From an optimization exercise on the open Yosys and OpenROAD flow, aimed at small area and a short achievable clock period; shortcuts taken in it are not production practice.
Where RTL was checked, it was by simulation tests only, not by an equivalence proof against the original.
Not every run is shown, and edits may drop behaviour that the tests do not exercise.
Function not checked in run 5: the RTL went through the layout flow alone.
Power and IR drop assume default switching activity.

Fig. 1: run 1, signal wires on met2
Bar = 100 um.
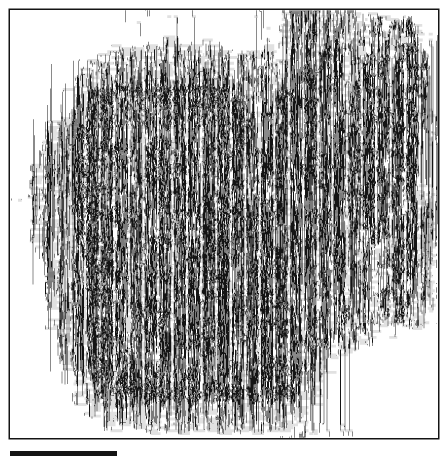
Fig. 2: run 1, M3 wires
Bar = 100 um.
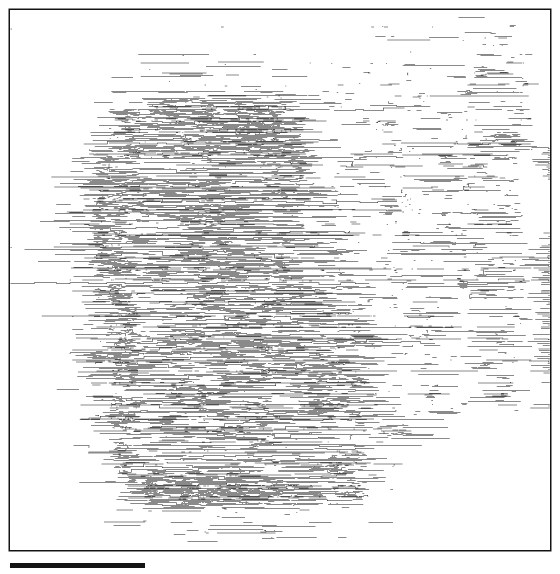
Fig. 3: run 1, signal wires on met4
Bar = 100 um.
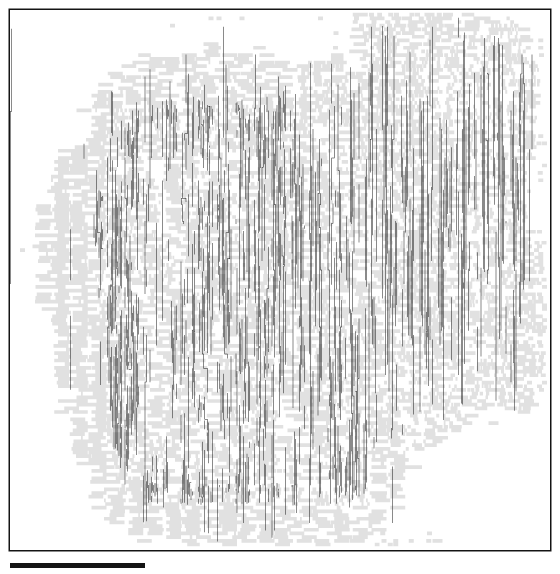
Fig. 4: run 1, top view of the die
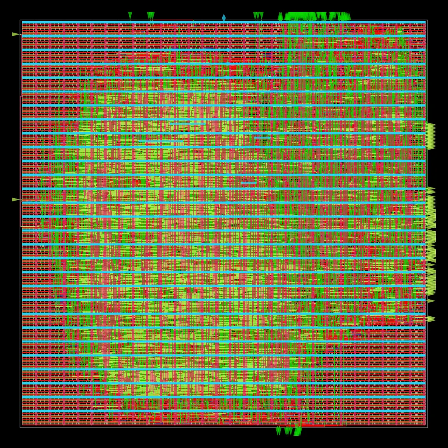
`run.sh`:
```
#!/bin/bash
# synth_recipe.tcl (not shown) runs the flow's synth.tcl, then flattens the netlist and writes it again
# the make line also repeats each setting of config.mk as NAME=value (left out here)
make -C /OpenROAD-flow-scripts/flow DESIGN_CONFIG=/design/flow/config.mk WORK_HOME=/design/flow/orfs CLKGATE_MAP_FILE= SYNTH_SCRIPT=/design/flow/synth_recipe.tcl finish
```
`config.mk`:
```
export PLATFORM = sky130hd
export DESIGN_NAME = Risc_32_bit
export DESIGN_NICKNAME = Risc_32_bit
export VERILOG_FILES = /design/flow/design.v
export SDC_FILE = /design/flow/constraint.sdc
export NUM_CORES = 4
export LEC_CHECK = 0
export CAP_MARGIN = 20
export CORE_MARGIN = 2
export CORE_UTILIZATION = 40
export SLEW_MARGIN = 20
```
`constraint.sdc`:
```
create_clock -name core_clock -period 8.5 [get_ports {clk}]
set_input_delay 1.7000 -clock core_clock [delete_from_list [all_inputs] [get_ports {clk}]]
set_output_delay 1.7000 -clock core_clock [all_outputs]
set_load 0.01 [all_outputs]
```
`design.v`:
```
module Risc_32_bit
(
  input         clk       ,
  input         rst_n     ,
  output [31:0] imem_addr ,
  input  [31:0] imem_rdata,
  output [31:0] dmem_addr ,
  output [31:0] dmem_wdata,
  output        dmem_we   ,
  input  [31:0] dmem_rdata
);
  integer k;
  reg  [31:0] pc;                  
  reg  [1:0]  cnt0;                
  reg         cnt1;                
  reg  [31:0] id_inst;             
  reg  [31:0] id_pc;
  reg  [31:0] ex_a, ex_b, ex_fb;
  reg         ex_j, ex_cin, ex_sum, ex_slt, ex_sltu, ex_xor, ex_or, ex_and;
  reg         ex_srl, ex_sll, ex_sra;
  reg         ex_memrw, ex_regwen;
  reg  [1:0]  ex_wbsel;
  reg  [4:0]  ex_rd;
  reg         ex_breq, ex_brlt;
  reg  [31:0] mem_alu, mem_x;
  reg         mem_memrw, mem_regwen;
  reg  [1:0]  mem_wbsel;
  reg  [4:0]  mem_rd;
  reg  [31:0] wb_data;
  reg         wb_regwen;
  reg  [4:0]  wb_rd;
  wire [6:0] op = id_inst[6:0];
  wire [2:0] f3 = id_inst[14:12];
  wire [6:0] f7 = id_inst[31:25];
  wire opR  = (op == 7'b0110011);
  wire opI  = (op == 7'b0010011);
  wire opL  = (op == 7'b0000011);
  wire opS  = (op == 7'b0100011);
  wire opB  = (op == 7'b1100011);
  wire opJR = (op == 7'b1100111);
  wire opJ  = (op == 7'b1101111);
  wire opU  = (op == 7'b0010111);
  wire f7z  = (f7 == 7'b0000000);
  wire f7s  = (f7 == 7'b0100000);
  wire r_add  = opR & (f3 == 3'd0) & f7z;
  wire r_sub  = opR & (f3 == 3'd0) & f7s;
  wire r_sll  = opR & (f3 == 3'd1);
  wire r_slt  = opR & (f3 == 3'd2);
  wire r_sltu = opR & (f3 == 3'd3);
  wire r_xor  = opR & (f3 == 3'd4);
  wire r_srl  = opR & (f3 == 3'd5) & f7z;
  wire r_sra  = opR & (f3 == 3'd5) & f7s;
  wire r_or   = opR & (f3 == 3'd6);
  wire r_and  = opR & (f3 == 3'd7);
  wire r_val  = r_add | r_sub | r_sll | r_slt | r_sltu | r_xor | r_srl | r_sra | r_or | r_and;
  wire b_beq  = opB & (f3 == 3'd0);
  wire b_bne  = opB & (f3 == 3'd1);
  wire b_blt  = opB & (f3 == 3'd4);
  wire b_bltu = opB & (f3 == 3'd5);
  wire b_val  = b_beq | b_bne | b_blt | b_bltu;
  wire isj    = opJR | opJ;
  wire asel   = b_val | opJ | opU;
  wire bsel   = opI | opL | opS | b_val | isj | opU;
  wire addop  = r_add | bsel;
  wire cin    = r_sub | r_slt | r_sltu;
  wire regwen = r_val | opI | opL | isj | opU;
  wire [1:0] wbsel = isj ? 2'd2 : (r_val | opI | opU) ? 2'd1 : 2'd0;
  wire rs2v   = ~(opI | opL | isj | opU);
  wire [31:0] i = id_inst;
  wire [31:0] imm = opS ? {{20{i[31]}}, i[31:25], i[11:7]} :
                    b_val ? {{20{i[31]}}, i[7], i[30:25], i[11:8], 1'b0} :
                    opJ ? {{12{i[31]}}, i[19:12], i[20], i[30:21], 1'b0} :
                    opU ? {i[31:12], 12'b0} :
                          {{20{i[31]}}, i[31:20]};
  wire [4:0] rs1 = id_inst[19:15];
  wire [4:0] rs2 = id_inst[24:20];
  wire [4:0] rd  = id_inst[11:7];
  wire [31:0] wr_d = wb_data & {32{rst_n}};
  reg  [31:0] rf [1:31];
  always @(posedge clk) begin
    for (k = 1; k < 32; k = k + 1)
      if (~rst_n | (wb_regwen & (wb_rd == k))) rf[k] <= wr_d;
  end
  reg [31:0] rdA, rdB;
  always @(*) begin
    rdA = 32'd0;
    rdB = 32'd0;
    for (k = 1; k < 32; k = k + 1) begin
      rdA = rdA | ({32{rs1 == k}} & rf[k]);
      rdB = rdB | ({32{rs2 == k}} & rf[k]);
    end
  end
  wire bypA = ~wb_regwen & (rs1 == wb_rd) & (rs1 != 5'd0);
  wire bypB = ~wb_regwen & (rs2 == wb_rd) & (rs2 != 5'd0);
  wire [31:0] dataA = bypA ? wb_data : rdA;
  wire [31:0] dataB = rs2v ? (bypB ? wb_data : rdB) : 32'd0;
  wire [31:0] dout = mem_memrw ? 32'd0 : dmem_rdata;
  wire [31:0] mem_wbdata = (mem_wbsel == 2'd0) ? dout :
                           (mem_wbsel == 2'd1) ? mem_alu :
                           (mem_wbsel == 2'd2) ? (mem_x + 32'd1) : 32'd0;
  wire fwd_ok = mem_regwen & ~ex_memrw & (mem_rd != 5'd0);
  wire fwdA = fwd_ok & (mem_rd == rs1);
  wire fwdB = fwd_ok & rs2v & (mem_rd == rs2);
  wire [31:0] fa = fwdA ? mem_wbdata : dataA;
  wire [31:0] fb = fwdB ? mem_wbdata : dataB;
  reg  [31:0] fa_rev;
  always @(*) for (k = 0; k < 32; k = k + 1) fa_rev[k] = fa[31-k];
  wire breq = (dataA == dataB);
  wire brlt = b_bltu ? (dataA < dataB) : ($signed(dataA) < $signed(dataB));
  always @(posedge clk) begin
    ex_a      <= asel ? id_pc : (r_sll ? fa_rev : fa);
    ex_b      <= bsel ? imm : (cin ? ~fb : fb);
    ex_fb     <= isj ? id_pc : fb;
    ex_j      <= isj;
    ex_cin    <= cin;
    ex_sum    <= addop | r_sub;
    ex_slt    <= r_slt;
    ex_sltu   <= r_sltu;
    ex_xor    <= r_xor;
    ex_or     <= r_or;
    ex_and    <= r_and;
    ex_srl    <= r_srl | r_sra;
    ex_sll    <= r_sll;
    ex_sra    <= r_sra;
    ex_memrw  <= opS;
    ex_regwen <= regwen;
    ex_wbsel  <= wbsel;
    ex_rd     <= rd;
    ex_breq   <= breq;
    ex_brlt   <= brlt;
  end
  wire [31:0] A = ex_a;
  wire [31:0] B = ex_b;
  wire [32:0] sum = {1'b0, A} + {1'b0, B} + {32'd0, ex_cin};
  wire lt_s = (A[31] == B[31]) ? A[31] : sum[31];
  wire lt_u = ~sum[32];
  wire [31:0] shr = A >> B[4:0];
  reg  [31:0] shl, mask;
  always @(*) begin
    for (k = 0; k < 32; k = k + 1) begin
      shl[k]  = shr[31-k];
      mask[k] = ((31 - k) < A[4:0]);
    end
  end
  wire [31:0] alu = ({32{ex_sum}} & sum[31:0])
                  | {31'd0, (ex_slt & lt_s) | (ex_sltu & lt_u)}
                  | ({32{ex_xor}} & (A ^ B))
                  | ({32{ex_or}}  & (A | B))
                  | ({32{ex_and}} & (A & B))
                  | ({32{ex_srl}} & shr)
                  | ({32{ex_sll}} & shl)
                  | ({32{ex_sra & A[31]}} & mask);
  wire isbj    = opB | opJR;
  wire pcw0    = ~((cnt0 == 2'd1) | (cnt0 == 2'd2));
  wire pcwrite = isbj ? pcw0 : ~cnt1;
  wire cnt_en1 = ~ex_memrw & (ex_rd != 5'd0) & rs2v & (ex_rd == rs2);
  wire take    = (b_beq & ex_breq) | (b_bne & ~ex_brlt) | ((b_blt | b_bltu) & ex_brlt);
  assign imem_addr = pcwrite ? pc : 32'd0;
  always @(posedge clk or negedge rst_n) begin
    if (!rst_n) begin
      pc      <= 32'd0;
      cnt0    <= 2'd0;
      cnt1    <= 1'b0;
      id_inst <= 32'd0;
    end else begin
      if (pcwrite) pc <= take ? alu : isj ? 32'd0 : (pc + 32'd1);
      cnt0    <= isbj ? ((cnt0 < 2'd2) ? cnt0 + 2'd1 : 2'd0) : 2'd0;
      cnt1    <= cnt_en1 & ~cnt1;
      id_inst <= imem_rdata;
    end
  end
  always @(posedge clk) id_pc <= imem_addr;
  always @(posedge clk) begin
    mem_alu <= alu;
    mem_x   <= ex_fb;
    wb_data <= mem_wbdata;
  end
  always @(posedge clk or negedge rst_n) begin
    if (!rst_n) begin
      mem_memrw  <= 1'b0;
      mem_regwen <= 1'b0;
      mem_wbsel  <= 2'd0;
      mem_rd     <= 5'd0;
      wb_regwen  <= 1'b0;
      wb_rd      <= 5'd0;
    end else begin
      mem_memrw  <= ex_memrw;
      mem_regwen <= ex_regwen;
      mem_wbsel  <= ex_wbsel;
      mem_rd     <= ex_rd;
      wb_regwen  <= mem_regwen;
      wb_rd      <= mem_rd;
    end
  end
  assign dmem_addr  = mem_alu;
  assign dmem_wdata = ex_j ? 32'd0 : ex_fb;
  assign dmem_we    = mem_memrw;
endmodule
```
==> qor.txt, run 1 <==
HPWL Detailed -> 199,000 um
Total number of H-tree levels -> 4
Number of fillers in the final layout -> 14,100
Status -> finished clean
Standard cell area after detailed placement -> 66,800 um2
Most frequent cells after synthesis -> 992 x sky130_fd_sc_hd__edfxtp_1, 768 x sky130_fd_sc_hd__a22oi_1, 493 x sky130_fd_sc_hd__nand2_1
Final Skew -> 40.1 ps
Cells on worst reg2reg path -> 16
Overall via count from detail_route -> 55,500
Proportion of register bits with asynchronous set or reset after synthesis -> 6.21%
Tot GR Track Use -> 39.0%
Max-slew violations -> 0
Critical path arrival -> 6890 ps
Count of cells resized by post-cts repair -> 0
Met3 global-route usage -> 15.7%
Overall die area -> 159,000 um2
Time the worst path needs with I/O delays and setup -> 6200 ps
Chip width -> 399 um
Most utilized layer in the global route result -> met2
Insertion delay of the later-clocked pin in the worst-skew pair -> 820 ps
Number of antenna violations at the first check in global routing -> 10
Layout overhead on the synthesized area -> 14.7%
Power after layout -> 0.0174 W
Number of cells produced by synthesis -> 5,379
Pin slew with the least headroom to its limit -> 1230 ps
Unique masters post-synth -> 104
Via density per instance -> 7.27
Post-Syn Area per Cell -> 11.6 um2
Setup WS pre-CTS -> 2770 ps
Share of the synthesized area in the top cell type -> 47.7%
Grt ovf -> 0
Number of detailed-route iterations in the first pass -> 14
Worst reg2reg path startpoint -> id_inst[18]
Max Fanout on Critical Path -> 16
Storage cell area -> 36,800 um2
Area used by multi-input combinational logic -> 24,100 um2
TritonCTS clock tree -> built
Starting DRC count in detailed routing -> 12,600
Number of flops mapped to enable cells by yosys -> 992
Normalized max-slew margin -> 16.7%
Post-Layout Inst Area -> 71,600 um2
Reg-to-Reg End -> ex_brlt
Critical path data required time -> 9190 ps
TritonCTS buffer count -> 143
Worst setup endpoint -> ex_brlt
Total of flip-flops plus latches after synthesis -> 1,320
Met1 Track Usage GR -> 46.9%
Critical path startpoint category -> flip-flop
Crit path capture type -> flip-flop
Share of synthesized area occupied by flip-flops and latches -> 58.9%
Total of buffers placed on input and output ports -> 162
Final setup violation count -> 0
Max-cap check violation count -> 0
Final routed DRC violation total -> 0
Post-layout nets -> 5,620
Total core area -> 156,000 um2
Longest Clk Path Bufs -> 3
Unrepaired setup endpoints after global routing -> false
Layout cells sized above 1 -> 10.8%
Largest net degree at the start of global routing -> 60
Root Buffer Master -> sky130_fd_sc_hd__clkbuf_16
Share of the core filled with cells in the final layout -> 46.0%
Share of the clock period used by the worst path after layout -> 72.9%
CTS sink cnt -> 1,320
Leading cell types in the layout, fill and taps excluded -> 992 x sky130_fd_sc_hd__edfxtp_1, 768 x sky130_fd_sc_hd__a22oi_1, 493 x sky130_fd_sc_hd__nand2_1
Worst setup startpoint -> id_inst[18]
Start point of the worst hold path -> ex_wbsel[0]
RePlAce Congestion -> 1.03
Number of hold buffers added after CTS -> 0
Worst ir drop on vdd -> 0.000215 V
Initial core utilization -> 40.1%
Most frequent cell after synthesis -> sky130_fd_sc_hd__edfxtp_1
Netlist area before placement -> 62,500 um2
DRT antenna net count -> 0
Routed wirelength normalized by instance count -> 41.8 um
Pwr Density -> 242 nW/um2
## Picture notes: Fig. 1
- nets with wire on the layer: 4,705
- longest straight run: 131 um
- main direction: vertical

## Picture notes: Fig. 2
- longest straight run: 187 um
- nets with wire on the layer: 1,247
- share of all routed wire: 16%
- main direction: horizontal
- wire length on this layer: 50.2 mm

## Picture notes: Fig. 3
- main direction: vertical
- longest straight run: 245 um

## Picture notes: Fig. 4
Die Y: 399 um
final wirelength: 319,000 um
number of placed I/O pins: 163
number of placement rows: 145

## run 1: state kept, by name, indices dropped and copies added, names as in the netlist, 2 cells and up
register / count
pc: 32
mem_rd: 5
mem_alu: 32
ex_fb: 32
cnt0: 2
ex_b: 32
ex_rd: 5
rf: 992
ex_a: 32
mem_x: 32
wb_rd: 5
id_inst: 32
wb_data: 32
mem_wbsel: 2
id_pc: 32
ex_wbsel: 2
## run 1: metrics by stage
step,std cells,hold WS [ps]
floorplan,5379,316
global placement,7364,317
detailed placement,7364,322
global route,7625,333
finish,7632,328
CTS,7624,329
## run 1: power by group
group          switching (W)  total (W)  internal, W
Sequential          0.000539    0.00805      0.00751
Combinational        0.00195    0.00286     0.000906
Clock                0.00279    0.00645      0.00366
## run 1: kinds of logic after synthesis
family	count (synthesis)	share of synthesized area [%]
AOI/OAI and AO/OA	1539	17.9
xor gates and xnor gates	85	1.19
adders and majority gates	102	2.07
buffers and inverters	512	3.63
DFF	1320	58.9
muxes	111	2.41
and+or+nand+nor	1710	14.0
## run 1: worst max-delay path, cell delays in order, from the launching register on
cell,delay (ps)
sky130_fd_sc_hd__dfrtp_1,830
sky130_fd_sc_hd__nor2b_1,700
sky130_fd_sc_hd__and2_2,970
sky130_fd_sc_hd__buf_4,550
sky130_fd_sc_hd__a222oi_1,200
sky130_fd_sc_hd__nand3_1,120
sky130_fd_sc_hd__nor2_1,50
sky130_fd_sc_hd__a31oi_1,700
sky130_fd_sc_hd__ha_1,380
sky130_fd_sc_hd__nor2b_1,140
sky130_fd_sc_hd__o21a_1,150
sky130_fd_sc_hd__o21ai_0,140
sky130_fd_sc_hd__a21oi_1,130
sky130_fd_sc_hd__o2111ai_1,200
sky130_fd_sc_hd__o211ai_1,150
sky130_fd_sc_hd__a221oi_1,280
sky130_fd_sc_hd__mux2_2,360
## run 1: layer usage
| layer | up-vias | share of wire [%] |
|---|---|---|
| met5 | - | 0.032 |
| met4 | 8 | 9.5 |
| met3 | 1710 | 16 |
| met1 | 26600 | 33 |
| li1 | 21300 | - |
| met2 | 5849 | 41 |
## run 1: area by class of cell
cell class,count,share of cell area (%)
flip-flops and latches,1320,51.3
multi-input cells,3547,33.6
inverters,99,0.519
repair buffers,341,4.22
diodes,7,0.0245
well taps,2058,3.59
clock inverters,77,1.21
clock buffers,183,5.47
--- run 2 (changed files replaced; the others as in run 1) ---
==> design.v <==
module Risc_32_bit
(
  input         clk       ,
  input         rst_n     ,
  output [31:0] imem_addr ,
  input  [31:0] imem_rdata,
  output [31:0] dmem_addr ,
  output [31:0] dmem_wdata,
  output        dmem_we   ,
  input  [31:0] dmem_rdata
);
  integer k;
  reg  [31:0] pc;                  
  reg  [1:0]  cnt0;                
  reg         cnt1;                
  reg         stall;               
  reg  [31:0] imem_q;              
  reg  [31:0] id_inst;             
  reg  [31:0] id_pc;
  reg  [3:0]  r1lo, r2lo;          
  reg  [7:0]  r1hi, r2hi;          
  reg         bypA, bypB;          
  reg         fwdA, fwdB;          
  reg         cnt_en1;             
  reg  [31:0] ex_a, ex_b, ex_fb;
  reg  [31:0] ex_pc;
  reg         ex_cin, ex_sum, ex_slt, ex_sltu, ex_xor, ex_or, ex_and;
  reg         ex_srl, ex_sll, ex_sra;
  reg         ex_memrw, ex_regwen;
  reg  [1:0]  ex_wbsel;
  reg  [4:0]  ex_rd;
  reg  [7:0]  ex_eqg, ex_ltg;      
  reg  [4:0]  ex_sh;               
  reg  [4:0]  ex_am;               
  reg  [31:0] mem_alu, mem_x;
  reg         mem_memrw, mem_regwen;
  reg  [1:0]  mem_wbsel;
  reg  [4:0]  mem_rd;
  reg  [31:0] wb_data;
  reg         wb_regwen;
  reg  [4:0]  wb_rd;
  wire [6:0] op = id_inst[6:0];
  wire [2:0] f3 = id_inst[14:12];
  wire [6:0] f7 = id_inst[31:25];
  wire opR  = (op == 7'b0110011);
  wire opI  = (op == 7'b0010011);
  wire opL  = (op == 7'b0000011);
  wire opS  = (op == 7'b0100011);
  wire opB  = (op == 7'b1100011);
  wire opJR = (op == 7'b1100111);
  wire opJ  = (op == 7'b1101111);
  wire opU  = (op == 7'b0010111);
  wire f7z  = (f7 == 7'b0000000);
  wire f7s  = (f7 == 7'b0100000);
  wire r_add  = opR & (f3 == 3'd0) & f7z;
  wire r_sub  = opR & (f3 == 3'd0) & f7s;
  wire r_sll  = opR & (f3 == 3'd1);
  wire r_slt  = opR & (f3 == 3'd2);
  wire r_sltu = opR & (f3 == 3'd3);
  wire r_xor  = opR & (f3 == 3'd4);
  wire r_srl  = opR & (f3 == 3'd5) & f7z;
  wire r_sra  = opR & (f3 == 3'd5) & f7s;
  wire r_or   = opR & (f3 == 3'd6);
  wire r_and  = opR & (f3 == 3'd7);
  wire r_val  = r_add | r_sub | r_sll | r_slt | r_sltu | r_xor | r_srl | r_sra | r_or | r_and;
  wire b_beq  = opB & (f3 == 3'd0);
  wire b_bne  = opB & (f3 == 3'd1);
  wire b_blt  = opB & (f3 == 3'd4);
  wire b_bltu = opB & (f3 == 3'd5);
  wire b_val  = b_beq | b_bne | b_blt | b_bltu;
  wire isj    = opJR | opJ;
  wire asel   = b_val | opJ | opU;
  wire bsel   = opI | opL | opS | b_val | isj | opU;
  wire addop  = r_add | bsel;
  wire cin    = r_sub | r_slt | r_sltu;
  wire regwen = r_val | opI | opL | isj | opU;
  wire [1:0] wbsel = isj ? 2'd2 : (r_val | opI | opU) ? 2'd1 : 2'd0;
  wire [31:0] i = id_inst;
  wire [31:0] imm = opS ? {{20{i[31]}}, i[31:25], i[11:7]} :
                    b_val ? {{20{i[31]}}, i[7], i[30:25], i[11:8], 1'b0} :
                    opJ ? {{12{i[31]}}, i[19:12], i[20], i[30:21], 1'b0} :
                    opU ? {i[31:12], 12'b0} :
                          {{20{i[31]}}, i[31:20]};
  wire [4:0] rs1 = id_inst[19:15];
  wire [4:0] rs2 = id_inst[24:20];
  wire [4:0] rd  = id_inst[11:7];
  wire [31:0] wr_d = wb_data & {32{rst_n}};
  reg  [31:0] rf [1:31];
  always @(posedge clk) begin
    for (k = 1; k < 32; k = k + 1)
      if (~rst_n | (wb_regwen & (wb_rd == k))) rf[k] <= wr_d;
  end
  reg [31:0] rdA, rdB;
  always @(*) begin
    rdA = 32'd0;
    rdB = 32'd0;
    for (k = 1; k < 32; k = k + 1) begin
      rdA = rdA | ({32{r1lo[k%4] & r1hi[k/4]}} & rf[k]);
      rdB = rdB | ({32{r2lo[k%4] & r2hi[k/4]}} & rf[k]);
    end
  end
  wire [31:0] dataA = bypA ? wb_data : rdA;
  wire [31:0] dataB = bypB ? wb_data : rdB;    
  wire [31:0] dout = mem_memrw ? 32'd0 : dmem_rdata;
  wire [31:0] mem_wbdata = (mem_wbsel == 2'd0) ? dout :
                           (mem_wbsel == 2'd1) ? mem_alu :
                           (mem_wbsel == 2'd2) ? (mem_x + 32'd1) : 32'd0;
  wire [31:0] fa = fwdA ? mem_wbdata : dataA;
  wire [31:0] fb = fwdB ? mem_wbdata : dataB;
  reg  [31:0] fa_rev;
  always @(*) for (k = 0; k < 32; k = k + 1) fa_rev[k] = fa[31-k];
  wire [31:0] cmpA = {dataA[31] ^ ~b_bltu, dataA[30:0]};
  wire [31:0] cmpB = {dataB[31] ^ ~b_bltu, dataB[30:0]};
  reg  [7:0] eqg, ltg;
  always @(*) begin
    for (k = 0; k < 8; k = k + 1) begin
      eqg[k] = (cmpA[4*k +: 4] == cmpB[4*k +: 4]);
      ltg[k] = (cmpA[4*k +: 4] <  cmpB[4*k +: 4]);
    end
  end
  always @(posedge clk) begin
    ex_a      <= asel ? id_pc : (r_sll ? fa_rev : fa);
    ex_b      <= bsel ? imm : (cin ? ~fb : fb);
    ex_fb     <= fb;       
    ex_pc     <= id_pc;
    ex_cin    <= cin;
    ex_sum    <= addop | r_sub;
    ex_slt    <= r_slt;
    ex_sltu   <= r_sltu;
    ex_xor    <= r_xor;
    ex_or     <= r_or;
    ex_and    <= r_and;
    ex_srl    <= r_srl | r_sra;
    ex_sll    <= r_sll;
    ex_sra    <= r_sra;
    ex_memrw  <= opS;
    ex_regwen <= regwen;
    ex_wbsel  <= wbsel;
    ex_rd     <= rd;
    ex_eqg    <= eqg;
    ex_ltg    <= ltg;
    ex_sh     <= fb[4:0];
    ex_am     <= fa[4:0];
  end
  wire [31:0] A = ex_a;
  wire [31:0] B = ex_b;
  reg  [31:0] pg_g, pg_p, pg_gn, pg_pn;
  reg  [32:0] cy;
  integer l;
  always @(*) begin
    pg_g = A & B;
    pg_p = A ^ B;
    pg_g[0] = pg_g[0] | (pg_p[0] & ex_cin);
    for (l = 0; l < 5; l = l + 1) begin
      pg_gn = pg_g;
      pg_pn = pg_p;
      for (k = 0; k < 32; k = k + 1)
        if (((k >> l) & 1) == 1) begin
          pg_gn[k] = pg_g[k] | (pg_p[k] & pg_g[((k >> l) << l) - 1]);
          pg_pn[k] = pg_p[k] & pg_p[((k >> l) << l) - 1];
        end
      pg_g = pg_gn;
      pg_p = pg_pn;
    end
    cy[0] = ex_cin;
    for (k = 0; k < 32; k = k + 1) cy[k+1] = pg_g[k];
  end
  wire [32:0] sum = {cy[32], (A ^ B) ^ cy[31:0]};
  wire lt_s = (A[31] == B[31]) ? A[31] : sum[31];
  wire lt_u = ~sum[32];
  wire [31:0] shr = A >> ex_sh;
  reg  [31:0] shl, mask;
  always @(*) begin
    for (k = 0; k < 32; k = k + 1) begin
      shl[k]  = shr[31-k];
      mask[k] = ((31 - k) < ex_am);
    end
  end
  wire [31:0] alu = ({32{ex_sum}} & sum[31:0])
                  | {31'd0, (ex_slt & lt_s) | (ex_sltu & lt_u)}
                  | ({32{ex_xor}} & (A ^ B))
                  | ({32{ex_or}}  & (A | B))
                  | ({32{ex_and}} & (A & B))
                  | ({32{ex_srl}} & shr)
                  | ({32{ex_sll}} & shl)
                  | ({32{ex_sra & A[31]}} & mask);
  wire isbj    = opB | opJR;
  wire pcwrite = ~stall;
  wire [1:0] cnt0_n = isbj ? ((cnt0 < 2'd2) ? cnt0 + 2'd1 : 2'd0) : 2'd0;
  wire       cnt1_n = cnt_en1 & ~cnt1;
  wire [6:0] op_n   = imem_rdata[6:0];
  wire [4:0] rs1_n  = imem_rdata[19:15];
  wire [4:0] rs2_n  = imem_rdata[24:20];
  wire rs2v_n = ~((op_n == 7'b0010011) | (op_n == 7'b0000011) | (op_n == 7'b1100111) |
                  (op_n == 7'b1101111) | (op_n == 7'b0010111));
  wire bypA_n = ~mem_regwen & (rs1_n == mem_rd) & (rs1_n != 5'd0);
  wire bypB_n = ~mem_regwen & (rs2_n == mem_rd) & (rs2_n != 5'd0) & rs2v_n;
  wire fok_n  = ex_regwen & ~opS & (ex_rd != 5'd0);
  wire fwdA_n = fok_n & (ex_rd == rs1_n);
  wire fwdB_n = fok_n & rs2v_n & (ex_rd == rs2_n);
  wire cen1_n = ~opS & (rd != 5'd0) & rs2v_n & (rd == rs2_n);
  reg  [3:0] r1lo_n, r2lo_n;
  reg  [7:0] r1hi_n, r2hi_n;
  always @(*) begin
    for (k = 0; k < 4; k = k + 1) begin
      r1lo_n[k] = (rs1_n[1:0] == k);
      r2lo_n[k] = (rs2_n[1:0] == k);
    end
    for (k = 0; k < 8; k = k + 1) begin
      r1hi_n[k] = (rs1_n[4:2] == k);
      r2hi_n[k] = (rs2_n[4:2] == k) & rs2v_n;
    end
  end
  wire       isbj_n = (op_n == 7'b1100011) | (op_n == 7'b1100111);
  wire       stall_n = isbj_n ? ((cnt0_n == 2'd1) | (cnt0_n == 2'd2)) : cnt1_n;
  reg ex_brlt;
  always @(*) begin
    ex_brlt = 1'b0;
    for (k = 0; k < 8; k = k + 1) ex_brlt = ex_ltg[k] | (ex_eqg[k] & ex_brlt);
  end
  wire ex_breq = &ex_eqg;
  wire take    = (b_beq & ex_breq) | (b_bne & ~ex_brlt) | ((b_blt | b_bltu) & ex_brlt);
  wire [31:0] pc_n = pcwrite ? (take ? alu : isj ? 32'd0 : (pc + 32'd1)) : pc;
  assign imem_addr = imem_q;
  always @(posedge clk or negedge rst_n) begin
    if (!rst_n) begin
      pc      <= 32'd0;
      cnt0    <= 2'd0;
      cnt1    <= 1'b0;
      stall   <= 1'b0;
      imem_q  <= 32'd0;
      id_inst <= 32'd0;
      r1lo    <= 4'd0;
      r1hi    <= 8'd0;
      r2lo    <= 4'd0;
      r2hi    <= 8'd0;
      bypA    <= 1'b0;
      bypB    <= 1'b0;
      fwdA    <= 1'b0;
      fwdB    <= 1'b0;
      cnt_en1 <= 1'b0;
    end else begin
      pc      <= pc_n;
      imem_q  <= stall_n ? 32'd0 : pc_n;
      cnt0    <= cnt0_n;
      cnt1    <= cnt1_n;
      stall   <= stall_n;
      id_inst <= imem_rdata;
      r1lo    <= r1lo_n;
      r1hi    <= r1hi_n;
      r2lo    <= r2lo_n;
      r2hi    <= r2hi_n;
      bypA    <= bypA_n;
      bypB    <= bypB_n;
      fwdA    <= fwdA_n;
      fwdB    <= fwdB_n;
      cnt_en1 <= cen1_n;
    end
  end
  always @(posedge clk) id_pc <= imem_addr;
  always @(posedge clk) begin
    mem_alu <= alu;
    mem_x   <= ex_pc;
    wb_data <= mem_wbdata;
  end
  always @(posedge clk or negedge rst_n) begin
    if (!rst_n) begin
      mem_memrw  <= 1'b0;
      mem_regwen <= 1'b0;
      mem_wbsel  <= 2'd0;
      mem_rd     <= 5'd0;
      wb_regwen  <= 1'b0;
      wb_rd      <= 5'd0;
    end else begin
      mem_memrw  <= ex_memrw;
      mem_regwen <= ex_regwen;
      mem_wbsel  <= ex_wbsel;
      mem_rd     <= ex_rd;
      wb_regwen  <= mem_regwen;
      wb_rd      <= mem_rd;
    end
  end
  assign dmem_addr  = mem_alu;
  assign dmem_wdata = ex_fb;
  assign dmem_we    = mem_memrw;
endmodule
==> config.mk <==
export PLATFORM = sky130hd
export DESIGN_NAME = Risc_32_bit
export DESIGN_NICKNAME = Risc_32_bit
export VERILOG_FILES = /design/flow/design.v
export SDC_FILE = /design/flow/constraint.sdc
export NUM_CORES = 4
export LEC_CHECK = 0
export CAP_MARGIN = 20
export CORE_MARGIN = 2
export CORE_UTILIZATION = 45
export SETUP_SLACK_MARGIN = 5
export SLEW_MARGIN = 20
Fig. 5: run 2, top view of the die
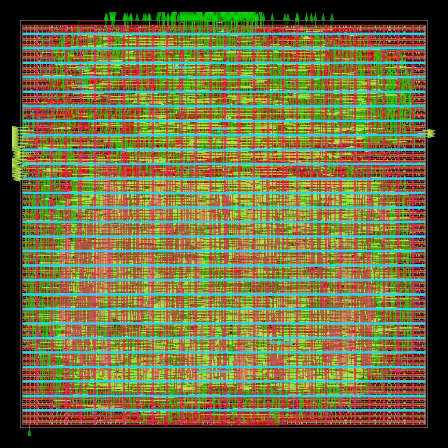
Post-Layout Inst Area: 76,400 um2
final wirelength: 348,000 um
chip width: 383 um
Die Y: 383 um

Fig. 6: run 2, signal wires on met4
Bar = 100 um.
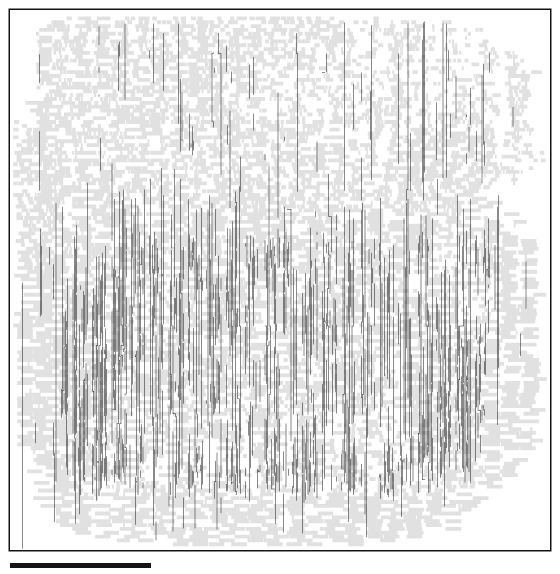
- longest straight run: 197 um
- nets with wire on the layer: 415
- wire length on this layer: 28.2 mm
- main direction: vertical

==> run 2 against run 1 <==
Compared with the run above: still clean on timing, DRC and antenna; non-clock buffer count up 109; die area down 8.1%; register-to-register slack better by 2500 ps; area after synthesis up 3.3%; worst hold slack worse by 7.3 ps; power up 9.2%; largest cell class unchanged.
==> qor.txt, run 2 <==
Status -> finished clean
TritonCTS clock tree -> built
HPWL Detailed -> 217,000 um (+9.1%)
Cells along the critical path -> fa_2 > inv_2 > fa_2 > nor2b_2 > o31a_1 > o21ai_4 > o21ai_4 > a211oi_4 > fa_1 > o22ai_2 > a221oi_2 > nand2_1 > nor3_1 > buf_4 > o32a_1 > o22ai_1 > and2_1
Worst reg2reg path startpoint -> ex_b[0]
Total of flip-flops plus latches after synthesis -> 1,432 (+8.5%)
Largest register by flop count -> rf
Reg2reg setup slack -> 4800 ps
Unique masters post-synth -> 96 (-7.7%)
Leading cell types in the layout, fill and taps excluded -> 992 x sky130_fd_sc_hd__edfxtp_1, 478 x sky130_fd_sc_hd__a22oi_1, 256 x sky130_fd_sc_hd__dfxtp_1
Critical path arrival -> 4460 ps (-2430 ps)
Layout cells sized above 1 -> 16.3% (+5.4 points)
Number of global-route vias before repair -> 53,000
Setup TNS -> 0 ps
Post-Syn Area per Cell -> 12.5 um2 (+7.8%)
Class of the tightest hold or removal check -> reg2reg
Final-layout worst hold slack -> 321 ps (-7.26 ps)
Longest Clk Path Bufs -> 3 (unchanged)
Clk pin slew, worst setup/hold paths -> 60 ps
Most frequent cell after synthesis -> sky130_fd_sc_hd__edfxtp_1
Worst ir drop on vdd -> 0.000206 V (-4.4%)
CTS sink cnt -> 1,432 (+8.5%)
Library cell occupying the most area in the post-synthesis netlist -> sky130_fd_sc_hd__edfxtp_1
Unrepaired setup endpoints after global routing -> true
Reg-to-Reg End -> imem_q[16]
Crit path capture type -> flip-flop
Critical path data required time -> 9260 ps (+70 ps)
Share of synthesized area occupied by flip-flops and latches -> 60.9% (+2.1 points)
Routed wirelength normalized by instance count -> 47.1 um (+13%)
Worst setup startpoint -> ex_b[0]
Tot GR Track Use -> 46.1% (+7.1 points)
Commonest non-fill, non-tap cell in the layout -> sky130_fd_sc_hd__edfxtp_1
Start point of the worst hold path -> ex_pc[13]
Number of flops mapped to enable cells by yosys -> 992 (unchanged)
RePlAce Congestion -> 1.03 (-0.40%)
Critical-path top delay cell -> sky130_fd_sc_hd__fa_1
Total number of H-tree levels -> 4 (unchanged)
Post-layout nets -> 5,535 (-1.5%)
Overall via count from detail_route -> 58,000 (+4.6%)
Endpoints failing hold -> 0
Cells on Worst Hold Path -> 0
Number of detailed-route iterations in the first pass -> 14 (unchanged)
Total of buffers placed on input and output ports -> 162 (unchanged)
Critical path startpoint category -> flip-flop
Total core area -> 142,000 um2 (-8.8%)
Leakage power -> 27.6 nW
Proportion of register bits with asynchronous set or reset after synthesis -> 10.1% (+3.8 points)
Grt ovf -> 0 (unchanged)
Share of the core filled with cells in the final layout -> 53.8% (+7.8 points)
Final routed DRC violation total -> 0 (unchanged)
Primary FF master, synth -> sky130_fd_sc_hd__edfxtp_1
Layout overhead on the synthesized area -> 18.4%
Worst-case hold path end point -> mem_x[13]
Final setup violation count -> 0 (unchanged)
Final Skew -> 66.6 ps (+26.5 ps)
Largest net degree at the start of global routing -> 111 (+85%)
Placed cells -> 7,005 (-4.9%)
Number of antenna violations at the first check in global routing -> 25 (+15)
Pin slew with the least headroom to its limit -> 1160 ps (-77.8 ps)
TritonCTS buffer count -> 155 (+8.4%)
Number of cells produced by synthesis -> 5,155 (-4.2%)
Number of placed I/O pins -> 163 (unchanged)
Overall die area -> 146,000 um2 (-8.1%)
Normalized max-slew margin -> 22.6% (+6.0 points)
Largest cells by area after synthesis -> sky130_fd_sc_hd__edfxtp_1 46%, sky130_fd_sc_hd__dfxtp_1 9.2%, sky130_fd_sc_hd__a22oi_1 5.6%
Critical path start-end classification -> reg2reg
Initial core utilization -> 45.5% (+5.3 points)
Time the worst path needs with I/O delays and setup -> 3700 ps (-2500 ps)
Share of the synthesized area in the top cell type -> 46.2% (-1.5 points)
Total of warnings raised by yosys -> 2
DRT antenna net count -> 0 (unchanged)
Maximum cell stage delay along the critical path -> 460 ps (-510 ps)
Max FFs per register -> 992 (unchanged)
Root Buffer Master -> sky130_fd_sc_hd__clkbuf_16
Max-cap check violation count -> 0 (unchanged)
Number of placement rows -> 138 (-4.8%)
Cells on worst reg2reg path -> 17 (+1)
Most frequent cells after synthesis -> 992 x sky130_fd_sc_hd__edfxtp_1, 481 x sky130_fd_sc_hd__a22oi_1, 316 x sky130_fd_sc_hd__clkbuf_1
Via density per instance -> 7.84 (+7.9%)
Max Fanout on Critical Path -> 3 (-13)
Insertion delay of the later-clocked pin in the worst-skew pair -> 830 ps (about the same)
Non-filler cells in the finished layout -> 7,393 (-3.1%)
Power after layout -> 0.0190 W (+9.2%)
Max-slew violations -> 0 (unchanged)
Wire length of the first global-routing pass -> 461,000 um
Share of the clock period used by the worst path after layout -> 43.5% (-29 points)
Pwr Density -> 248 nW/um2 (+2.3%)
Starting DRC count in detailed routing -> 15,700 (+24%)
Maximum clock frequency -> 270 MHz
Netlist area before placement -> 64,500 um2 (+3.3%)
[run 2: worst max path at each step]
stage                             to  slack [ps]
after global routing       imem_q[8]        4720
after global placement       ex_a[6]        4190
after detailed placement     ex_a[6]        4140
final                     imem_q[16]        4800
after floorplan            rf[12][0]        4920
after CTS                    ex_a[5]        4830
[run 2: final cells by class]
class                   count  area, um2
diodes                     14       35.0
fillers                 11900      65500
inverters                 177        677
repair buffers            450       4680
clock buffers             207       4220
flip-flops and latches   1432      39500
clock inverters            74        861
well taps                1890       2360
multi-input cells        3149      24100
[run 2: repair_timing]
| action | CTS | global route |
|---|---|---|
| setup endpoints to repair | 211 | 112 |
| buffers inserted | 47 | 34 |
| hold buffers | 0 | 0 |
| gates resized for setup | 254 | 128 |
| pin swaps | 12 | 26 |
| gates cloned | 8 | 0 |
[run 2: kinds of logic after synthesis]
kind of cell    count (synthesis)  share of synthesized area (%)
compound gates               1801                           21.2
flops                        1432                           60.9
simple gates                 1038                           8.32
buf+inv                       574                           3.43
mux                           149                           3.21
fa+ha+maj                     104                           2.09
xor+xnor                       57                          0.774
[run 2: per-layer routing]
layer	GRT usage (%)	up-vias	wire length, um	part of all wire, %
met5	0.694	-	94	0.027
met4	27.1	12	28200	8.1
met3	20.5	1660	62300	18
met2	59.9	6576	131000	38
met1	62.8	28400	126000	36
li1	-	21300	-	-
[run 2: power breakdown]
| part | switching (W) | leakage (nW) | internal (W) |
|---|---|---|---|
| registers | 0.000701 | 14.4 | 0.00812 |
| clock network | 0.00303 | 2.45 | 0.00385 |
| logic | 0.00211 | 10.8 | 0.00114 |
[run 2: through the flow]
stage,setup WS (ps),instance area [um2]
CTS,4830,75500
detailed placement,4140,69000
floorplan,4920,64500
global route,4720,76400
finish,4800,76400
global placement,4190,68900
[run 2: critical path, delay by kind of cell, from the launching register on]
family          cells  cell delay (ps)
simple gates        4              380
fa+ha+maj           3             1040
flops               1              360
compound gates      8             1590
buf+inv             2              250
## Run 3: what changed since run 2
--- a/config.mk
+++ b/config.mk
@@ -9,4 +9,7 @@
 export CORE_MARGIN = 2
 export CORE_UTILIZATION = 45
+export CTS_BUF_LIST = sky130_fd_sc_hd__clkbuf_16
+export CTS_CLUSTER_DIAMETER = 100
+export CTS_CLUSTER_SIZE = 20
 export SETUP_SLACK_MARGIN = 5
 export SLEW_MARGIN = 20
Fig. 7: run 3, placed standard cells
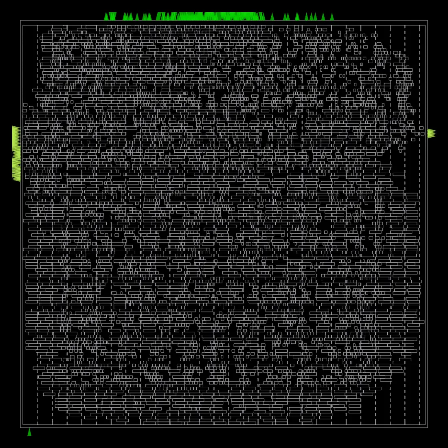
total core area: 142,000 um2
tap cells: 1,890
proportion of cell area occupied by registers: 53.6%
share of the core filled with cells in the final layout: 51.9%
number of placement rows: 138

Fig. 8: run 3, signal wires on met2
Bar = 100 um.
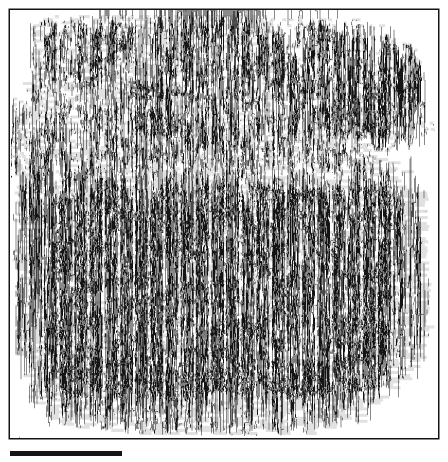
- share of all routed wire: 38%
- main direction: vertical
- nets with wire on the layer: 4,701
- wire length on this layer: 130 mm

==> run 3 against run 2 <==
Compared with the run above: worst setup slack worse by 51 ps; sequential power is essentially flat; clock power decreased by 38%; synthesized cell count unchanged; power decreased by 14%; utilization is 1.9 points lower; sequential share of layout area increased by 1.9 points; first-iteration DRC count fell by 1.9%; die area did not move; clock skew decreased by 0.75 ps; maximum frequency fell by 1.4%; via count shrank 0.94%; largest power group unchanged; highest routed layer unchanged.
==> qor.txt, run 3 <==
Final-layout worst hold slack -> 325 ps (+4.37 ps)
Endpoints failing hold -> 0 (unchanged)
Critical path startpoint category -> flip-flop
RePlAce Congestion -> 1.03 (unchanged)
Primary FF master, synth -> sky130_fd_sc_hd__edfxtp_1
Total of warnings raised by yosys -> 2 (unchanged)
Root Buffer Master -> sky130_fd_sc_hd__clkbuf_16
Chip width -> 383 um (unchanged)
Routed wirelength normalized by instance count -> 47.8 um (+1.5%)
Pin slew with the least headroom to its limit -> 1210 ps (+55.6 ps)
TritonCTS clock tree -> built
Max-cap check violation count -> 0 (unchanged)
Final Skew -> 65.8 ps (-0.754 ps)
Share of synthesized area occupied by flip-flops and latches -> 60.9% (unchanged)
Share of the synthesized area in the top cell type -> 46.2% (unchanged)
Worst ir drop on vdd -> 0.000212 V (+3.2%)
TritonCTS buffer count -> 82 (-47%)
Max FFs per register -> 992 (unchanged)
Share of the clock period used by the worst path after layout -> 44.1% (+0.60 points)
CTS sink cnt -> 1,432 (unchanged)
Proportion of register bits with asynchronous set or reset after synthesis -> 10.1% (unchanged)
DRT antenna net count -> 0 (unchanged)
Post-layout nets -> 5,458 (-1.4%)
Netlist area before placement -> 64,500 um2 (unchanged)
Maximum clock frequency -> 267 MHz (-1.4%)
Most frequent cell after synthesis -> sky130_fd_sc_hd__edfxtp_1
Final setup violation count -> 0 (unchanged)
Initial core utilization -> 45.5% (unchanged)
Final wirelength -> 347,000 um (-0.34%)
Most frequent cells after synthesis -> 992 x sky130_fd_sc_hd__edfxtp_1, 481 x sky130_fd_sc_hd__a22oi_1, 316 x sky130_fd_sc_hd__clkbuf_1
Setup TNS -> 0 ps (unchanged)
Unrepaired setup endpoints after global routing -> true
Total of buffers placed on input and output ports -> 162 (unchanged)
Class of the tightest hold or removal check -> reg2reg
Largest register by flop count -> rf
Die Y -> 383 um (unchanged)
Commonest non-fill, non-tap cell in the layout -> sky130_fd_sc_hd__edfxtp_1
Post-Syn Area per Cell -> 12.5 um2 (unchanged)
Total of flip-flops plus latches after synthesis -> 1,432 (unchanged)
Overall die area -> 146,000 um2 (unchanged)
Number of detailed-route iterations in the first pass -> 13 (-1)
Number of placed I/O pins -> 163 (unchanged)
Leading cell types in the layout, fill and taps excluded -> 992 x sky130_fd_sc_hd__edfxtp_1, 478 x sky130_fd_sc_hd__a22oi_1, 257 x sky130_fd_sc_hd__dfxtp_1
Overall via count from detail_route -> 57,400 (-0.94%)
Power after layout -> 0.0163 W (-14%)
Largest cells by area after synthesis -> sky130_fd_sc_hd__edfxtp_1 46%, sky130_fd_sc_hd__dfxtp_1 9.2%, sky130_fd_sc_hd__a22oi_1 5.6%
Final routed DRC violation total -> 0 (unchanged)
Number of global-route vias before repair -> 52,200 (-1.6%)
Critical path arrival -> 4390 ps (-70 ps)
Number of flops mapped to enable cells by yosys -> 992 (unchanged)
Leakage power -> 26.4 nW (-4.5%)
Normalized max-slew margin -> 18.9% (-3.7 points)
Status -> finished clean
Critical path data required time -> 9140 ps (-120 ps)
Longest Clk Path Bufs -> 3 (unchanged)
Layout overhead on the synthesized area -> 14.2%
Layout cells sized above 1 -> 14.2% (-2.1 points)
Pwr Density -> 221 nW/um2 (-11%)
HPWL Detailed -> 217,000 um (unchanged)
Clk pin slew, worst setup/hold paths -> 90 ps (+30 ps)
Unique masters post-synth -> 96 (unchanged)
Time the worst path needs with I/O delays and setup -> 3750 ps (+51.4 ps)
Largest net degree at the start of global routing -> 111 (unchanged)
Wire length of the first global-routing pass -> 457,000 um (-0.80%)
Tot GR Track Use -> 45.8% (-0.37 points)
Max Fanout on Critical Path -> 29 (+26)
Number of hold buffers added after CTS -> 0 (unchanged)
Max-slew violations -> 0 (unchanged)
Crit path capture type -> flip-flop
Via density per instance -> 7.91 (+0.87%)
Number of antenna violations at the first check in global routing -> 30 (+20%)
Critical path start-end classification -> reg2reg
Grt ovf -> 0 (unchanged)
Insertion delay of the later-clocked pin in the worst-skew pair -> 780 ps (-50 ps)
Number of cells produced by synthesis -> 5,155 (unchanged)
Starting DRC count in detailed routing -> 15,400 (-1.9%)
Total number of H-tree levels -> 3 (-1)
Library cell occupying the most area in the post-synthesis netlist -> sky130_fd_sc_hd__edfxtp_1
run 3: path summary, 6_finish.rpt:
path	start	depth (start not counted)	slack, ps	to
worst max-delay path	r1lo[3]	9	4750	ex_eqg[3]
worst min-delay path	ex_pc[1]	0	330	mem_x[1]
worst max register to register	r1lo[3]	9	4750	ex_eqg[3]
worst min register to register	ex_pc[1]	0	330	mem_x[1]
max in group asynchronous	rst_n	3	5770	imem_q[16]
min in group asynchronous	rst_n	1	900	id_inst[31]
run 3: layout make-up:
type                            count  area (um2)
Tap cell                         1890        2360
Fill cell                       12200       68200
Sequential cell                  1432       39500
Clock buffer                       82        2050
Multi-Input combinational cell   3149       24100
Timing Repair Buffer              446        4590
Clock inverter                     62         377
Antenna cell                       22        55.1
Inverter                          177         677
run 3: timing repair:
action,4_1_cts,5_1_grt
resized for setup,232,119
setup buffers,46,33
pin swaps,13,26
cloned,7,2
setup endpoints to repair,204,103
run 3: power breakdown:
part / switching, W / internal, W
Sequential: 0.000698 / 0.00811
Combinational: 0.00210 / 0.00113
Clock: 0.00247 / 0.00180
Total: 0.00527 / 0.0110
run 3: kinds of logic after synthesis:
kind of cell    share of synthesized area, %
mux                                     3.21
simple gates                            8.32
fa+ha+maj                               2.09
compound gates                          21.2
flops                                   60.9
xor+xnor                               0.774
buf+inv                                 3.43
run 3: metrics by stage:
stage	setup WS (ps)	std cells	instance area [um2]
floorplan	4920	5155	64500
global placement	4190	7002	68900
CTS	4830	7202	72800
detailed placement	4140	7005	69000
finish	4750	7260	73700
global route	4820	7238	73600
run 3: worst max-delay path, stage by stage (launching register included):
cell and delay, ps:
sky130_fd_sc_hd__dfrtp_2 450, sky130_fd_sc_hd__buf_6 390, sky130_fd_sc_hd__and2_2 870, sky130_fd_sc_hd__a222oi_1 290
sky130_fd_sc_hd__o21ai_0 130, sky130_fd_sc_hd__nor2_1 80, sky130_fd_sc_hd__nand4_1 100, sky130_fd_sc_hd__a2bb2oi_1 690
sky130_fd_sc_hd__ha_1 370, sky130_fd_sc_hd__and4_1 200
run 3: routing by layer:
layer,share of wire [%],vias up,track usage (%)
met5,0.060,-,0
met4,8.1,22,27.4
met3,17,1671,21.0
met2,38,6393,59.4
met1,37,28200,61.7
li1,-,21100,-
## Run 4: what changed since run 3
--- a/design.v
+++ b/design.v
@@ -177,12 +177,16 @@
     end
   end
-  wire [31:0] alu = ({32{ex_sum}} & sum[31:0])
-                  | {31'd0, (ex_slt & lt_s) | (ex_sltu & lt_u)}
-                  | ({32{ex_xor}} & (A ^ B))
-                  | ({32{ex_or}}  & (A | B))
-                  | ({32{ex_and}} & (A & B))
-                  | ({32{ex_srl}} & shr)
-                  | ({32{ex_sll}} & shl)
-                  | ({32{ex_sra & A[31]}} & mask);
+  wire [31:0] ax   = A ^ B;
+  wire [31:0] rest = ({32{ex_xor}} & ax)
+                   | ({32{ex_or}}  & (A | B))
+                   | ({32{ex_and}} & (A & B))
+                   | ({32{ex_srl}} & shr)
+                   | ({32{ex_sll}} & shl)
+                   | ({32{ex_sra & A[31]}} & mask);
+  wire [31:0] r0   = ({32{ex_sum}} &  ax) | rest;
+  wire [31:0] r1   = ({32{ex_sum}} & ~ax) | rest;
+  reg  [31:0] alu_s;
+  always @(*) for (k = 0; k < 32; k = k + 1) alu_s[k] = cy[k] ? r1[k] : r0[k];
+  wire [31:0] alu = alu_s | {31'd0, (ex_slt & lt_s) | (ex_sltu & lt_u)};
   wire isbj    = opB | opJR;
   wire pcwrite = ~stall;
Fig. 9: run 4, M3 wires
Bar = 100 um.
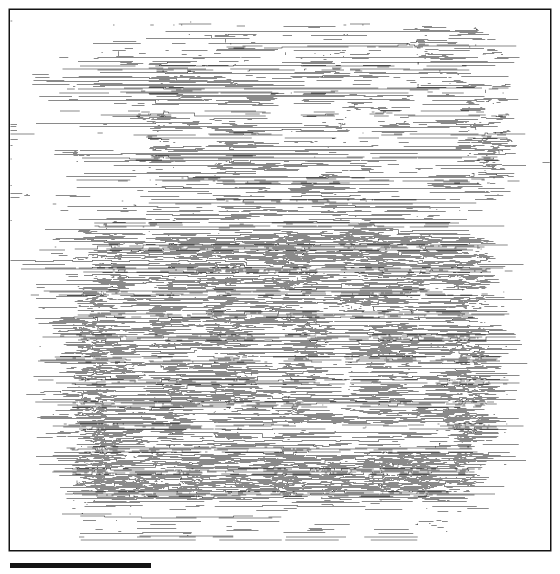
- wire length on this layer: 66.8 mm
- nets with wire on the layer: 1,432
- longest straight run: 242 um
- share of all routed wire: 18%

Fig. 10: run 4, signal wires on met4
Bar = 100 um.
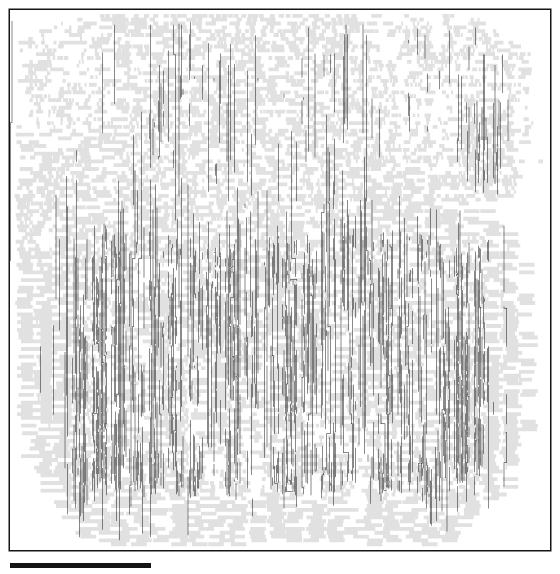
- share of all routed wire: 8.7%
- longest straight run: 188 um
- nets with wire on the layer: 466
- wire length on this layer: 31.5 mm

==> run 4 against run 3 <==
Compared with the run above: worst setup slack better by 81 ps; largest cell class unchanged; routed wire length rose by 4.5%; critical path type unchanged; largest power group unchanged; via count rose by 3.5%; register-to-register slack improved by 80 ps; maximum frequency rose by 2.2%; worst hold slack got worse by 4.7 ps.
==> qor.txt, run 4 <==
Leakage power -> 26.7 nW (+1.4%)
Maximum cell stage delay along the critical path -> 450 ps (-420 ps)
Largest cells by area after synthesis -> sky130_fd_sc_hd__edfxtp_1 46%, sky130_fd_sc_hd__dfxtp_1 9.1%, sky130_fd_sc_hd__dfrtp_1 5.6%
Number of placement rows -> 139 (+0.72%)
Library cell occupying the most area in the post-synthesis netlist -> sky130_fd_sc_hd__edfxtp_1
Pin slew with the least headroom to its limit -> 1190 ps (-20.5 ps)
Unrepaired setup endpoints after global routing -> true
Via density per instance -> 8.14 (+2.9%)
Normalized max-slew margin -> 20.6% (+1.7 points)
Worst-case hold path end point -> mem_x[18]
Number of global-route vias before repair -> 53,300 (+2.0%)
Root Buffer Master -> sky130_fd_sc_hd__clkbuf_16
Top Family by Delay on Critical Path -> buffers and inverters
Number of detailed-route iterations in the first pass -> 19 (+6)
Status -> finished clean
TritonCTS buffer count -> 81 (-1.2%)
Final setup violation count -> 0 (unchanged)
Largest register by flop count -> rf
Cells along the critical path -> buf_4 > buf_6 > and2_2 > buf_6 > a22oi_1 > and3_1 > a41oi_2 > inv_1 > ha_1 > nor2b_1 > o21ai_0 > nand2b_1 > a21oi_1
Max-slew violations -> 0 (unchanged)
Time the worst path needs with I/O delays and setup -> 3670 ps (-81.4 ps)
Layout cells sized above 1 -> 13.5% (-0.62 points)
CP most frequent cell -> sky130_fd_sc_hd__buf_6
Standard cell area after detailed placement -> 69,300 um2 (+0.43%)
Worst ir drop on vdd -> 0.000155 V (-27%)
Netlist area before placement -> 64,800 um2 (+0.49%)
Total core area -> 143,000 um2 (+0.97%)
Routed wirelength normalized by instance count -> 49.7 um (+3.9%)
Cells on worst reg2reg path -> 13 (+4)
Share of the synthesized area in the top cell type -> 45.9% (-0.23 points)
Critical path data required time -> 9140 ps (about the same)
Primary FF master, synth -> sky130_fd_sc_hd__edfxtp_1
Setup WS pre-CTS -> 4130 ps (-12.6 ps)
Share of the clock period used by the worst path after layout -> 43.2% (-0.96 points)
Chip width -> 384 um (+0.24%)
Reg2reg setup slack -> 4830 ps (+80 ps)
Reg-to-Reg End -> ex_ltg[6]
Most frequent cell after synthesis -> sky130_fd_sc_hd__edfxtp_1
Number of cells produced by synthesis -> 5,192 (+0.72%)
Endpoints failing hold -> 0 (unchanged)
Number of hold buffers added after CTS -> 0 (unchanged)
Tot GR Track Use -> 47.6% (+1.8 points)
Total of warnings raised by yosys -> 2 (unchanged)
Setup TNS -> 0 ps (unchanged)
Layout overhead on the synthesized area -> 13.8%
Leading cell types in the layout, fill and taps excluded -> 992 x sky130_fd_sc_hd__edfxtp_1, 429 x sky130_fd_sc_hd__a22oi_1, 273 x sky130_fd_sc_hd__dfxtp_1
Unique masters post-synth -> 87 (-9.4%)
Placed cells -> 7,054 (+0.70%)
Max Fanout on Critical Path -> 19 (-34%)
HPWL Detailed -> 226,000 um (+4.1%)
Max FFs per register -> 992 (unchanged)
Post-Layout Inst Area -> 73,800 um2 (about the same)
Critical-path top delay cell -> sky130_fd_sc_hd__a41oi_2
Critical path startpoint category -> flip-flop
RePlAce Congestion -> 1.04 (+1.4%)
Critical path arrival -> 4310 ps (-80 ps)
Number of flops mapped to enable cells by yosys -> 992 (unchanged)
Post-Syn Area per Cell -> 12.5 um2 (-0.22%)
Crit path capture type -> flip-flop
Number of antenna violations at the first check in global routing -> 33 (+10%)
Final Skew -> 65.4 ps (-0.450 ps)
Final wirelength -> 362,000 um (+4.5%)
Longest Clk Path Bufs -> 3 (unchanged)
Number of fillers in the final layout -> 12,400 (+2.1%)
Clk pin slew, worst setup/hold paths -> 90 ps (about the same)
Critical path start-end classification -> reg2reg
Post-layout worst setup margin -> 4830 ps (+81.4 ps)
CTS sink cnt -> 1,432 (unchanged)
Number of placed I/O pins -> 163 (unchanged)
Pwr Density -> 221 nW/um2 (-0.18%)
Overall via count from detail_route -> 59,400 (+3.5%)
Final routed DRC violation total -> 0 (unchanged)
Power after layout -> 0.0163 W (about the same)
[run 4: cell count changes in the layout (fill, tap and decap cells not counted), sizes merged, moves of 17 or more]
cell / delta
a21oi: -46
a22o: +67
nand2: -20
a22oi: -47
a221oi: +73
o21ai: -33
mux2i: +22
nand3: +30
nand4: +26
a222oi: -20
nor2: -30
mux2: -17
[run 4: how the worst max path moves through the flow]
| stage | end | startpoint | cells past startpoint |
|---|---|---|---|
| after floorplan | rf[12][0] | rst_n | 2 |
| after global placement | ex_b[27] | r2hi[2] | 10 |
| after detailed placement | ex_ltg[4] | r1hi[3] | 13 |
| after CTS | imem_q[14] | ex_a[4] | 10 |
| after global routing | imem_q[15] | ex_a[11] | 10 |
| final | ex_ltg[6] | r1lo[3] | 13 |
[run 4: per-layer routing]
layer | share of wire [%] | vias up | global-route usage (%)
li1 | - | 21200 | -
met1 | 35 | 28900 | 62.0
met2 | 37 | 7178 | 61.4
met3 | 18 | 2117 | 25.0
met4 | 8.7 | 32 | 28.9
met5 | 0.092 | - | 1.04
[run 4: kinds of logic (layout without fill, tap and decap cells)]
family	Yosys count	after routing	share of synthesized area, %
compound gates	1761	1761	21.1
flops	1432	1432	60.6
simple gates	1089	1089	8.94
buf+inv	593	757	3.54
mux	143	143	2.82
fa+ha+maj	98	98	1.89
xor+xnor	76	76	1.03
other cells	0	38	0
[run 4: area by class of cell]
| cell class | instances | area (um2) | area share (%) |
|---|---|---|---|
| diodes | 38 | 95.1 | 0.129 |
| repair buffers | 431 | 4370 | 5.92 |
| multi-input cells | 3167 | 24400 | 33.1 |
| flip-flops and latches | 1432 | 39400 | 53.5 |
| clock inverters | 57 | 235 | 0.319 |
| inverters | 185 | 712 | 0.965 |
| well taps | 1903 | 2380 | 3.23 |
| clock buffers | 84 | 2100 | 2.85 |
[run 4: where the power goes]
part | total (W) | switching [W] | internal [W] | leakage, nW
clock network | 0.00420 | 0.00241 | 0.00180 | 1.33
registers | 0.00875 | 0.000671 | 0.00808 | 14.4
logic | 0.00334 | 0.00223 | 0.00112 | 11.0
[run 4: repair_timing]
action / in CTS / in global routing
pin swaps: 7 / 11
cloned: 8 / 1
setup endpoints to repair: 194 / 988
buffers inserted: 34 / 18
gates resized for setup: 247 / 149
--- run 5 (changed files replaced; the others as in run 4) ---
==> design.v <==
module mux4_1 #(parameter BIT_WIDTH = 32)
(
  input      [1:0]           sel,
  input      [BIT_WIDTH-1:0] in0,
  input      [BIT_WIDTH-1:0] in1,
  input      [BIT_WIDTH-1:0] in2,
  input      [BIT_WIDTH-1:0] in3,
  output reg [BIT_WIDTH-1:0] out 
);
always @(*) begin
  case (sel)
    2'b00: out = in0;
    2'b01: out = in1;
    2'b10: out = in2;
    2'b11: out = in3;
    default : out = 0;
  endcase
end
endmodule
module ALU(
  input  [31:0] a             ,   
  input  [31:0] b             ,   
  input  [3:0]  ALUSel        ,  
  output reg [31:0] alu_result,   
  output zero_flag             
  );
  parameter ALUadd  =  4'b0000;
  parameter ALUsub  =  4'b0001;
  parameter ALUsll  =  4'b0010;
  parameter ALUslt  =  4'b0011;
  parameter ALUsltu =  4'b0100;
  parameter ALUxor  =  4'b0101;
  parameter ALUsrl  =  4'b0110;
  parameter ALUsra  =  4'b0111;
  parameter ALUor   =  4'b1000;
  parameter ALUand  =  4'b1001;
  parameter ALUnop  =  4'b1111;
  assign zero_flag = (alu_result == 32'd0) ? 1'b1: 1'b0;
  always @(*)
    begin 
    case(ALUSel)
      ALUadd : alu_result = a + b;  
      ALUsub : alu_result = a - b;  
      ALUsll : alu_result = a << b[4:0];
      ALUslt : alu_result = $signed(a) < $signed(b);
      ALUsltu: alu_result = a < b;
      ALUxor : alu_result = a ^ b;
      ALUsrl : alu_result = a >> b[4:0];
      ALUsra : alu_result = ({32{a[31]}} << {6'd32 - {1'b0, a[4:0]}}) |
                (a >> b[4:0]);
      ALUor  : alu_result = a | b;
      ALUand : alu_result = a & b;
      ALUnop : alu_result = 0;
      default:alu_result = 0;  
    endcase
  end
endmodule
module Branch_Comparator
(
  input        BrUn    ,
  input  [31:0]ex_DataA,
  input  [31:0]ex_DataB,
  output  reg  BrEq    ,
  output  reg  BrLt     
);
always @(*) begin
  if (BrUn) begin
      BrEq = (ex_DataA == ex_DataB) ? 1'b1 : 1'b0;
      BrLt = (ex_DataA < ex_DataB) ? 1'b1 : 1'b0;
  end
  else begin
      BrEq = ($signed(ex_DataA) == $signed(ex_DataB)) ? 1'b1 : 1'b0;
      BrLt = ($signed(ex_DataA) <  $signed(ex_DataB)) ? 1'b1 : 1'b0;
  end
end
endmodule
module Imm_Gen (
  input     [31:0] inst       ,
  input     [2:0]  ImmSel     ,
  output reg[31:0] imm         
);
  always @(*) begin : proc_imm
    case (ImmSel)
      3'b000: imm = {{20{inst[31]}},inst[31:20]};
      3'b001: imm = {{20{inst[31]}},inst[31:25], inst[11:7]};
      3'b010: imm = {{20{inst[31]}}, inst[7], inst[30:25], inst[11:8], 1'b0};
      3'b011: imm = {{12{inst[31]}}, inst[19:12], inst[20], inst[30:21], 1'b0};
      3'b100: imm = {inst[31:12],12'b0};
      default : imm = 32'b0;
    endcase
  end
endmodule
module Control_Unit(
    input            clk    ,
    input            rst_n  ,
    input            BrEq   ,
    input            BrLT   ,
    input      [6:0] opcode ,
    input      [6:0] funct7 ,
    input      [2:0] funct3 ,
    output reg [2:0] ImmSel ,
    output reg [1:0] PCSel  ,
    output reg       BrUn   ,
    output reg       ASel   ,
    output reg       BSel   ,
    output reg       MemRW  ,
    output reg       RegWEn ,
    output reg [1:0] WBSel  ,
    output reg [3:0] ALUSel  
);
parameter ImmSelI = 3'b000;
parameter ImmSelS = 3'b001;
parameter ImmSelB = 3'b010;
parameter ImmSelJ = 3'b011;
parameter ImmSelU = 3'b100;
parameter ImmSelR = 3'b111;
parameter ALUadd  =  4'b0000;
parameter ALUsub  =  4'b0001;
parameter ALUsll  =  4'b0010;
parameter ALUslt  =  4'b0011;
parameter ALUsltu =  4'b0100;
parameter ALUxor  =  4'b0101;
parameter ALUsrl  =  4'b0110;
parameter ALUsra  =  4'b0111;
parameter ALUor   =  4'b1000;
parameter ALUand  =  4'b1001;
parameter ALUnop  =  4'b1111;
parameter NoP     = 7'b0000000;
parameter R       = 7'b0110011;
parameter addi    = 7'b0010011;
parameter lw      = 7'b0000011;
parameter sw      = 7'b0100011;
parameter SB      = 7'b1100011;
parameter jalr    = 7'b1100111;
parameter jal     = 7'b1101111;
parameter auipc   = 7'b0010111;
always @(*)
begin
    ImmSel      = ImmSelR;
    PCSel       = 0;
    BrUn        = 0;
    ASel        = 0;
    BSel        = 0;
    MemRW       = 0;
    RegWEn      = 0;
    WBSel       = 2'b00;
    ALUSel      = ALUnop;
    case(opcode)
    R:
        case(funct3)
        3'b000:
            case(funct7)
            7'b0000000:  
                begin
                    PCSel       = 0;  
                    ImmSel      = ImmSelR;
                    ASel        = 0;  
                    BSel        = 0;  
                    ALUSel      = ALUadd;
                    MemRW       = 0;  
                    RegWEn      = 1;
                    WBSel       = 2'b01;  
                end
            7'b0100000:  
                begin
                    PCSel       = 0;  
                    ImmSel      = ImmSelR;
                    ASel        = 0;  
                    BSel        = 0;  
                    ALUSel      = ALUsub;
                    MemRW       = 0;  
                    RegWEn      = 1;
                    WBSel       = 2'b01;  
                end
            endcase
        3'b001:  
            begin
                PCSel           = 0;  
                ImmSel          = ImmSelR;
                ASel            = 0;  
                BSel            = 0;  
                ALUSel          = ALUsll;
                MemRW           = 0; 
                RegWEn          = 1;
                WBSel           = 2'b01;  
            end
        3'b010:  
            begin
                PCSel           = 0;  
                ImmSel          = ImmSelR;
                ASel            = 0;  
                BSel            = 0;  
                ALUSel          = ALUslt;
                MemRW           = 0;  
                RegWEn          = 1;
                WBSel           = 2'b01;  
            end
        3'b011:  
            begin
                PCSel           = 0;  
                ImmSel          = ImmSelR;
                ASel            = 0;  
                BSel            = 0;  
                ALUSel          = ALUsltu;
                MemRW           = 0;  
                RegWEn          = 1;
                WBSel           = 2'b01;  
            end
        3'b100:  
            begin
                PCSel           = 0;  
                ImmSel          = ImmSelR;
                ASel            = 0;  
                BSel            = 0;  
                ALUSel          = ALUxor;
                MemRW           = 0;  
                RegWEn          = 1;
                WBSel           = 2'b01;  
            end
        3'b101:
            case(funct7)
            7'b0000000:  
                begin
                    PCSel       = 0;  
                    ImmSel      = ImmSelR;
                    ASel        = 0;  
                    BSel        = 0;  
                    ALUSel      = ALUsrl;
                    MemRW       = 0;  
                    RegWEn      = 1;
                    WBSel       = 2'b01;  
                end
            7'b0100000:  
                begin
                    PCSel       = 0;  
                    ImmSel      = ImmSelR;
                    ASel        = 0;  
                    BSel        = 0;  
                    ALUSel      = ALUsra;
                    MemRW       = 0;  
                    RegWEn      = 1;
                    WBSel       = 2'b01;  
                end
            endcase
        3'b110:  
            begin
                PCSel           = 0;  
                ImmSel          = ImmSelR;
                ASel            = 0;  
                BSel            = 0;  
                ALUSel          = ALUor;
                MemRW           = 0;  
                RegWEn          = 1;
                WBSel           = 2'b01;  
            end
        3'b111:  
            begin
                PCSel           = 0;  
                ImmSel          = ImmSelR;
                ASel            = 0;  
                BSel            = 0;  
                ALUSel          = ALUand;
                MemRW           = 0;  
                RegWEn          = 1;
                WBSel           = 2'b01;  
            end
        endcase
    addi:
        begin
            PCSel               = 0;  
            ImmSel              = ImmSelI;  
            ASel                = 0;  
            BSel                = 1;  
            ALUSel              = ALUadd;
            MemRW               = 0;  
            RegWEn              = 1;
            WBSel               = 2'b01;  
        end
    lw:
        begin
            PCSel               = 0;  
            ImmSel              = ImmSelI;  
            BrUn                = 1'b0;
            ASel                = 0;  
            BSel                = 1;  
            ALUSel              = ALUadd;
            MemRW               = 0;  
            RegWEn              = 1;
            WBSel               = 2'b00;  
            end
    sw:
        begin
            PCSel               = 0;  
            ImmSel              = ImmSelS;  
            BrUn                = 1'b0;
            ASel                = 0;  
            BSel                = 1;  
            ALUSel              = ALUadd;
            MemRW               = 1;  
            RegWEn              = 0;
            WBSel               = 2'b00;
            end
    SB:
        case(funct3)
        3'b000:  
            begin
                PCSel           = (BrEq) ? 1 : 0;  
                ImmSel          = ImmSelB;  
                ASel            = 1;  
                BSel            = 1;  
                ALUSel          = ALUadd;
                MemRW           = 0;  
                RegWEn          = 0;
                WBSel           = 2'b00;
            end
        3'b001:  
            begin
                PCSel           = (BrLT) ? 0 : 1;  
                ImmSel          = ImmSelB;  
                ASel            = 1;  
                BSel            = 1;  
                ALUSel          = ALUadd;
                MemRW           = 0;  
                RegWEn          = 0;
                WBSel           = 2'b00;
            end
        3'b100:  
            begin
                PCSel           = (BrLT) ? 1 : 0;  
                ImmSel          = ImmSelB;  
                BrUn            = 0;
                ASel            = 1;  
                BSel            = 1;  
                ALUSel          = ALUadd;
                MemRW           = 0; 
                RegWEn          = 0;
                WBSel           = 2'b00;
            end
        3'b101:  
            begin
                PCSel           = (BrLT) ? 1 : 0;  
                ImmSel          = ImmSelB;  
                BrUn            = 1;
                ASel            = 1;  
                BSel            = 1;  
                ALUSel          = ALUadd;
                MemRW           = 0;  
                RegWEn          = 0;
                WBSel           = 2'b00;
            end
        endcase
    jalr:
        begin
            PCSel               = 2;  
            ImmSel              = ImmSelI;  
            ASel                = 0;  
            BSel                = 1;  
            ALUSel              = ALUadd;
            MemRW               = 0;  
            RegWEn              = 1;
            WBSel               = 2'b10;  
        end
    jal:
        begin
            PCSel               = 2;  
            ImmSel              = ImmSelJ;  
            ASel                = 1;  
            BSel                = 1;  
            ALUSel              = ALUadd;
            MemRW               = 0;  
            RegWEn              = 1;
            WBSel               = 2'b10;  
        end
    auipc:
        begin
            PCSel               = 0;  
            ImmSel              = ImmSelU;  
            BrUn                = 1'b0;
            ASel                = 1;  
            BSel                = 1;  
            ALUSel              = ALUadd;
            MemRW               = 0;  
            RegWEn              = 1;
            WBSel               = 2'b01;  
        end
    default: ALUSel             = ALUnop;
    endcase
end
endmodule
module Forwarding_Unit(
      input  wire [4:0]  ex_rs1     ,
      input  wire [4:0]  ex_rs2     ,
      input  wire [4:0]  mem_rd     ,
      input  wire [4:0]  wb_rd      ,
      input              mem_RegWEn ,
      input              wb_RegWEn  ,
      input              mem_MemRW  ,
      output reg  [1:0]  ForwardASel,
      output reg  [1:0]  ForwardBSel 
  );
always @(*)
  begin
    if ((mem_RegWEn == 1)&&(mem_MemRW == 1)&&(mem_rd!=5'b00000)&&(mem_rd==ex_rs1))
      begin
        ForwardASel = 2'b10;
      end
    else
      begin
        ForwardASel = 2'b00;
      end
    if ((mem_RegWEn == 1)&&(mem_MemRW == 1)&&(mem_rd!= 5'b00000)&&(mem_rd==ex_rs2))
      begin
        ForwardBSel = 2'b10;
      end
    else
      begin
        ForwardBSel = 2'b00;
      end
    if ((wb_RegWEn == 1)&&(mem_MemRW == 0)&&(wb_rd!= 5'b00000)&&(wb_rd==ex_rs1))
      begin
        ForwardASel = 2'b01;
      end
    else
      begin
        ForwardASel = 2'b00;
      end
    if ((wb_RegWEn == 1)&&(mem_MemRW == 0)&&(wb_rd!= 5'b00000)&&(wb_rd==ex_rs2))
      begin
        ForwardBSel = 2'b01;
      end
    else
      begin
        ForwardBSel = 2'b00;
      end
  end
endmodule
module Hazard_Detection_Unit(
      input              clk            ,
      input              rst_n          ,
      input  wire[4:0]   id_rs1         ,
      input  wire[4:0]   id_rs2         ,
      input  wire[4:0]   ex_rd          ,
      input      [6:0]   opcode         ,
      input              ex_MemRW       ,
      output reg         PCWrite        ,
      output             Reg_IF_ID_Data  
);
parameter NoP     = 7'b0000000;
parameter R       = 7'b0110011;
parameter addi    = 7'b0010011;
parameter lw      = 7'b0000011;
parameter sw      = 7'b0100011;
parameter SB      = 7'b1100011;
parameter jalr    = 7'b1100111;
parameter jal     = 7'b1101111;
parameter auipc   = 7'b0010111;
  reg [1:0] cnt0    ;
  reg [1:0] cnt1    ;
  wire      cnt_en0 ;
  reg       cnt_en1 ;
  wire      PCWrite0;
  wire      PCWrite1;
  assign cnt_en0 = ((opcode == SB) || (opcode == jalr)) ? 1 : 0;
  assign PCWrite0= ((cnt0 == 1) || (cnt0 == 2)) ? 0 : 1;
  assign PCWrite1= (cnt1 == 1) ? 0 : 1;
  assign Reg_IF_ID_Data = ((cnt0 == 1) || (cnt0 == 2)) ? 0 : 1;
  always @(posedge clk or negedge rst_n) begin
    if(~rst_n) begin
      cnt0 <= 0;
    end else begin
      if (cnt_en0) begin
        if (cnt0 < 2) begin
          cnt0 <= cnt0 +1;
        end else cnt0 <= 0;
      end 
      else cnt0 <= 0;
    end
  end
  always @(posedge clk or negedge rst_n) begin
    if(~rst_n) begin
      cnt1 <= 0;
    end else begin
      if (cnt_en1) begin
        if (cnt1 < 1) begin
          cnt1 <= cnt1 +1;
        end else cnt1 <= 0;
      end 
      else cnt1 <= 0;
    end
  end
  always @(*) begin
    if((ex_MemRW == 0) && (ex_rd == id_rs1) && (ex_rd != 0)) begin
      cnt_en1          = 1;
    end
    else begin
      cnt_en1          = 0;
    end
    if((ex_MemRW == 0) && (ex_rd == id_rs2) && (ex_rd != 0)) begin
      cnt_en1          = 1;
    end
    else begin
      cnt_en1          = 0;
    end
  end
  always @(*) begin : proc_PCWrite
    if ((opcode == SB) || (opcode == jalr)) begin
      PCWrite = PCWrite0;
    end 
    else PCWrite = PCWrite1;
  end
endmodule
module Register_Array (
    input  wire               clk    ,
    input  wire               rst_n  ,
    input  wire               RegWEn ,
    input  wire [4:0]         AddrD  ,
    input  wire [31:0]        DataD  ,
    input  wire [4:0]         AddrA  ,
    output reg  [31:0]        DataA  ,
    input  wire [4:0]         AddrB  ,
    output reg  [31:0]        DataB   
);
    reg[31:0]  regs[0:31];
    always @ (posedge clk) begin
        if (!rst_n) begin
            regs[0]  <=0;
            regs [1] <=0;
            regs [2] <=0;
            regs [3] <=0;
            regs [4] <=0;
            regs [5] <=0;
            regs [6] <=0;
            regs [7] <=0;
            regs [8] <=0;
            regs [9] <=0;
            regs [10]<=0;
            regs [11]<=0;
            regs [12]<=0;
            regs [13]<=0;
            regs [14]<=0;
            regs [15]<=0;
            regs [16]<=0;
            regs [17]<=0;
            regs [18]<=0;
            regs [19]<=0;
            regs [20]<=0;
            regs [21]<=0;
            regs [22]<=0;
            regs [23]<=0;
            regs [24]<=0;
            regs [25]<=0;
            regs [26]<=0;
            regs [27]<=0;
            regs [28]<=0;
            regs [29]<=0;
            regs [30]<=0;
            regs [31]<=0;
        end
        else begin
            if (RegWEn && AddrD != 0) begin
                regs[AddrD] <= DataD;
            end
        end
    end
    always @ (*) begin
        if (!rst_n || AddrA == 0) begin
            DataA <= 0;
        end else if (!RegWEn && AddrA == AddrD) begin
            DataA <= DataD;
        end else begin
            DataA <= regs[AddrA];
        end
    end
    always @ (*) begin
        if (!rst_n || AddrB == 0) begin
            DataB <= 0;
        end else if (!RegWEn && AddrB == AddrD) begin
            DataB <= DataD;
        end else begin
            DataB <= regs[AddrB];
        end
    end
endmodule
module Reg_IF_ID (
  input  wire        clk    ,
  input  wire        rst_n  ,
  input  wire [31:0] if_pc  ,
  input  wire [31:0] if_inst,
  output reg  [31:0] id_pc  ,
  output reg  [31:0] id_inst 
);
  always @ (posedge clk or negedge rst_n) begin
    if (!rst_n) begin
      id_pc   <= 0;
      id_inst <= 0;
    end else begin
      id_pc   <= if_pc;
      id_inst <= if_inst;
    end
  end
endmodule  
module Reg_ID_EX (
  input  wire        clk        ,
  input  wire        rst_n      ,
  input  wire [31:0] id_inst    ,
  input  wire [31:0] id_pc      ,
  input  wire [31:0] id_DataA   ,
  input  wire [31:0] id_DataB   ,
  input  wire [4:0]  id_rd      ,
  input  wire [4:0]  id_rs1     ,
  input  wire [4:0]  id_rs2     ,
  input       [2:0]  id_ImmSel  ,
  input       [1:0]  id_PCSel   ,
  input              id_BrUn    ,
  input              id_ASel    ,
  input              id_BSel    ,
  input              id_MemRW   ,
  input              id_RegWEn  ,
  input       [1:0]  id_WBSel   ,
  input       [3:0]  id_ALUSel  ,
  input       [31:0] id_imm     ,
  output reg  [31:0] ex_inst    ,
  output reg  [31:0] ex_DataA   ,
  output reg  [31:0] ex_DataB   ,
  output reg  [31:0] ex_pc      ,
  output reg  [4:0]  ex_rd      ,
  output reg  [4:0]  ex_rs1     ,
  output reg  [4:0]  ex_rs2     ,
  output reg  [2:0]  ex_ImmSel  ,
  output reg  [31:0] ex_imm     ,
  output reg  [1:0]  ex_PCSel   ,
  output reg         ex_BrUn    ,
  output reg         ex_ASel    ,
  output reg         ex_BSel    ,
  output reg         ex_MemRW   ,
  output reg         ex_RegWEn  ,
  output reg  [1:0]  ex_WBSel   ,
  output reg  [3:0]  ex_ALUSel   
);
  always @ (posedge clk) begin
    if (!rst_n) begin
      ex_imm   <= 0;
      ex_inst  <= 0;
      ex_pc    <= 0;
      ex_DataA <= 0;
      ex_DataB <= 0;
      ex_PCSel <= 0;
      ex_BrUn  <= 0;
      ex_ASel  <= 0;
      ex_BSel  <= 0;
      ex_MemRW <= 0;
      ex_RegWEn<= 0;
      ex_rd    <= 0;
      ex_rs1   <= 0;
      ex_rs2   <= 0;
      ex_ALUSel<= 0;
      ex_ImmSel<= 0;
      ex_WBSel <= 0;
    end else if (1) begin
      ex_imm   <= id_imm   ;
      ex_inst  <= id_inst  ;
      ex_pc    <= id_pc    ;
      ex_DataA <= id_DataA ;
      ex_DataB <= id_DataB ;
      ex_PCSel <= id_PCSel ;
      ex_BrUn  <= id_BrUn  ;
      ex_ASel  <= id_ASel  ;
      ex_BSel  <= id_BSel  ;
      ex_MemRW <= id_MemRW ;
      ex_RegWEn<= id_RegWEn;
      ex_rd    <= id_rd    ;
      ex_rs1   <= id_rs1   ;
      ex_rs2   <= id_rs2   ;
      ex_ALUSel<= id_ALUSel;
      ex_ImmSel<= id_ImmSel;
      ex_WBSel <= id_WBSel ;
    end
  end
endmodule  
module Reg_EX_MEM (
  input  wire        clk        ,
  input  wire        rst_n      ,
  input  wire        ex_MemRW   ,
  input  wire        ex_RegWEn  ,
  input  wire [4:0]  ex_rd      ,
  input  wire [31:0] ex_pc      ,
  input  wire [31:0] ex_imm     ,
  input  wire [31:0] ex_DataB   ,
  input  wire [31:0] ex_ALU_out ,
  input  wire [1:0]  ex_WBSel   ,
  input  wire [4:0]  ex_rs2     ,
  output reg         mem_RegWEn ,
  output reg         mem_MemRW  ,
  output reg  [1:0]  mem_WBSel  ,
  output reg  [31:0] mem_imm    ,
  output reg  [4:0]  mem_rd     ,
  output reg  [4:0]  mem_rs2    ,
  output reg  [31:0] mem_ALU_out,
  output reg  [31:0] mem_DataB  ,
  output reg  [31:0] mem_pc      
);
  always @ (posedge clk) begin
    if (!rst_n) begin
      mem_RegWEn   <= 0;
      mem_pc       <= 0;
      mem_ALU_out  <= 0;
      mem_DataB    <= 0;
      mem_imm      <= 0;
      mem_MemRW    <= 0;
      mem_rd       <= 0;
      mem_WBSel    <= 0;
      mem_rs2      <= 0;
    end else if (1) begin
      mem_RegWEn   <= ex_RegWEn ;
      mem_pc       <= ex_pc     ;
      mem_ALU_out  <= ex_ALU_out;
      mem_DataB    <= ex_DataB  ;
      mem_imm      <= ex_imm    ;
      mem_MemRW    <= ex_MemRW  ;
      mem_rd       <= ex_rd     ;
      mem_WBSel    <= ex_WBSel  ;
      mem_rs2      <= ex_rs2    ;
    end
  end
endmodule  
module Reg_MEM_WB (
  input  wire        clk        ,
  input  wire        rst_n      ,
  input  wire        mem_RegWEn ,
  input  wire [4:0]  mem_rd     ,
  input  wire [31:0] mem_pc     ,
  input  wire [31:0] mem_imm    ,
  input  wire [31:0] mem_DataB  ,
  input  wire [31:0] mem_ALU_out,
  input  wire [31:0] mem_WBData ,
  output reg         wb_RegWEn  ,
  output reg  [31:0] wb_WBData  ,
  output reg  [4:0]  wb_rd      , 
  output reg  [31:0] wb_ALU_out , 
  output reg  [31:0] wb_DataB   , 
  output reg  [31:0] wb_pc      ,
  output reg  [31:0] wb_imm     
);
  always @ (posedge clk) begin
    if (!rst_n) begin
      wb_WBData   <= 0;
      wb_RegWEn   <= 0;
      wb_pc       <= 0;
      wb_ALU_out  <= 0;
      wb_DataB    <= 0;
      wb_imm      <= 0;
      wb_rd       <= 0;
    end
    else begin
      wb_WBData   <= mem_WBData ;
      wb_RegWEn   <= mem_RegWEn ;
      wb_pc       <= mem_pc     ;
      wb_ALU_out  <= mem_ALU_out;
      wb_DataB    <= mem_DataB  ;
      wb_imm      <= mem_imm    ;
      wb_rd       <= mem_rd     ;
    end
  end
endmodule  
module Reg_PC(
  input         clk             ,
  input         rst_n           ,
  input  [31:0] ALU_out         ,
  input  [31:0] jump_pc         ,
  input         PCWrite         , 
  input  [1:0]  PCSel           , 
  output [31:0] pc_next           
  );
  reg [31:0] pc_curr;
  wire[31:0] pc_plus_1;
  assign pc_plus_1 = pc_curr + 32'h0001;
  assign pc_next = PCWrite ? pc_curr : 0; 
  always @(posedge clk or negedge rst_n) begin : proc_pc
    if(~rst_n) begin
      pc_curr <= 0;
    end else begin
      if (PCWrite == 0) begin
        pc_curr <=  pc_curr;
      end
      else begin
        if (PCSel == 1) begin
          pc_curr <= ALU_out;
        end
        else begin
          if (PCSel == 0) begin
            pc_curr <= pc_plus_1;
          end
          else pc_curr <= jump_pc;
        end
      end
    end
  end
endmodule
module State_IF (
  input        clk         ,   
  input        rst_n       ,   
  input [31:0] ex_ALU_out  ,
  input        PCWrite     ,
  input [31:0] jump_pc     ,
  input [1:0]  PCSel       ,
  input [31:0] imem_rdata  ,
  output[31:0] instruction ,
  output[31:0] pc           
);
  wire [31:0] pc_next;
  assign pc = pc_next;
  Reg_PC Reg_PC_i
  (
  .clk         (clk        ),
  .rst_n       (rst_n      ),
  .ALU_out     (ex_ALU_out ),
  .jump_pc     (jump_pc    ),
  .PCWrite     (PCWrite    ),
  .PCSel       (PCSel      ),
  .pc_next     (pc_next    ) 
  );
  assign instruction = imem_rdata;
endmodule
module Execute_Unit(
  input        clk        ,
  input        rst_n      ,
  input        id_BrUn    ,
  input        id_ASel    ,
  input        id_BSel    ,
  input [31:0] ex_pc      ,
  input [31:0] mem_ALU_out,
  input [1:0]  ForwardASel, 
  input [1:0]  ForwardBSel, 
  input [31:0] ex_DataA   ,
  input [31:0] ex_DataB   ,
  input [31:0] imm        ,
  input [31:0] wb_WBData  ,
  input [3:0]  ex_ALUSel      ,
  output[31:0] ex_ALU_out     ,
  output       ex_BrEq        ,
  output       ex_BrLT        ,
  output[31:0] ex_ForwardDataB 
);
  wire [31:0] ALU_DataA   ;
  wire [31:0] ALU_DataB   ;
  wire [31:0] ForwardDataA;
  wire [31:0] ForwardDataB;
  wire zero_flag;
  assign ex_ForwardDataB = ForwardDataB;
  assign ALU_DataA = id_ASel ? ex_pc : ForwardDataA;
  assign ALU_DataB = id_BSel ? imm   : ForwardDataB;
  mux4_1 ForwardA_mux
  (
  .sel(ForwardASel ),
  .in0(ex_DataA    ),
  .in1(wb_WBData   ),
  .in2(mem_ALU_out ),
  .in3(32'd0       ),
  .out(ForwardDataA) 
  );
  mux4_1 ForwardB_mux
  (
  .sel(ForwardBSel ),
  .in0(ex_DataB    ),
  .in1(wb_WBData   ),
  .in2(mem_ALU_out ),
  .in3(32'd0       ),
  .out(ForwardDataB) 
  );
  Branch_Comparator Branch_Comparator_i
  (
  .BrUn       (id_BrUn    ),
  .ex_DataA   (ex_DataA   ),
  .ex_DataB   (ex_DataB   ),
  .BrEq       (ex_BrEq    ),
  .BrLt       (ex_BrLT    ) 
  );
  ALU ALU_Unit
  (
  .a          (ALU_DataA   ),
  .b          (ALU_DataB   ),
  .ALUSel     (ex_ALUSel   ),
  .alu_result (ex_ALU_out  ),
  .zero_flag  (zero_flag   ) 
  );
endmodule
module Risc_32_bit
(
  input         clk       ,
  input         rst_n     ,
  output [31:0] imem_addr ,
  input  [31:0] imem_rdata,
  output [31:0] dmem_addr ,
  output [31:0] dmem_wdata,
  output        dmem_we   ,
  input  [31:0] dmem_rdata
);
  parameter ImmSelI = 3'b000;
  parameter ImmSelS = 3'b001;
  parameter ImmSelB = 3'b010;
  parameter ImmSelJ = 3'b011;
  parameter ImmSelU = 3'b100;
  parameter ImmSelR = 3'b111;
  wire [31:0] if_inst;
  wire [31:0] if_pc  ;
  wire [31:0] id_pc    ;
  wire [6:0]  id_opcode;
  wire [31:0] id_inst  ;
  wire [4:0]  id_rd    ;
  wire [4:0]  id_rs1   ;
  wire [4:0]  id_rs2   ;
  wire [2:0]  id_funct3;
  wire [6:0]  id_funct7;
  wire [2:0]  id_ImmSel;
  wire [31:0] id_imm   ;
  wire [1:0]  id_PCSel ;
  wire        id_BrUn  ;
  wire        id_ASel  ;
  wire        id_BSel  ;
  wire        id_MemRW ;
  wire        id_RegWEn;
  wire [1:0]  id_WBSel ;
  wire [3:0]  id_ALUSel;
  wire [31:0] id_DataA ;
  wire [31:0] id_DataB ;
  wire [31:0] id_jump_pc;
  wire [31:0] ex_imm         ;
  wire        ex_we          ;
  wire [31:0] ex_DataA       ;
  wire [31:0] ex_DataB       ;
  wire [31:0] ex_pc          ;
  wire [4:0]  ex_rd          ;
  wire [4:0]  ex_rs1         ;
  wire [4:0]  ex_rs2         ;
  wire [2:0]  ex_ImmSel      ;
  wire        ex_BrEq        ;
  wire        ex_BrLT        ;
  wire [1:0]  ex_PCSel       ;
  wire        ex_BrUn        ;
  wire        ex_ASel        ;
  wire        ex_BSel        ;
  wire        ex_MemRW       ;
  wire        ex_RegWEn      ;
  wire [1:0]  ex_WBSel       ;
  wire [3:0]  ex_ALUSel      ;
  wire [31:0] ex_inst        ;
  wire [31:0] ex_ALU_out     ;
  wire [31:0] ex_ForwardDataB;
  wire        mem_RegWEn ;
  wire        mem_MemRW  ;
  wire [4:0]  mem_rd     ;
  wire [31:0] mem_imm    ;
  wire [31:0] mem_ALU_out;
  wire [31:0] mem_DataB  ;
  wire [31:0] mem_pc     ;
  wire [31:0] mem_WBData ;
  wire [1:0]  mem_WBSel  ;
  wire [4:0]  mem_rs2    ;
  wire        wb_RegWEn  ;
  wire [4:0]  wb_rd      ;
  wire [31:0] wb_ALU_out ;
  wire [31:0] wb_DataB   ;
  wire [31:0] wb_pc      ;
  wire [31:0] wb_WBData  ;
  wire [31:0] wb_imm     ;
  wire        PCWrite    ;
  wire        Reg_IF_ID_Data  ;
  wire [1:0]  ForwardASel;
  wire [1:0]  ForwardBSel;
  State_IF State_IF_if
  (
  .clk        (clk         ),
  .rst_n      (rst_n       ),
  .ex_ALU_out (ex_ALU_out  ),
  .PCWrite    (PCWrite     ),
  .jump_pc    (id_jump_pc  ),
  .PCSel      (id_PCSel    ),
  .imem_rdata (imem_rdata  ),
  .instruction(if_inst     ),
  .pc         (if_pc       ) 
  );
  assign imem_addr = if_pc;
  Reg_IF_ID Reg_IF_ID_i
  (
  .clk    (clk    ),
  .rst_n  (rst_n  ),
  .if_pc  (if_pc  ),
  .if_inst(if_inst),
  .id_pc  (id_pc  ),
  .id_inst(id_inst) 
  );
  assign id_opcode = id_inst[6:0];
  assign id_rd     = ((id_ImmSel != ImmSelS) || (id_ImmSel != ImmSelB)) ? id_inst[11:7] : 0;
  assign id_rs1    = ((id_ImmSel != ImmSelJ) || (id_ImmSel != ImmSelU)) ? id_inst[19:15]: 0;
  assign id_rs2    = ((id_ImmSel == ImmSelR) || (id_ImmSel == ImmSelB) || (id_ImmSel== ImmSelS)) ? id_inst[24:20] : 0; 
  assign id_funct3 = id_inst[14:12];
  assign id_funct7 = id_inst[31:25];
  assign id_jump_pc= (id_ImmSel == ImmSelB) ? (id_pc + id_imm) : 0;
  Control_Unit Control_Unit_i
  (
   .clk        (clk        ),
   .rst_n      (rst_n      ),
   .funct7     (id_funct7  ),
   .funct3     (id_funct3  ),
   .BrEq       (ex_BrEq    ),
   .BrLT       (ex_BrLT    ),
   .ImmSel     (id_ImmSel  ),
   .opcode     (id_opcode  ),
   .PCSel      (id_PCSel   ),
   .BrUn       (id_BrUn    ),
   .ASel       (id_ASel    ),
   .BSel       (id_BSel    ),
   .RegWEn     (id_RegWEn  ),
   .MemRW      (id_MemRW   ),
   .WBSel      (id_WBSel   ),
   .ALUSel     (id_ALUSel  ) 
  );
  Register_Array Register_Array_i
  (
  .clk          (clk       ),
  .rst_n        (rst_n     ),
  .RegWEn       (wb_RegWEn ),
  .AddrD        (wb_rd     ),
  .DataD        (wb_WBData ),
  .AddrA        (id_rs1    ),
  .AddrB        (id_rs2    ),
  .DataA        (id_DataA  ),
  .DataB        (id_DataB  ) 
  );
  Imm_Gen ImmGen_i
  (
  .inst       (id_inst    ),
  .ImmSel     (id_ImmSel  ),
  .imm        (id_imm     ) 
  );
  Reg_ID_EX Reg_ID_EX
  (
  .clk      (clk      ),
  .rst_n    (rst_n    ),
  .id_inst  (id_inst  ),
  .id_pc    (id_pc    ),
  .id_DataA (id_DataA ),
  .id_DataB (id_DataB ),
  .id_rd    (id_rd    ),
  .id_rs1   (id_rs1   ),
  .id_rs2   (id_rs2   ),
  .id_imm   (id_imm   ),
  .id_ImmSel(id_ImmSel),
  .id_PCSel (id_PCSel ),
  .id_BrUn  (id_BrUn  ),
  .id_ASel  (id_ASel  ),
  .id_BSel  (id_BSel  ),
  .id_MemRW (id_MemRW ),
  .id_RegWEn(id_RegWEn),
  .id_WBSel (id_WBSel ),
  .id_ALUSel(id_ALUSel),
  .ex_inst  (ex_inst  ),
  .ex_DataA (ex_DataA ),
  .ex_DataB (ex_DataB ),
  .ex_pc    (ex_pc    ),
  .ex_rd    (ex_rd    ),
  .ex_rs1   (ex_rs1   ),
  .ex_rs2   (ex_rs2   ),
  .ex_imm   (ex_imm   ),
  .ex_ImmSel(ex_ImmSel),
  .ex_PCSel (ex_PCSel ),
  .ex_BrUn  (ex_BrUn  ),
  .ex_ASel  (ex_ASel  ),
  .ex_BSel  (ex_BSel  ),
  .ex_MemRW (ex_MemRW ),
  .ex_RegWEn(ex_RegWEn),
  .ex_WBSel (ex_WBSel ),
  .ex_ALUSel(ex_ALUSel) 
  );
  Execute_Unit Execute_Unit_i
  (
  .clk            (clk            ),
  .rst_n          (rst_n          ),
  .id_BrUn        (ex_BrUn        ),
  .id_ASel        (ex_ASel        ),
  .id_BSel        (ex_BSel        ),
  .ex_pc          (ex_pc          ),
  .mem_ALU_out    (mem_ALU_out    ),
  .ForwardASel    (ForwardASel    ),
  .ForwardBSel    (ForwardBSel    ),
  .ex_DataA       (ex_DataA       ),
  .ex_DataB       (ex_DataB       ),
  .imm            (ex_imm         ),
  .wb_WBData      (wb_WBData      ),
  .ex_ALUSel      (ex_ALUSel      ),
  .ex_ALU_out     (ex_ALU_out     ),
  .ex_ForwardDataB(ex_ForwardDataB),
  .ex_BrEq        (ex_BrEq        ),
  .ex_BrLT        (ex_BrLT        ) 
  );
  Reg_EX_MEM Reg_EX_MEM
  (
  .clk        (clk        ),
  .rst_n      (rst_n      ),
  .ex_RegWEn  (ex_RegWEn  ),
  .ex_imm     (ex_imm     ),
  .ex_MemRW   (ex_MemRW   ),
  .ex_rd      (ex_rd      ),
  .ex_rs2     (ex_rs2     ),
  .ex_pc      (ex_pc      ),
  .ex_DataB   (ex_DataB   ),
  .ex_ALU_out (ex_ALU_out ),
  .ex_WBSel   (ex_WBSel   ),
  .mem_imm    (mem_imm    ),
  .mem_RegWEn (mem_RegWEn ),
  .mem_MemRW  (mem_MemRW  ),
  .mem_rd     (mem_rd     ),
  .mem_rs2    (mem_rs2    ),
  .mem_ALU_out(mem_ALU_out),
  .mem_DataB  (mem_DataB  ),
  .mem_pc     (mem_pc     ),
  .mem_WBSel  (mem_WBSel  ) 
  );
  wire [31:0] DataB_out;
  assign dmem_addr  = mem_ALU_out;
  assign dmem_wdata = ex_ForwardDataB;
  assign dmem_we    = mem_MemRW;
  assign DataB_out  = (mem_MemRW == 0) ? dmem_rdata : 32'd0;
  Reg_MEM_WB Reg_MEM_WB_i
  (
  .clk        (clk        ),
  .rst_n      (rst_n      ),
  .mem_RegWEn (mem_RegWEn ),
  .mem_rd     (mem_rd     ),
  .mem_pc     (mem_pc     ),
  .mem_imm    (mem_imm    ),
  .mem_WBData (mem_WBData ),
  .mem_DataB  (DataB_out  ),  
  .mem_ALU_out(mem_ALU_out),
  .wb_imm     (wb_imm     ),
  .wb_RegWEn  (wb_RegWEn  ),
  .wb_rd      (wb_rd      ),
  .wb_ALU_out (wb_ALU_out ),
  .wb_DataB   (wb_DataB   ),
  .wb_WBData  (wb_WBData  ),
  .wb_pc      (wb_pc      ) 
  );
  wire [31:0] mem_pc_plus_1 = mem_pc + 32'h0001;
  mux4_1 WBMux_i
  (
  .sel(mem_WBSel    ),
  .in0(DataB_out    ),
  .in1(mem_ALU_out  ),
  .in2(mem_pc_plus_1),
  .in3(32'd0        ),
  .out(mem_WBData    ) 
  );
  Hazard_Detection_Unit Hazard_Detection_Unit_i
  (
  .clk            (clk           ),
  .rst_n          (rst_n         ),
  .opcode         (id_opcode     ),
  .id_rs1         (id_rs1        ),
  .id_rs2         (id_rs2        ),
  .ex_rd          (ex_rd         ),
  .ex_MemRW       (ex_MemRW      ),
  .PCWrite        (PCWrite       ),
  .Reg_IF_ID_Data (Reg_IF_ID_Data) 
  );
  Forwarding_Unit Forwarding_Unit_i
  (
  .ex_rs1     (ex_rs1     ),
  .ex_rs2     (ex_rs2     ),
  .mem_rd     (mem_rd     ),
  .wb_rd      (wb_rd      ),
  .mem_RegWEn (mem_RegWEn ),
  .wb_RegWEn  (wb_RegWEn  ),
  .mem_MemRW  (mem_MemRW  ),
  .ForwardASel(ForwardASel),
  .ForwardBSel(ForwardBSel) 
  );
endmodule
==> config.mk <==
export PLATFORM = sky130hd
export DESIGN_NAME = Risc_32_bit
export DESIGN_NICKNAME = Risc_32_bit
export VERILOG_FILES = /design/flow/design.v
export SDC_FILE = /design/flow/constraint.sdc
export NUM_CORES = 4
export LEC_CHECK = 0
export CAP_MARGIN = 20
export CORE_MARGIN = 2
export CORE_UTILIZATION = 40
export SLEW_MARGIN = 20
Fig. 11: run 5, signal wires on met2
Bar = 100 um.
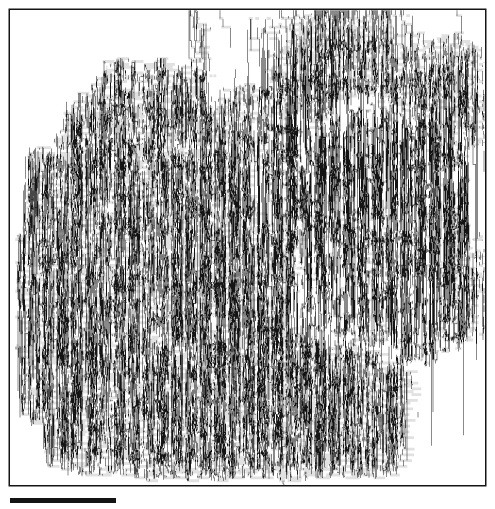
- share of all routed wire: 44%
- nets with wire on the layer: 5,946
- wire length on this layer: 158 mm
- longest straight run: 253 um
- main direction: vertical

Fig. 12: run 5, M3 wires
Bar = 100 um.
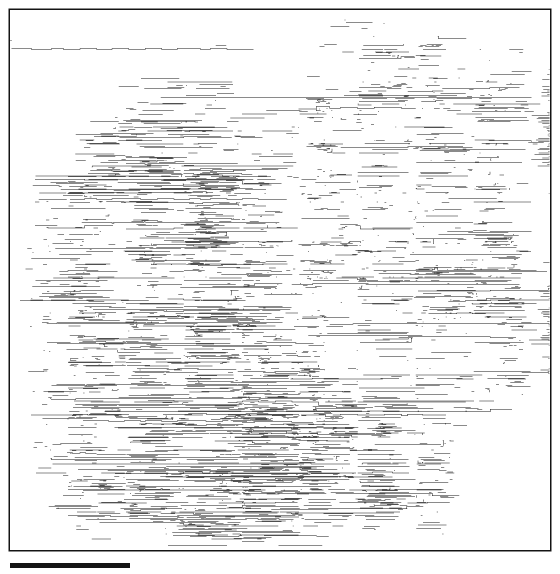
- wire length on this layer: 40.2 mm
- main direction: horizontal

==> run 5 against run 4 <==
Compared with the run above: area after synthesis is 23% higher; utilization shrank 6.3 points; via count increased by 8.1%; cell count increased by 36%; clock power rose by 63%; die area is 38% higher; global-route usage fell by 13 points; power up 12%; sequential power fell by 8.7%; sequential cell count decreased by 43; combinational power hardly changed; critical path type unchanged; largest cell class unchanged.
==> qor.txt, run 5 <==
Max Fanout on Critical Path -> 24 (+5)
Critical path startpoint category -> flip-flop
RePlAce Congestion -> 1.04 (-0.40%)
Main power-consuming group -> registers
Max-slew violations -> 0 (unchanged)
Via density per instance -> 6.48 (-20%)
Chip width -> 450 um (+17%)
Layout overhead on the synthesized area -> 12.1%
Max FFs per register -> 1,024 (+3.2%)
Critical-path top delay cell -> sky130_fd_sc_hd__nor2_4
Number of detailed-route iterations in the first pass -> 7 (-12)
Proportion of power drawn by the clock network -> 37.6% (+12 points)
Final routed DRC violation total -> 0 (unchanged)
Netlist area before placement -> 79,600 um2 (+23%)
Final setup violation count -> 0 (unchanged)
Share of the synthesized area in the top cell type -> 38.6% (-7.3 points)
Final Skew -> 68.5 ps (+3.07 ps)
Normalized max-slew margin -> 13.2% (-7.3 points)
Most frequent cell after synthesis -> sky130_fd_sc_hd__and2_1
Number of global-route vias before repair -> 61,400 (+15%)
Share of the clock period used by the worst path after layout -> 83.4% (+40 points)
Setup TNS -> 0 ps (unchanged)
Global routing met2 resource utilization -> 52.5% (-8.9 points)
Total core area -> 198,000 um2 (+38%)
Largest cells by area after synthesis -> sky130_fd_sc_hd__edfxtp_1 39%, sky130_fd_sc_hd__mux4_2 9.4%, sky130_fd_sc_hd__and2_1 9.0%
Leakage power -> 32.9 nW (+23%)
Critical path start-end classification -> reg2reg
Number of flops mapped to enable cells by yosys -> 1,024 (+3.2%)
Critical path arrival -> 7770 ps (+3460 ps)
Status -> finished clean
Worst ir drop on vdd -> 0.000232 V (+49%)
TritonCTS buffer count -> 158 (+95%)
Grt ovf -> 0
Cells along the critical path -> xor2_1 > or4_4 > nor2_4 > o311a_1 > inv_1 > ha_1 > or3_1 > or3_1 > a21oi_1 > nor4_1 > a221oi_1 > a41oi_1 > a21oi_1 > a32oi_1 > xor2_1 > a211oi_1 > o21ai_1
Total of warnings raised by yosys -> 13 (+11)
Clock network power -> 0.00684 W (+63%)
Max-cap check violation count -> 0
Met1 Track Usage GR -> 44.5% (-18 points)
Register share of total power -> 44.0% (-9.7 points)
Overall via count from detail_route -> 64,200 (+8.1%)
Routed wirelength normalized by instance count -> 35.9 um (-28%)
Longest Clk Path Bufs -> 3 (unchanged)
Total number of H-tree levels -> 4
Die Y -> 450 um
Pwr Density -> 204 nW/um2 (-7.8%)
Number of hold buffers added after CTS -> 0 (unchanged)
Pin slew with the least headroom to its limit -> 1290 ps (+100 ps)
Post-layout worst setup margin -> 1410 ps (-3420 ps)
Combinational cell fraction of total power -> 18.4% (-2.1 points)
Leading cell types in the layout, fill and taps excluded -> 1,139 x sky130_fd_sc_hd__and2_1, 1,024 x sky130_fd_sc_hd__edfxtp_1, 661 x sky130_fd_sc_hd__nand2_1
Seq power -> 0.00799 W (-8.7%)
Number of placement rows -> 163 (+17%)
Standard cell area after detailed placement -> 84,100 um2 (+21%)
Layout cells sized above 1 -> 14.5% (+0.91 points)
Setup WS pre-CTS -> 1510 ps (-2620 ps)
Post-Layout Inst Area -> 89,200 um2 (+21%)
Clk pin slew, worst setup/hold paths -> 60 ps (-30 ps)
Count of cells resized by post-cts repair -> 0 (-100%)
Endpoints failing hold -> 0 (unchanged)
Largest register by flop count -> Register_Array_i.regs
Root Buffer Master -> sky130_fd_sc_hd__clkbuf_16
Unrepaired setup endpoints after global routing -> false
Final wirelength -> 356,000 um (-1.9%)
Met3 global-route usage -> 8.29% (-17 points)
Crit path capture type -> flip-flop
Time the worst path needs with I/O delays and setup -> 7090 ps (+3420 ps)
Unique masters post-synth -> 108 (+24%)
P_int -> 0.0125 W (+14%)
Number of buffers inserted to repair setup after CTS -> 0 (-100%)
Number of fillers in the final layout -> 18,200 (+46%)
Number of placed I/O pins -> 163 (unchanged)
Tot GR Track Use -> 34.2% (-13 points)
Number of antenna violations at the first check in global routing -> 35 (+6.1%)
Net Sw Power -> 0.00566 W (+6.7%)
Primary FF master, synth -> sky130_fd_sc_hd__edfxtp_1
HPWL Detailed -> 235,000 um (+4.1%)
Critical path data required time -> 9180 ps (+40 ps)
run 5: cell count changes after synthesis, sizes merged, moves of 186 or more:
cell / delta
nor2: +198
mux4: +304
a22o: -247
nand2: +457
and2: +1013
a22oi: -415
clkbuf: +186
run 5: layout make-up:
cell class	instances	area [um2]	share of cell area, %
antenna	15	37.5	0.0421
clock buffer	227	4480	5.02
clock inverter	62	632	0.708
inverter	161	619	0.694
multi-input combinational	5076	38400	43.0
sequential	1389	38600	43.3
tap	2640	3300	3.70
timing repair buffer	344	3190	3.58
run 5: logic make-up after synthesis:
| kind of cell | share of synthesized area (%) |
|---|---|
| compound gates | 11.7 |
| xor+xnor | 0.913 |
| fa+ha+maj | 2.19 |
| buf+inv | 4.20 |
| flops | 48.4 |
| mux | 13.9 |
| other cells | 0.00471 |
| simple gates | 18.6 |
run 5: path summary, 6_finish.rpt:
path / from / end / slack, ps / cells past startpoint
max: Reg_MEM_WB_i.wb_rd[1] / State_IF_if.Reg_PC_i.pc_curr[30] / 1410 / 17
min: Reg_EX_MEM.mem_rd[0] / Reg_MEM_WB_i.wb_rd[0] / 400 / 1
max reg2reg: Reg_MEM_WB_i.wb_rd[1] / State_IF_if.Reg_PC_i.pc_curr[30] / 1410 / 17
min reg2reg: Reg_EX_MEM.mem_rd[0] / Reg_MEM_WB_i.wb_rd[0] / 400 / 1
max in group asynchronous: rst_n / Reg_IF_ID_i.id_inst[17] / 6380 / 2
min in group asynchronous: rst_n / Reg_IF_ID_i.id_pc[6] / 860 / 1
run 5: per-layer routing:
metal	share of wire, %	up-vias
li1	-	26600
met1	38	32200
met2	44	4466
met3	11	965
met4	6.6	10
met5	0.019	-
run 5: stage by stage:
stage / std cells / utilization (%) / total power [W] / hold WS [ps]
after floorplan: 7298 / - / 0.00982 / 412
after global placement: 9609 / 42.5 / 0.0114 / 415
after detailed placement: 9610 / 42.6 / 0.0114 / 419
after CTS: 9899 / 45.1 / 0.0181 / 406
after global routing: 9901 / 45.1 / 0.0186 / 445
final: 9914 / 45.2 / 0.0182 / 402
run 5: critical path, delay by kind of cell (launching register included):
kind | cells | cell delay [ps]
compound gates | 8 | 2660
fa+ha+maj | 1 | 490
simple gates | 5 | 2370
buf+inv | 1 | 210
xor+xnor | 2 | 440
flops | 1 | 690

## port drivers added, routing unchanged
In the flow no input, the clock included, has a driving cell. The finished layouts below were timed again as built, in two steps. Step 1, drivers: a clkbuf_16 drives clk and a buf_2 each remaining input, both assumed. Step 2 also shifts input and output timing later by t, the mid clock arrival at the registers, as if the neighbouring blocks saw the same clock. a / b / c = ideal / step 1 / step 2; a / b = the first two.
run | t (ns) | setup slack, ns | worst data-port slew with drivers (ns)
run 1 | 0.886 | 2.304 / 2.304 / 2.304 | 0.05
run 2 | 0.893 | 4.802 / 4.802 / 4.194 | 0.09
run 3 | 0.852 | 4.750 / 4.750 / 4.386 | 0.09
run 4 | 0.822 | 4.832 / 4.832 / 4.277 | 0.06
run 5 | 0.908 | 1.408 / 1.408 / 1.408 | 0.08
After both steps setup and hold are still met in every run listed. The setup slack of run 2, which loses most, moves by 0.000 ns with the drivers and by -0.608 ns with both steps.
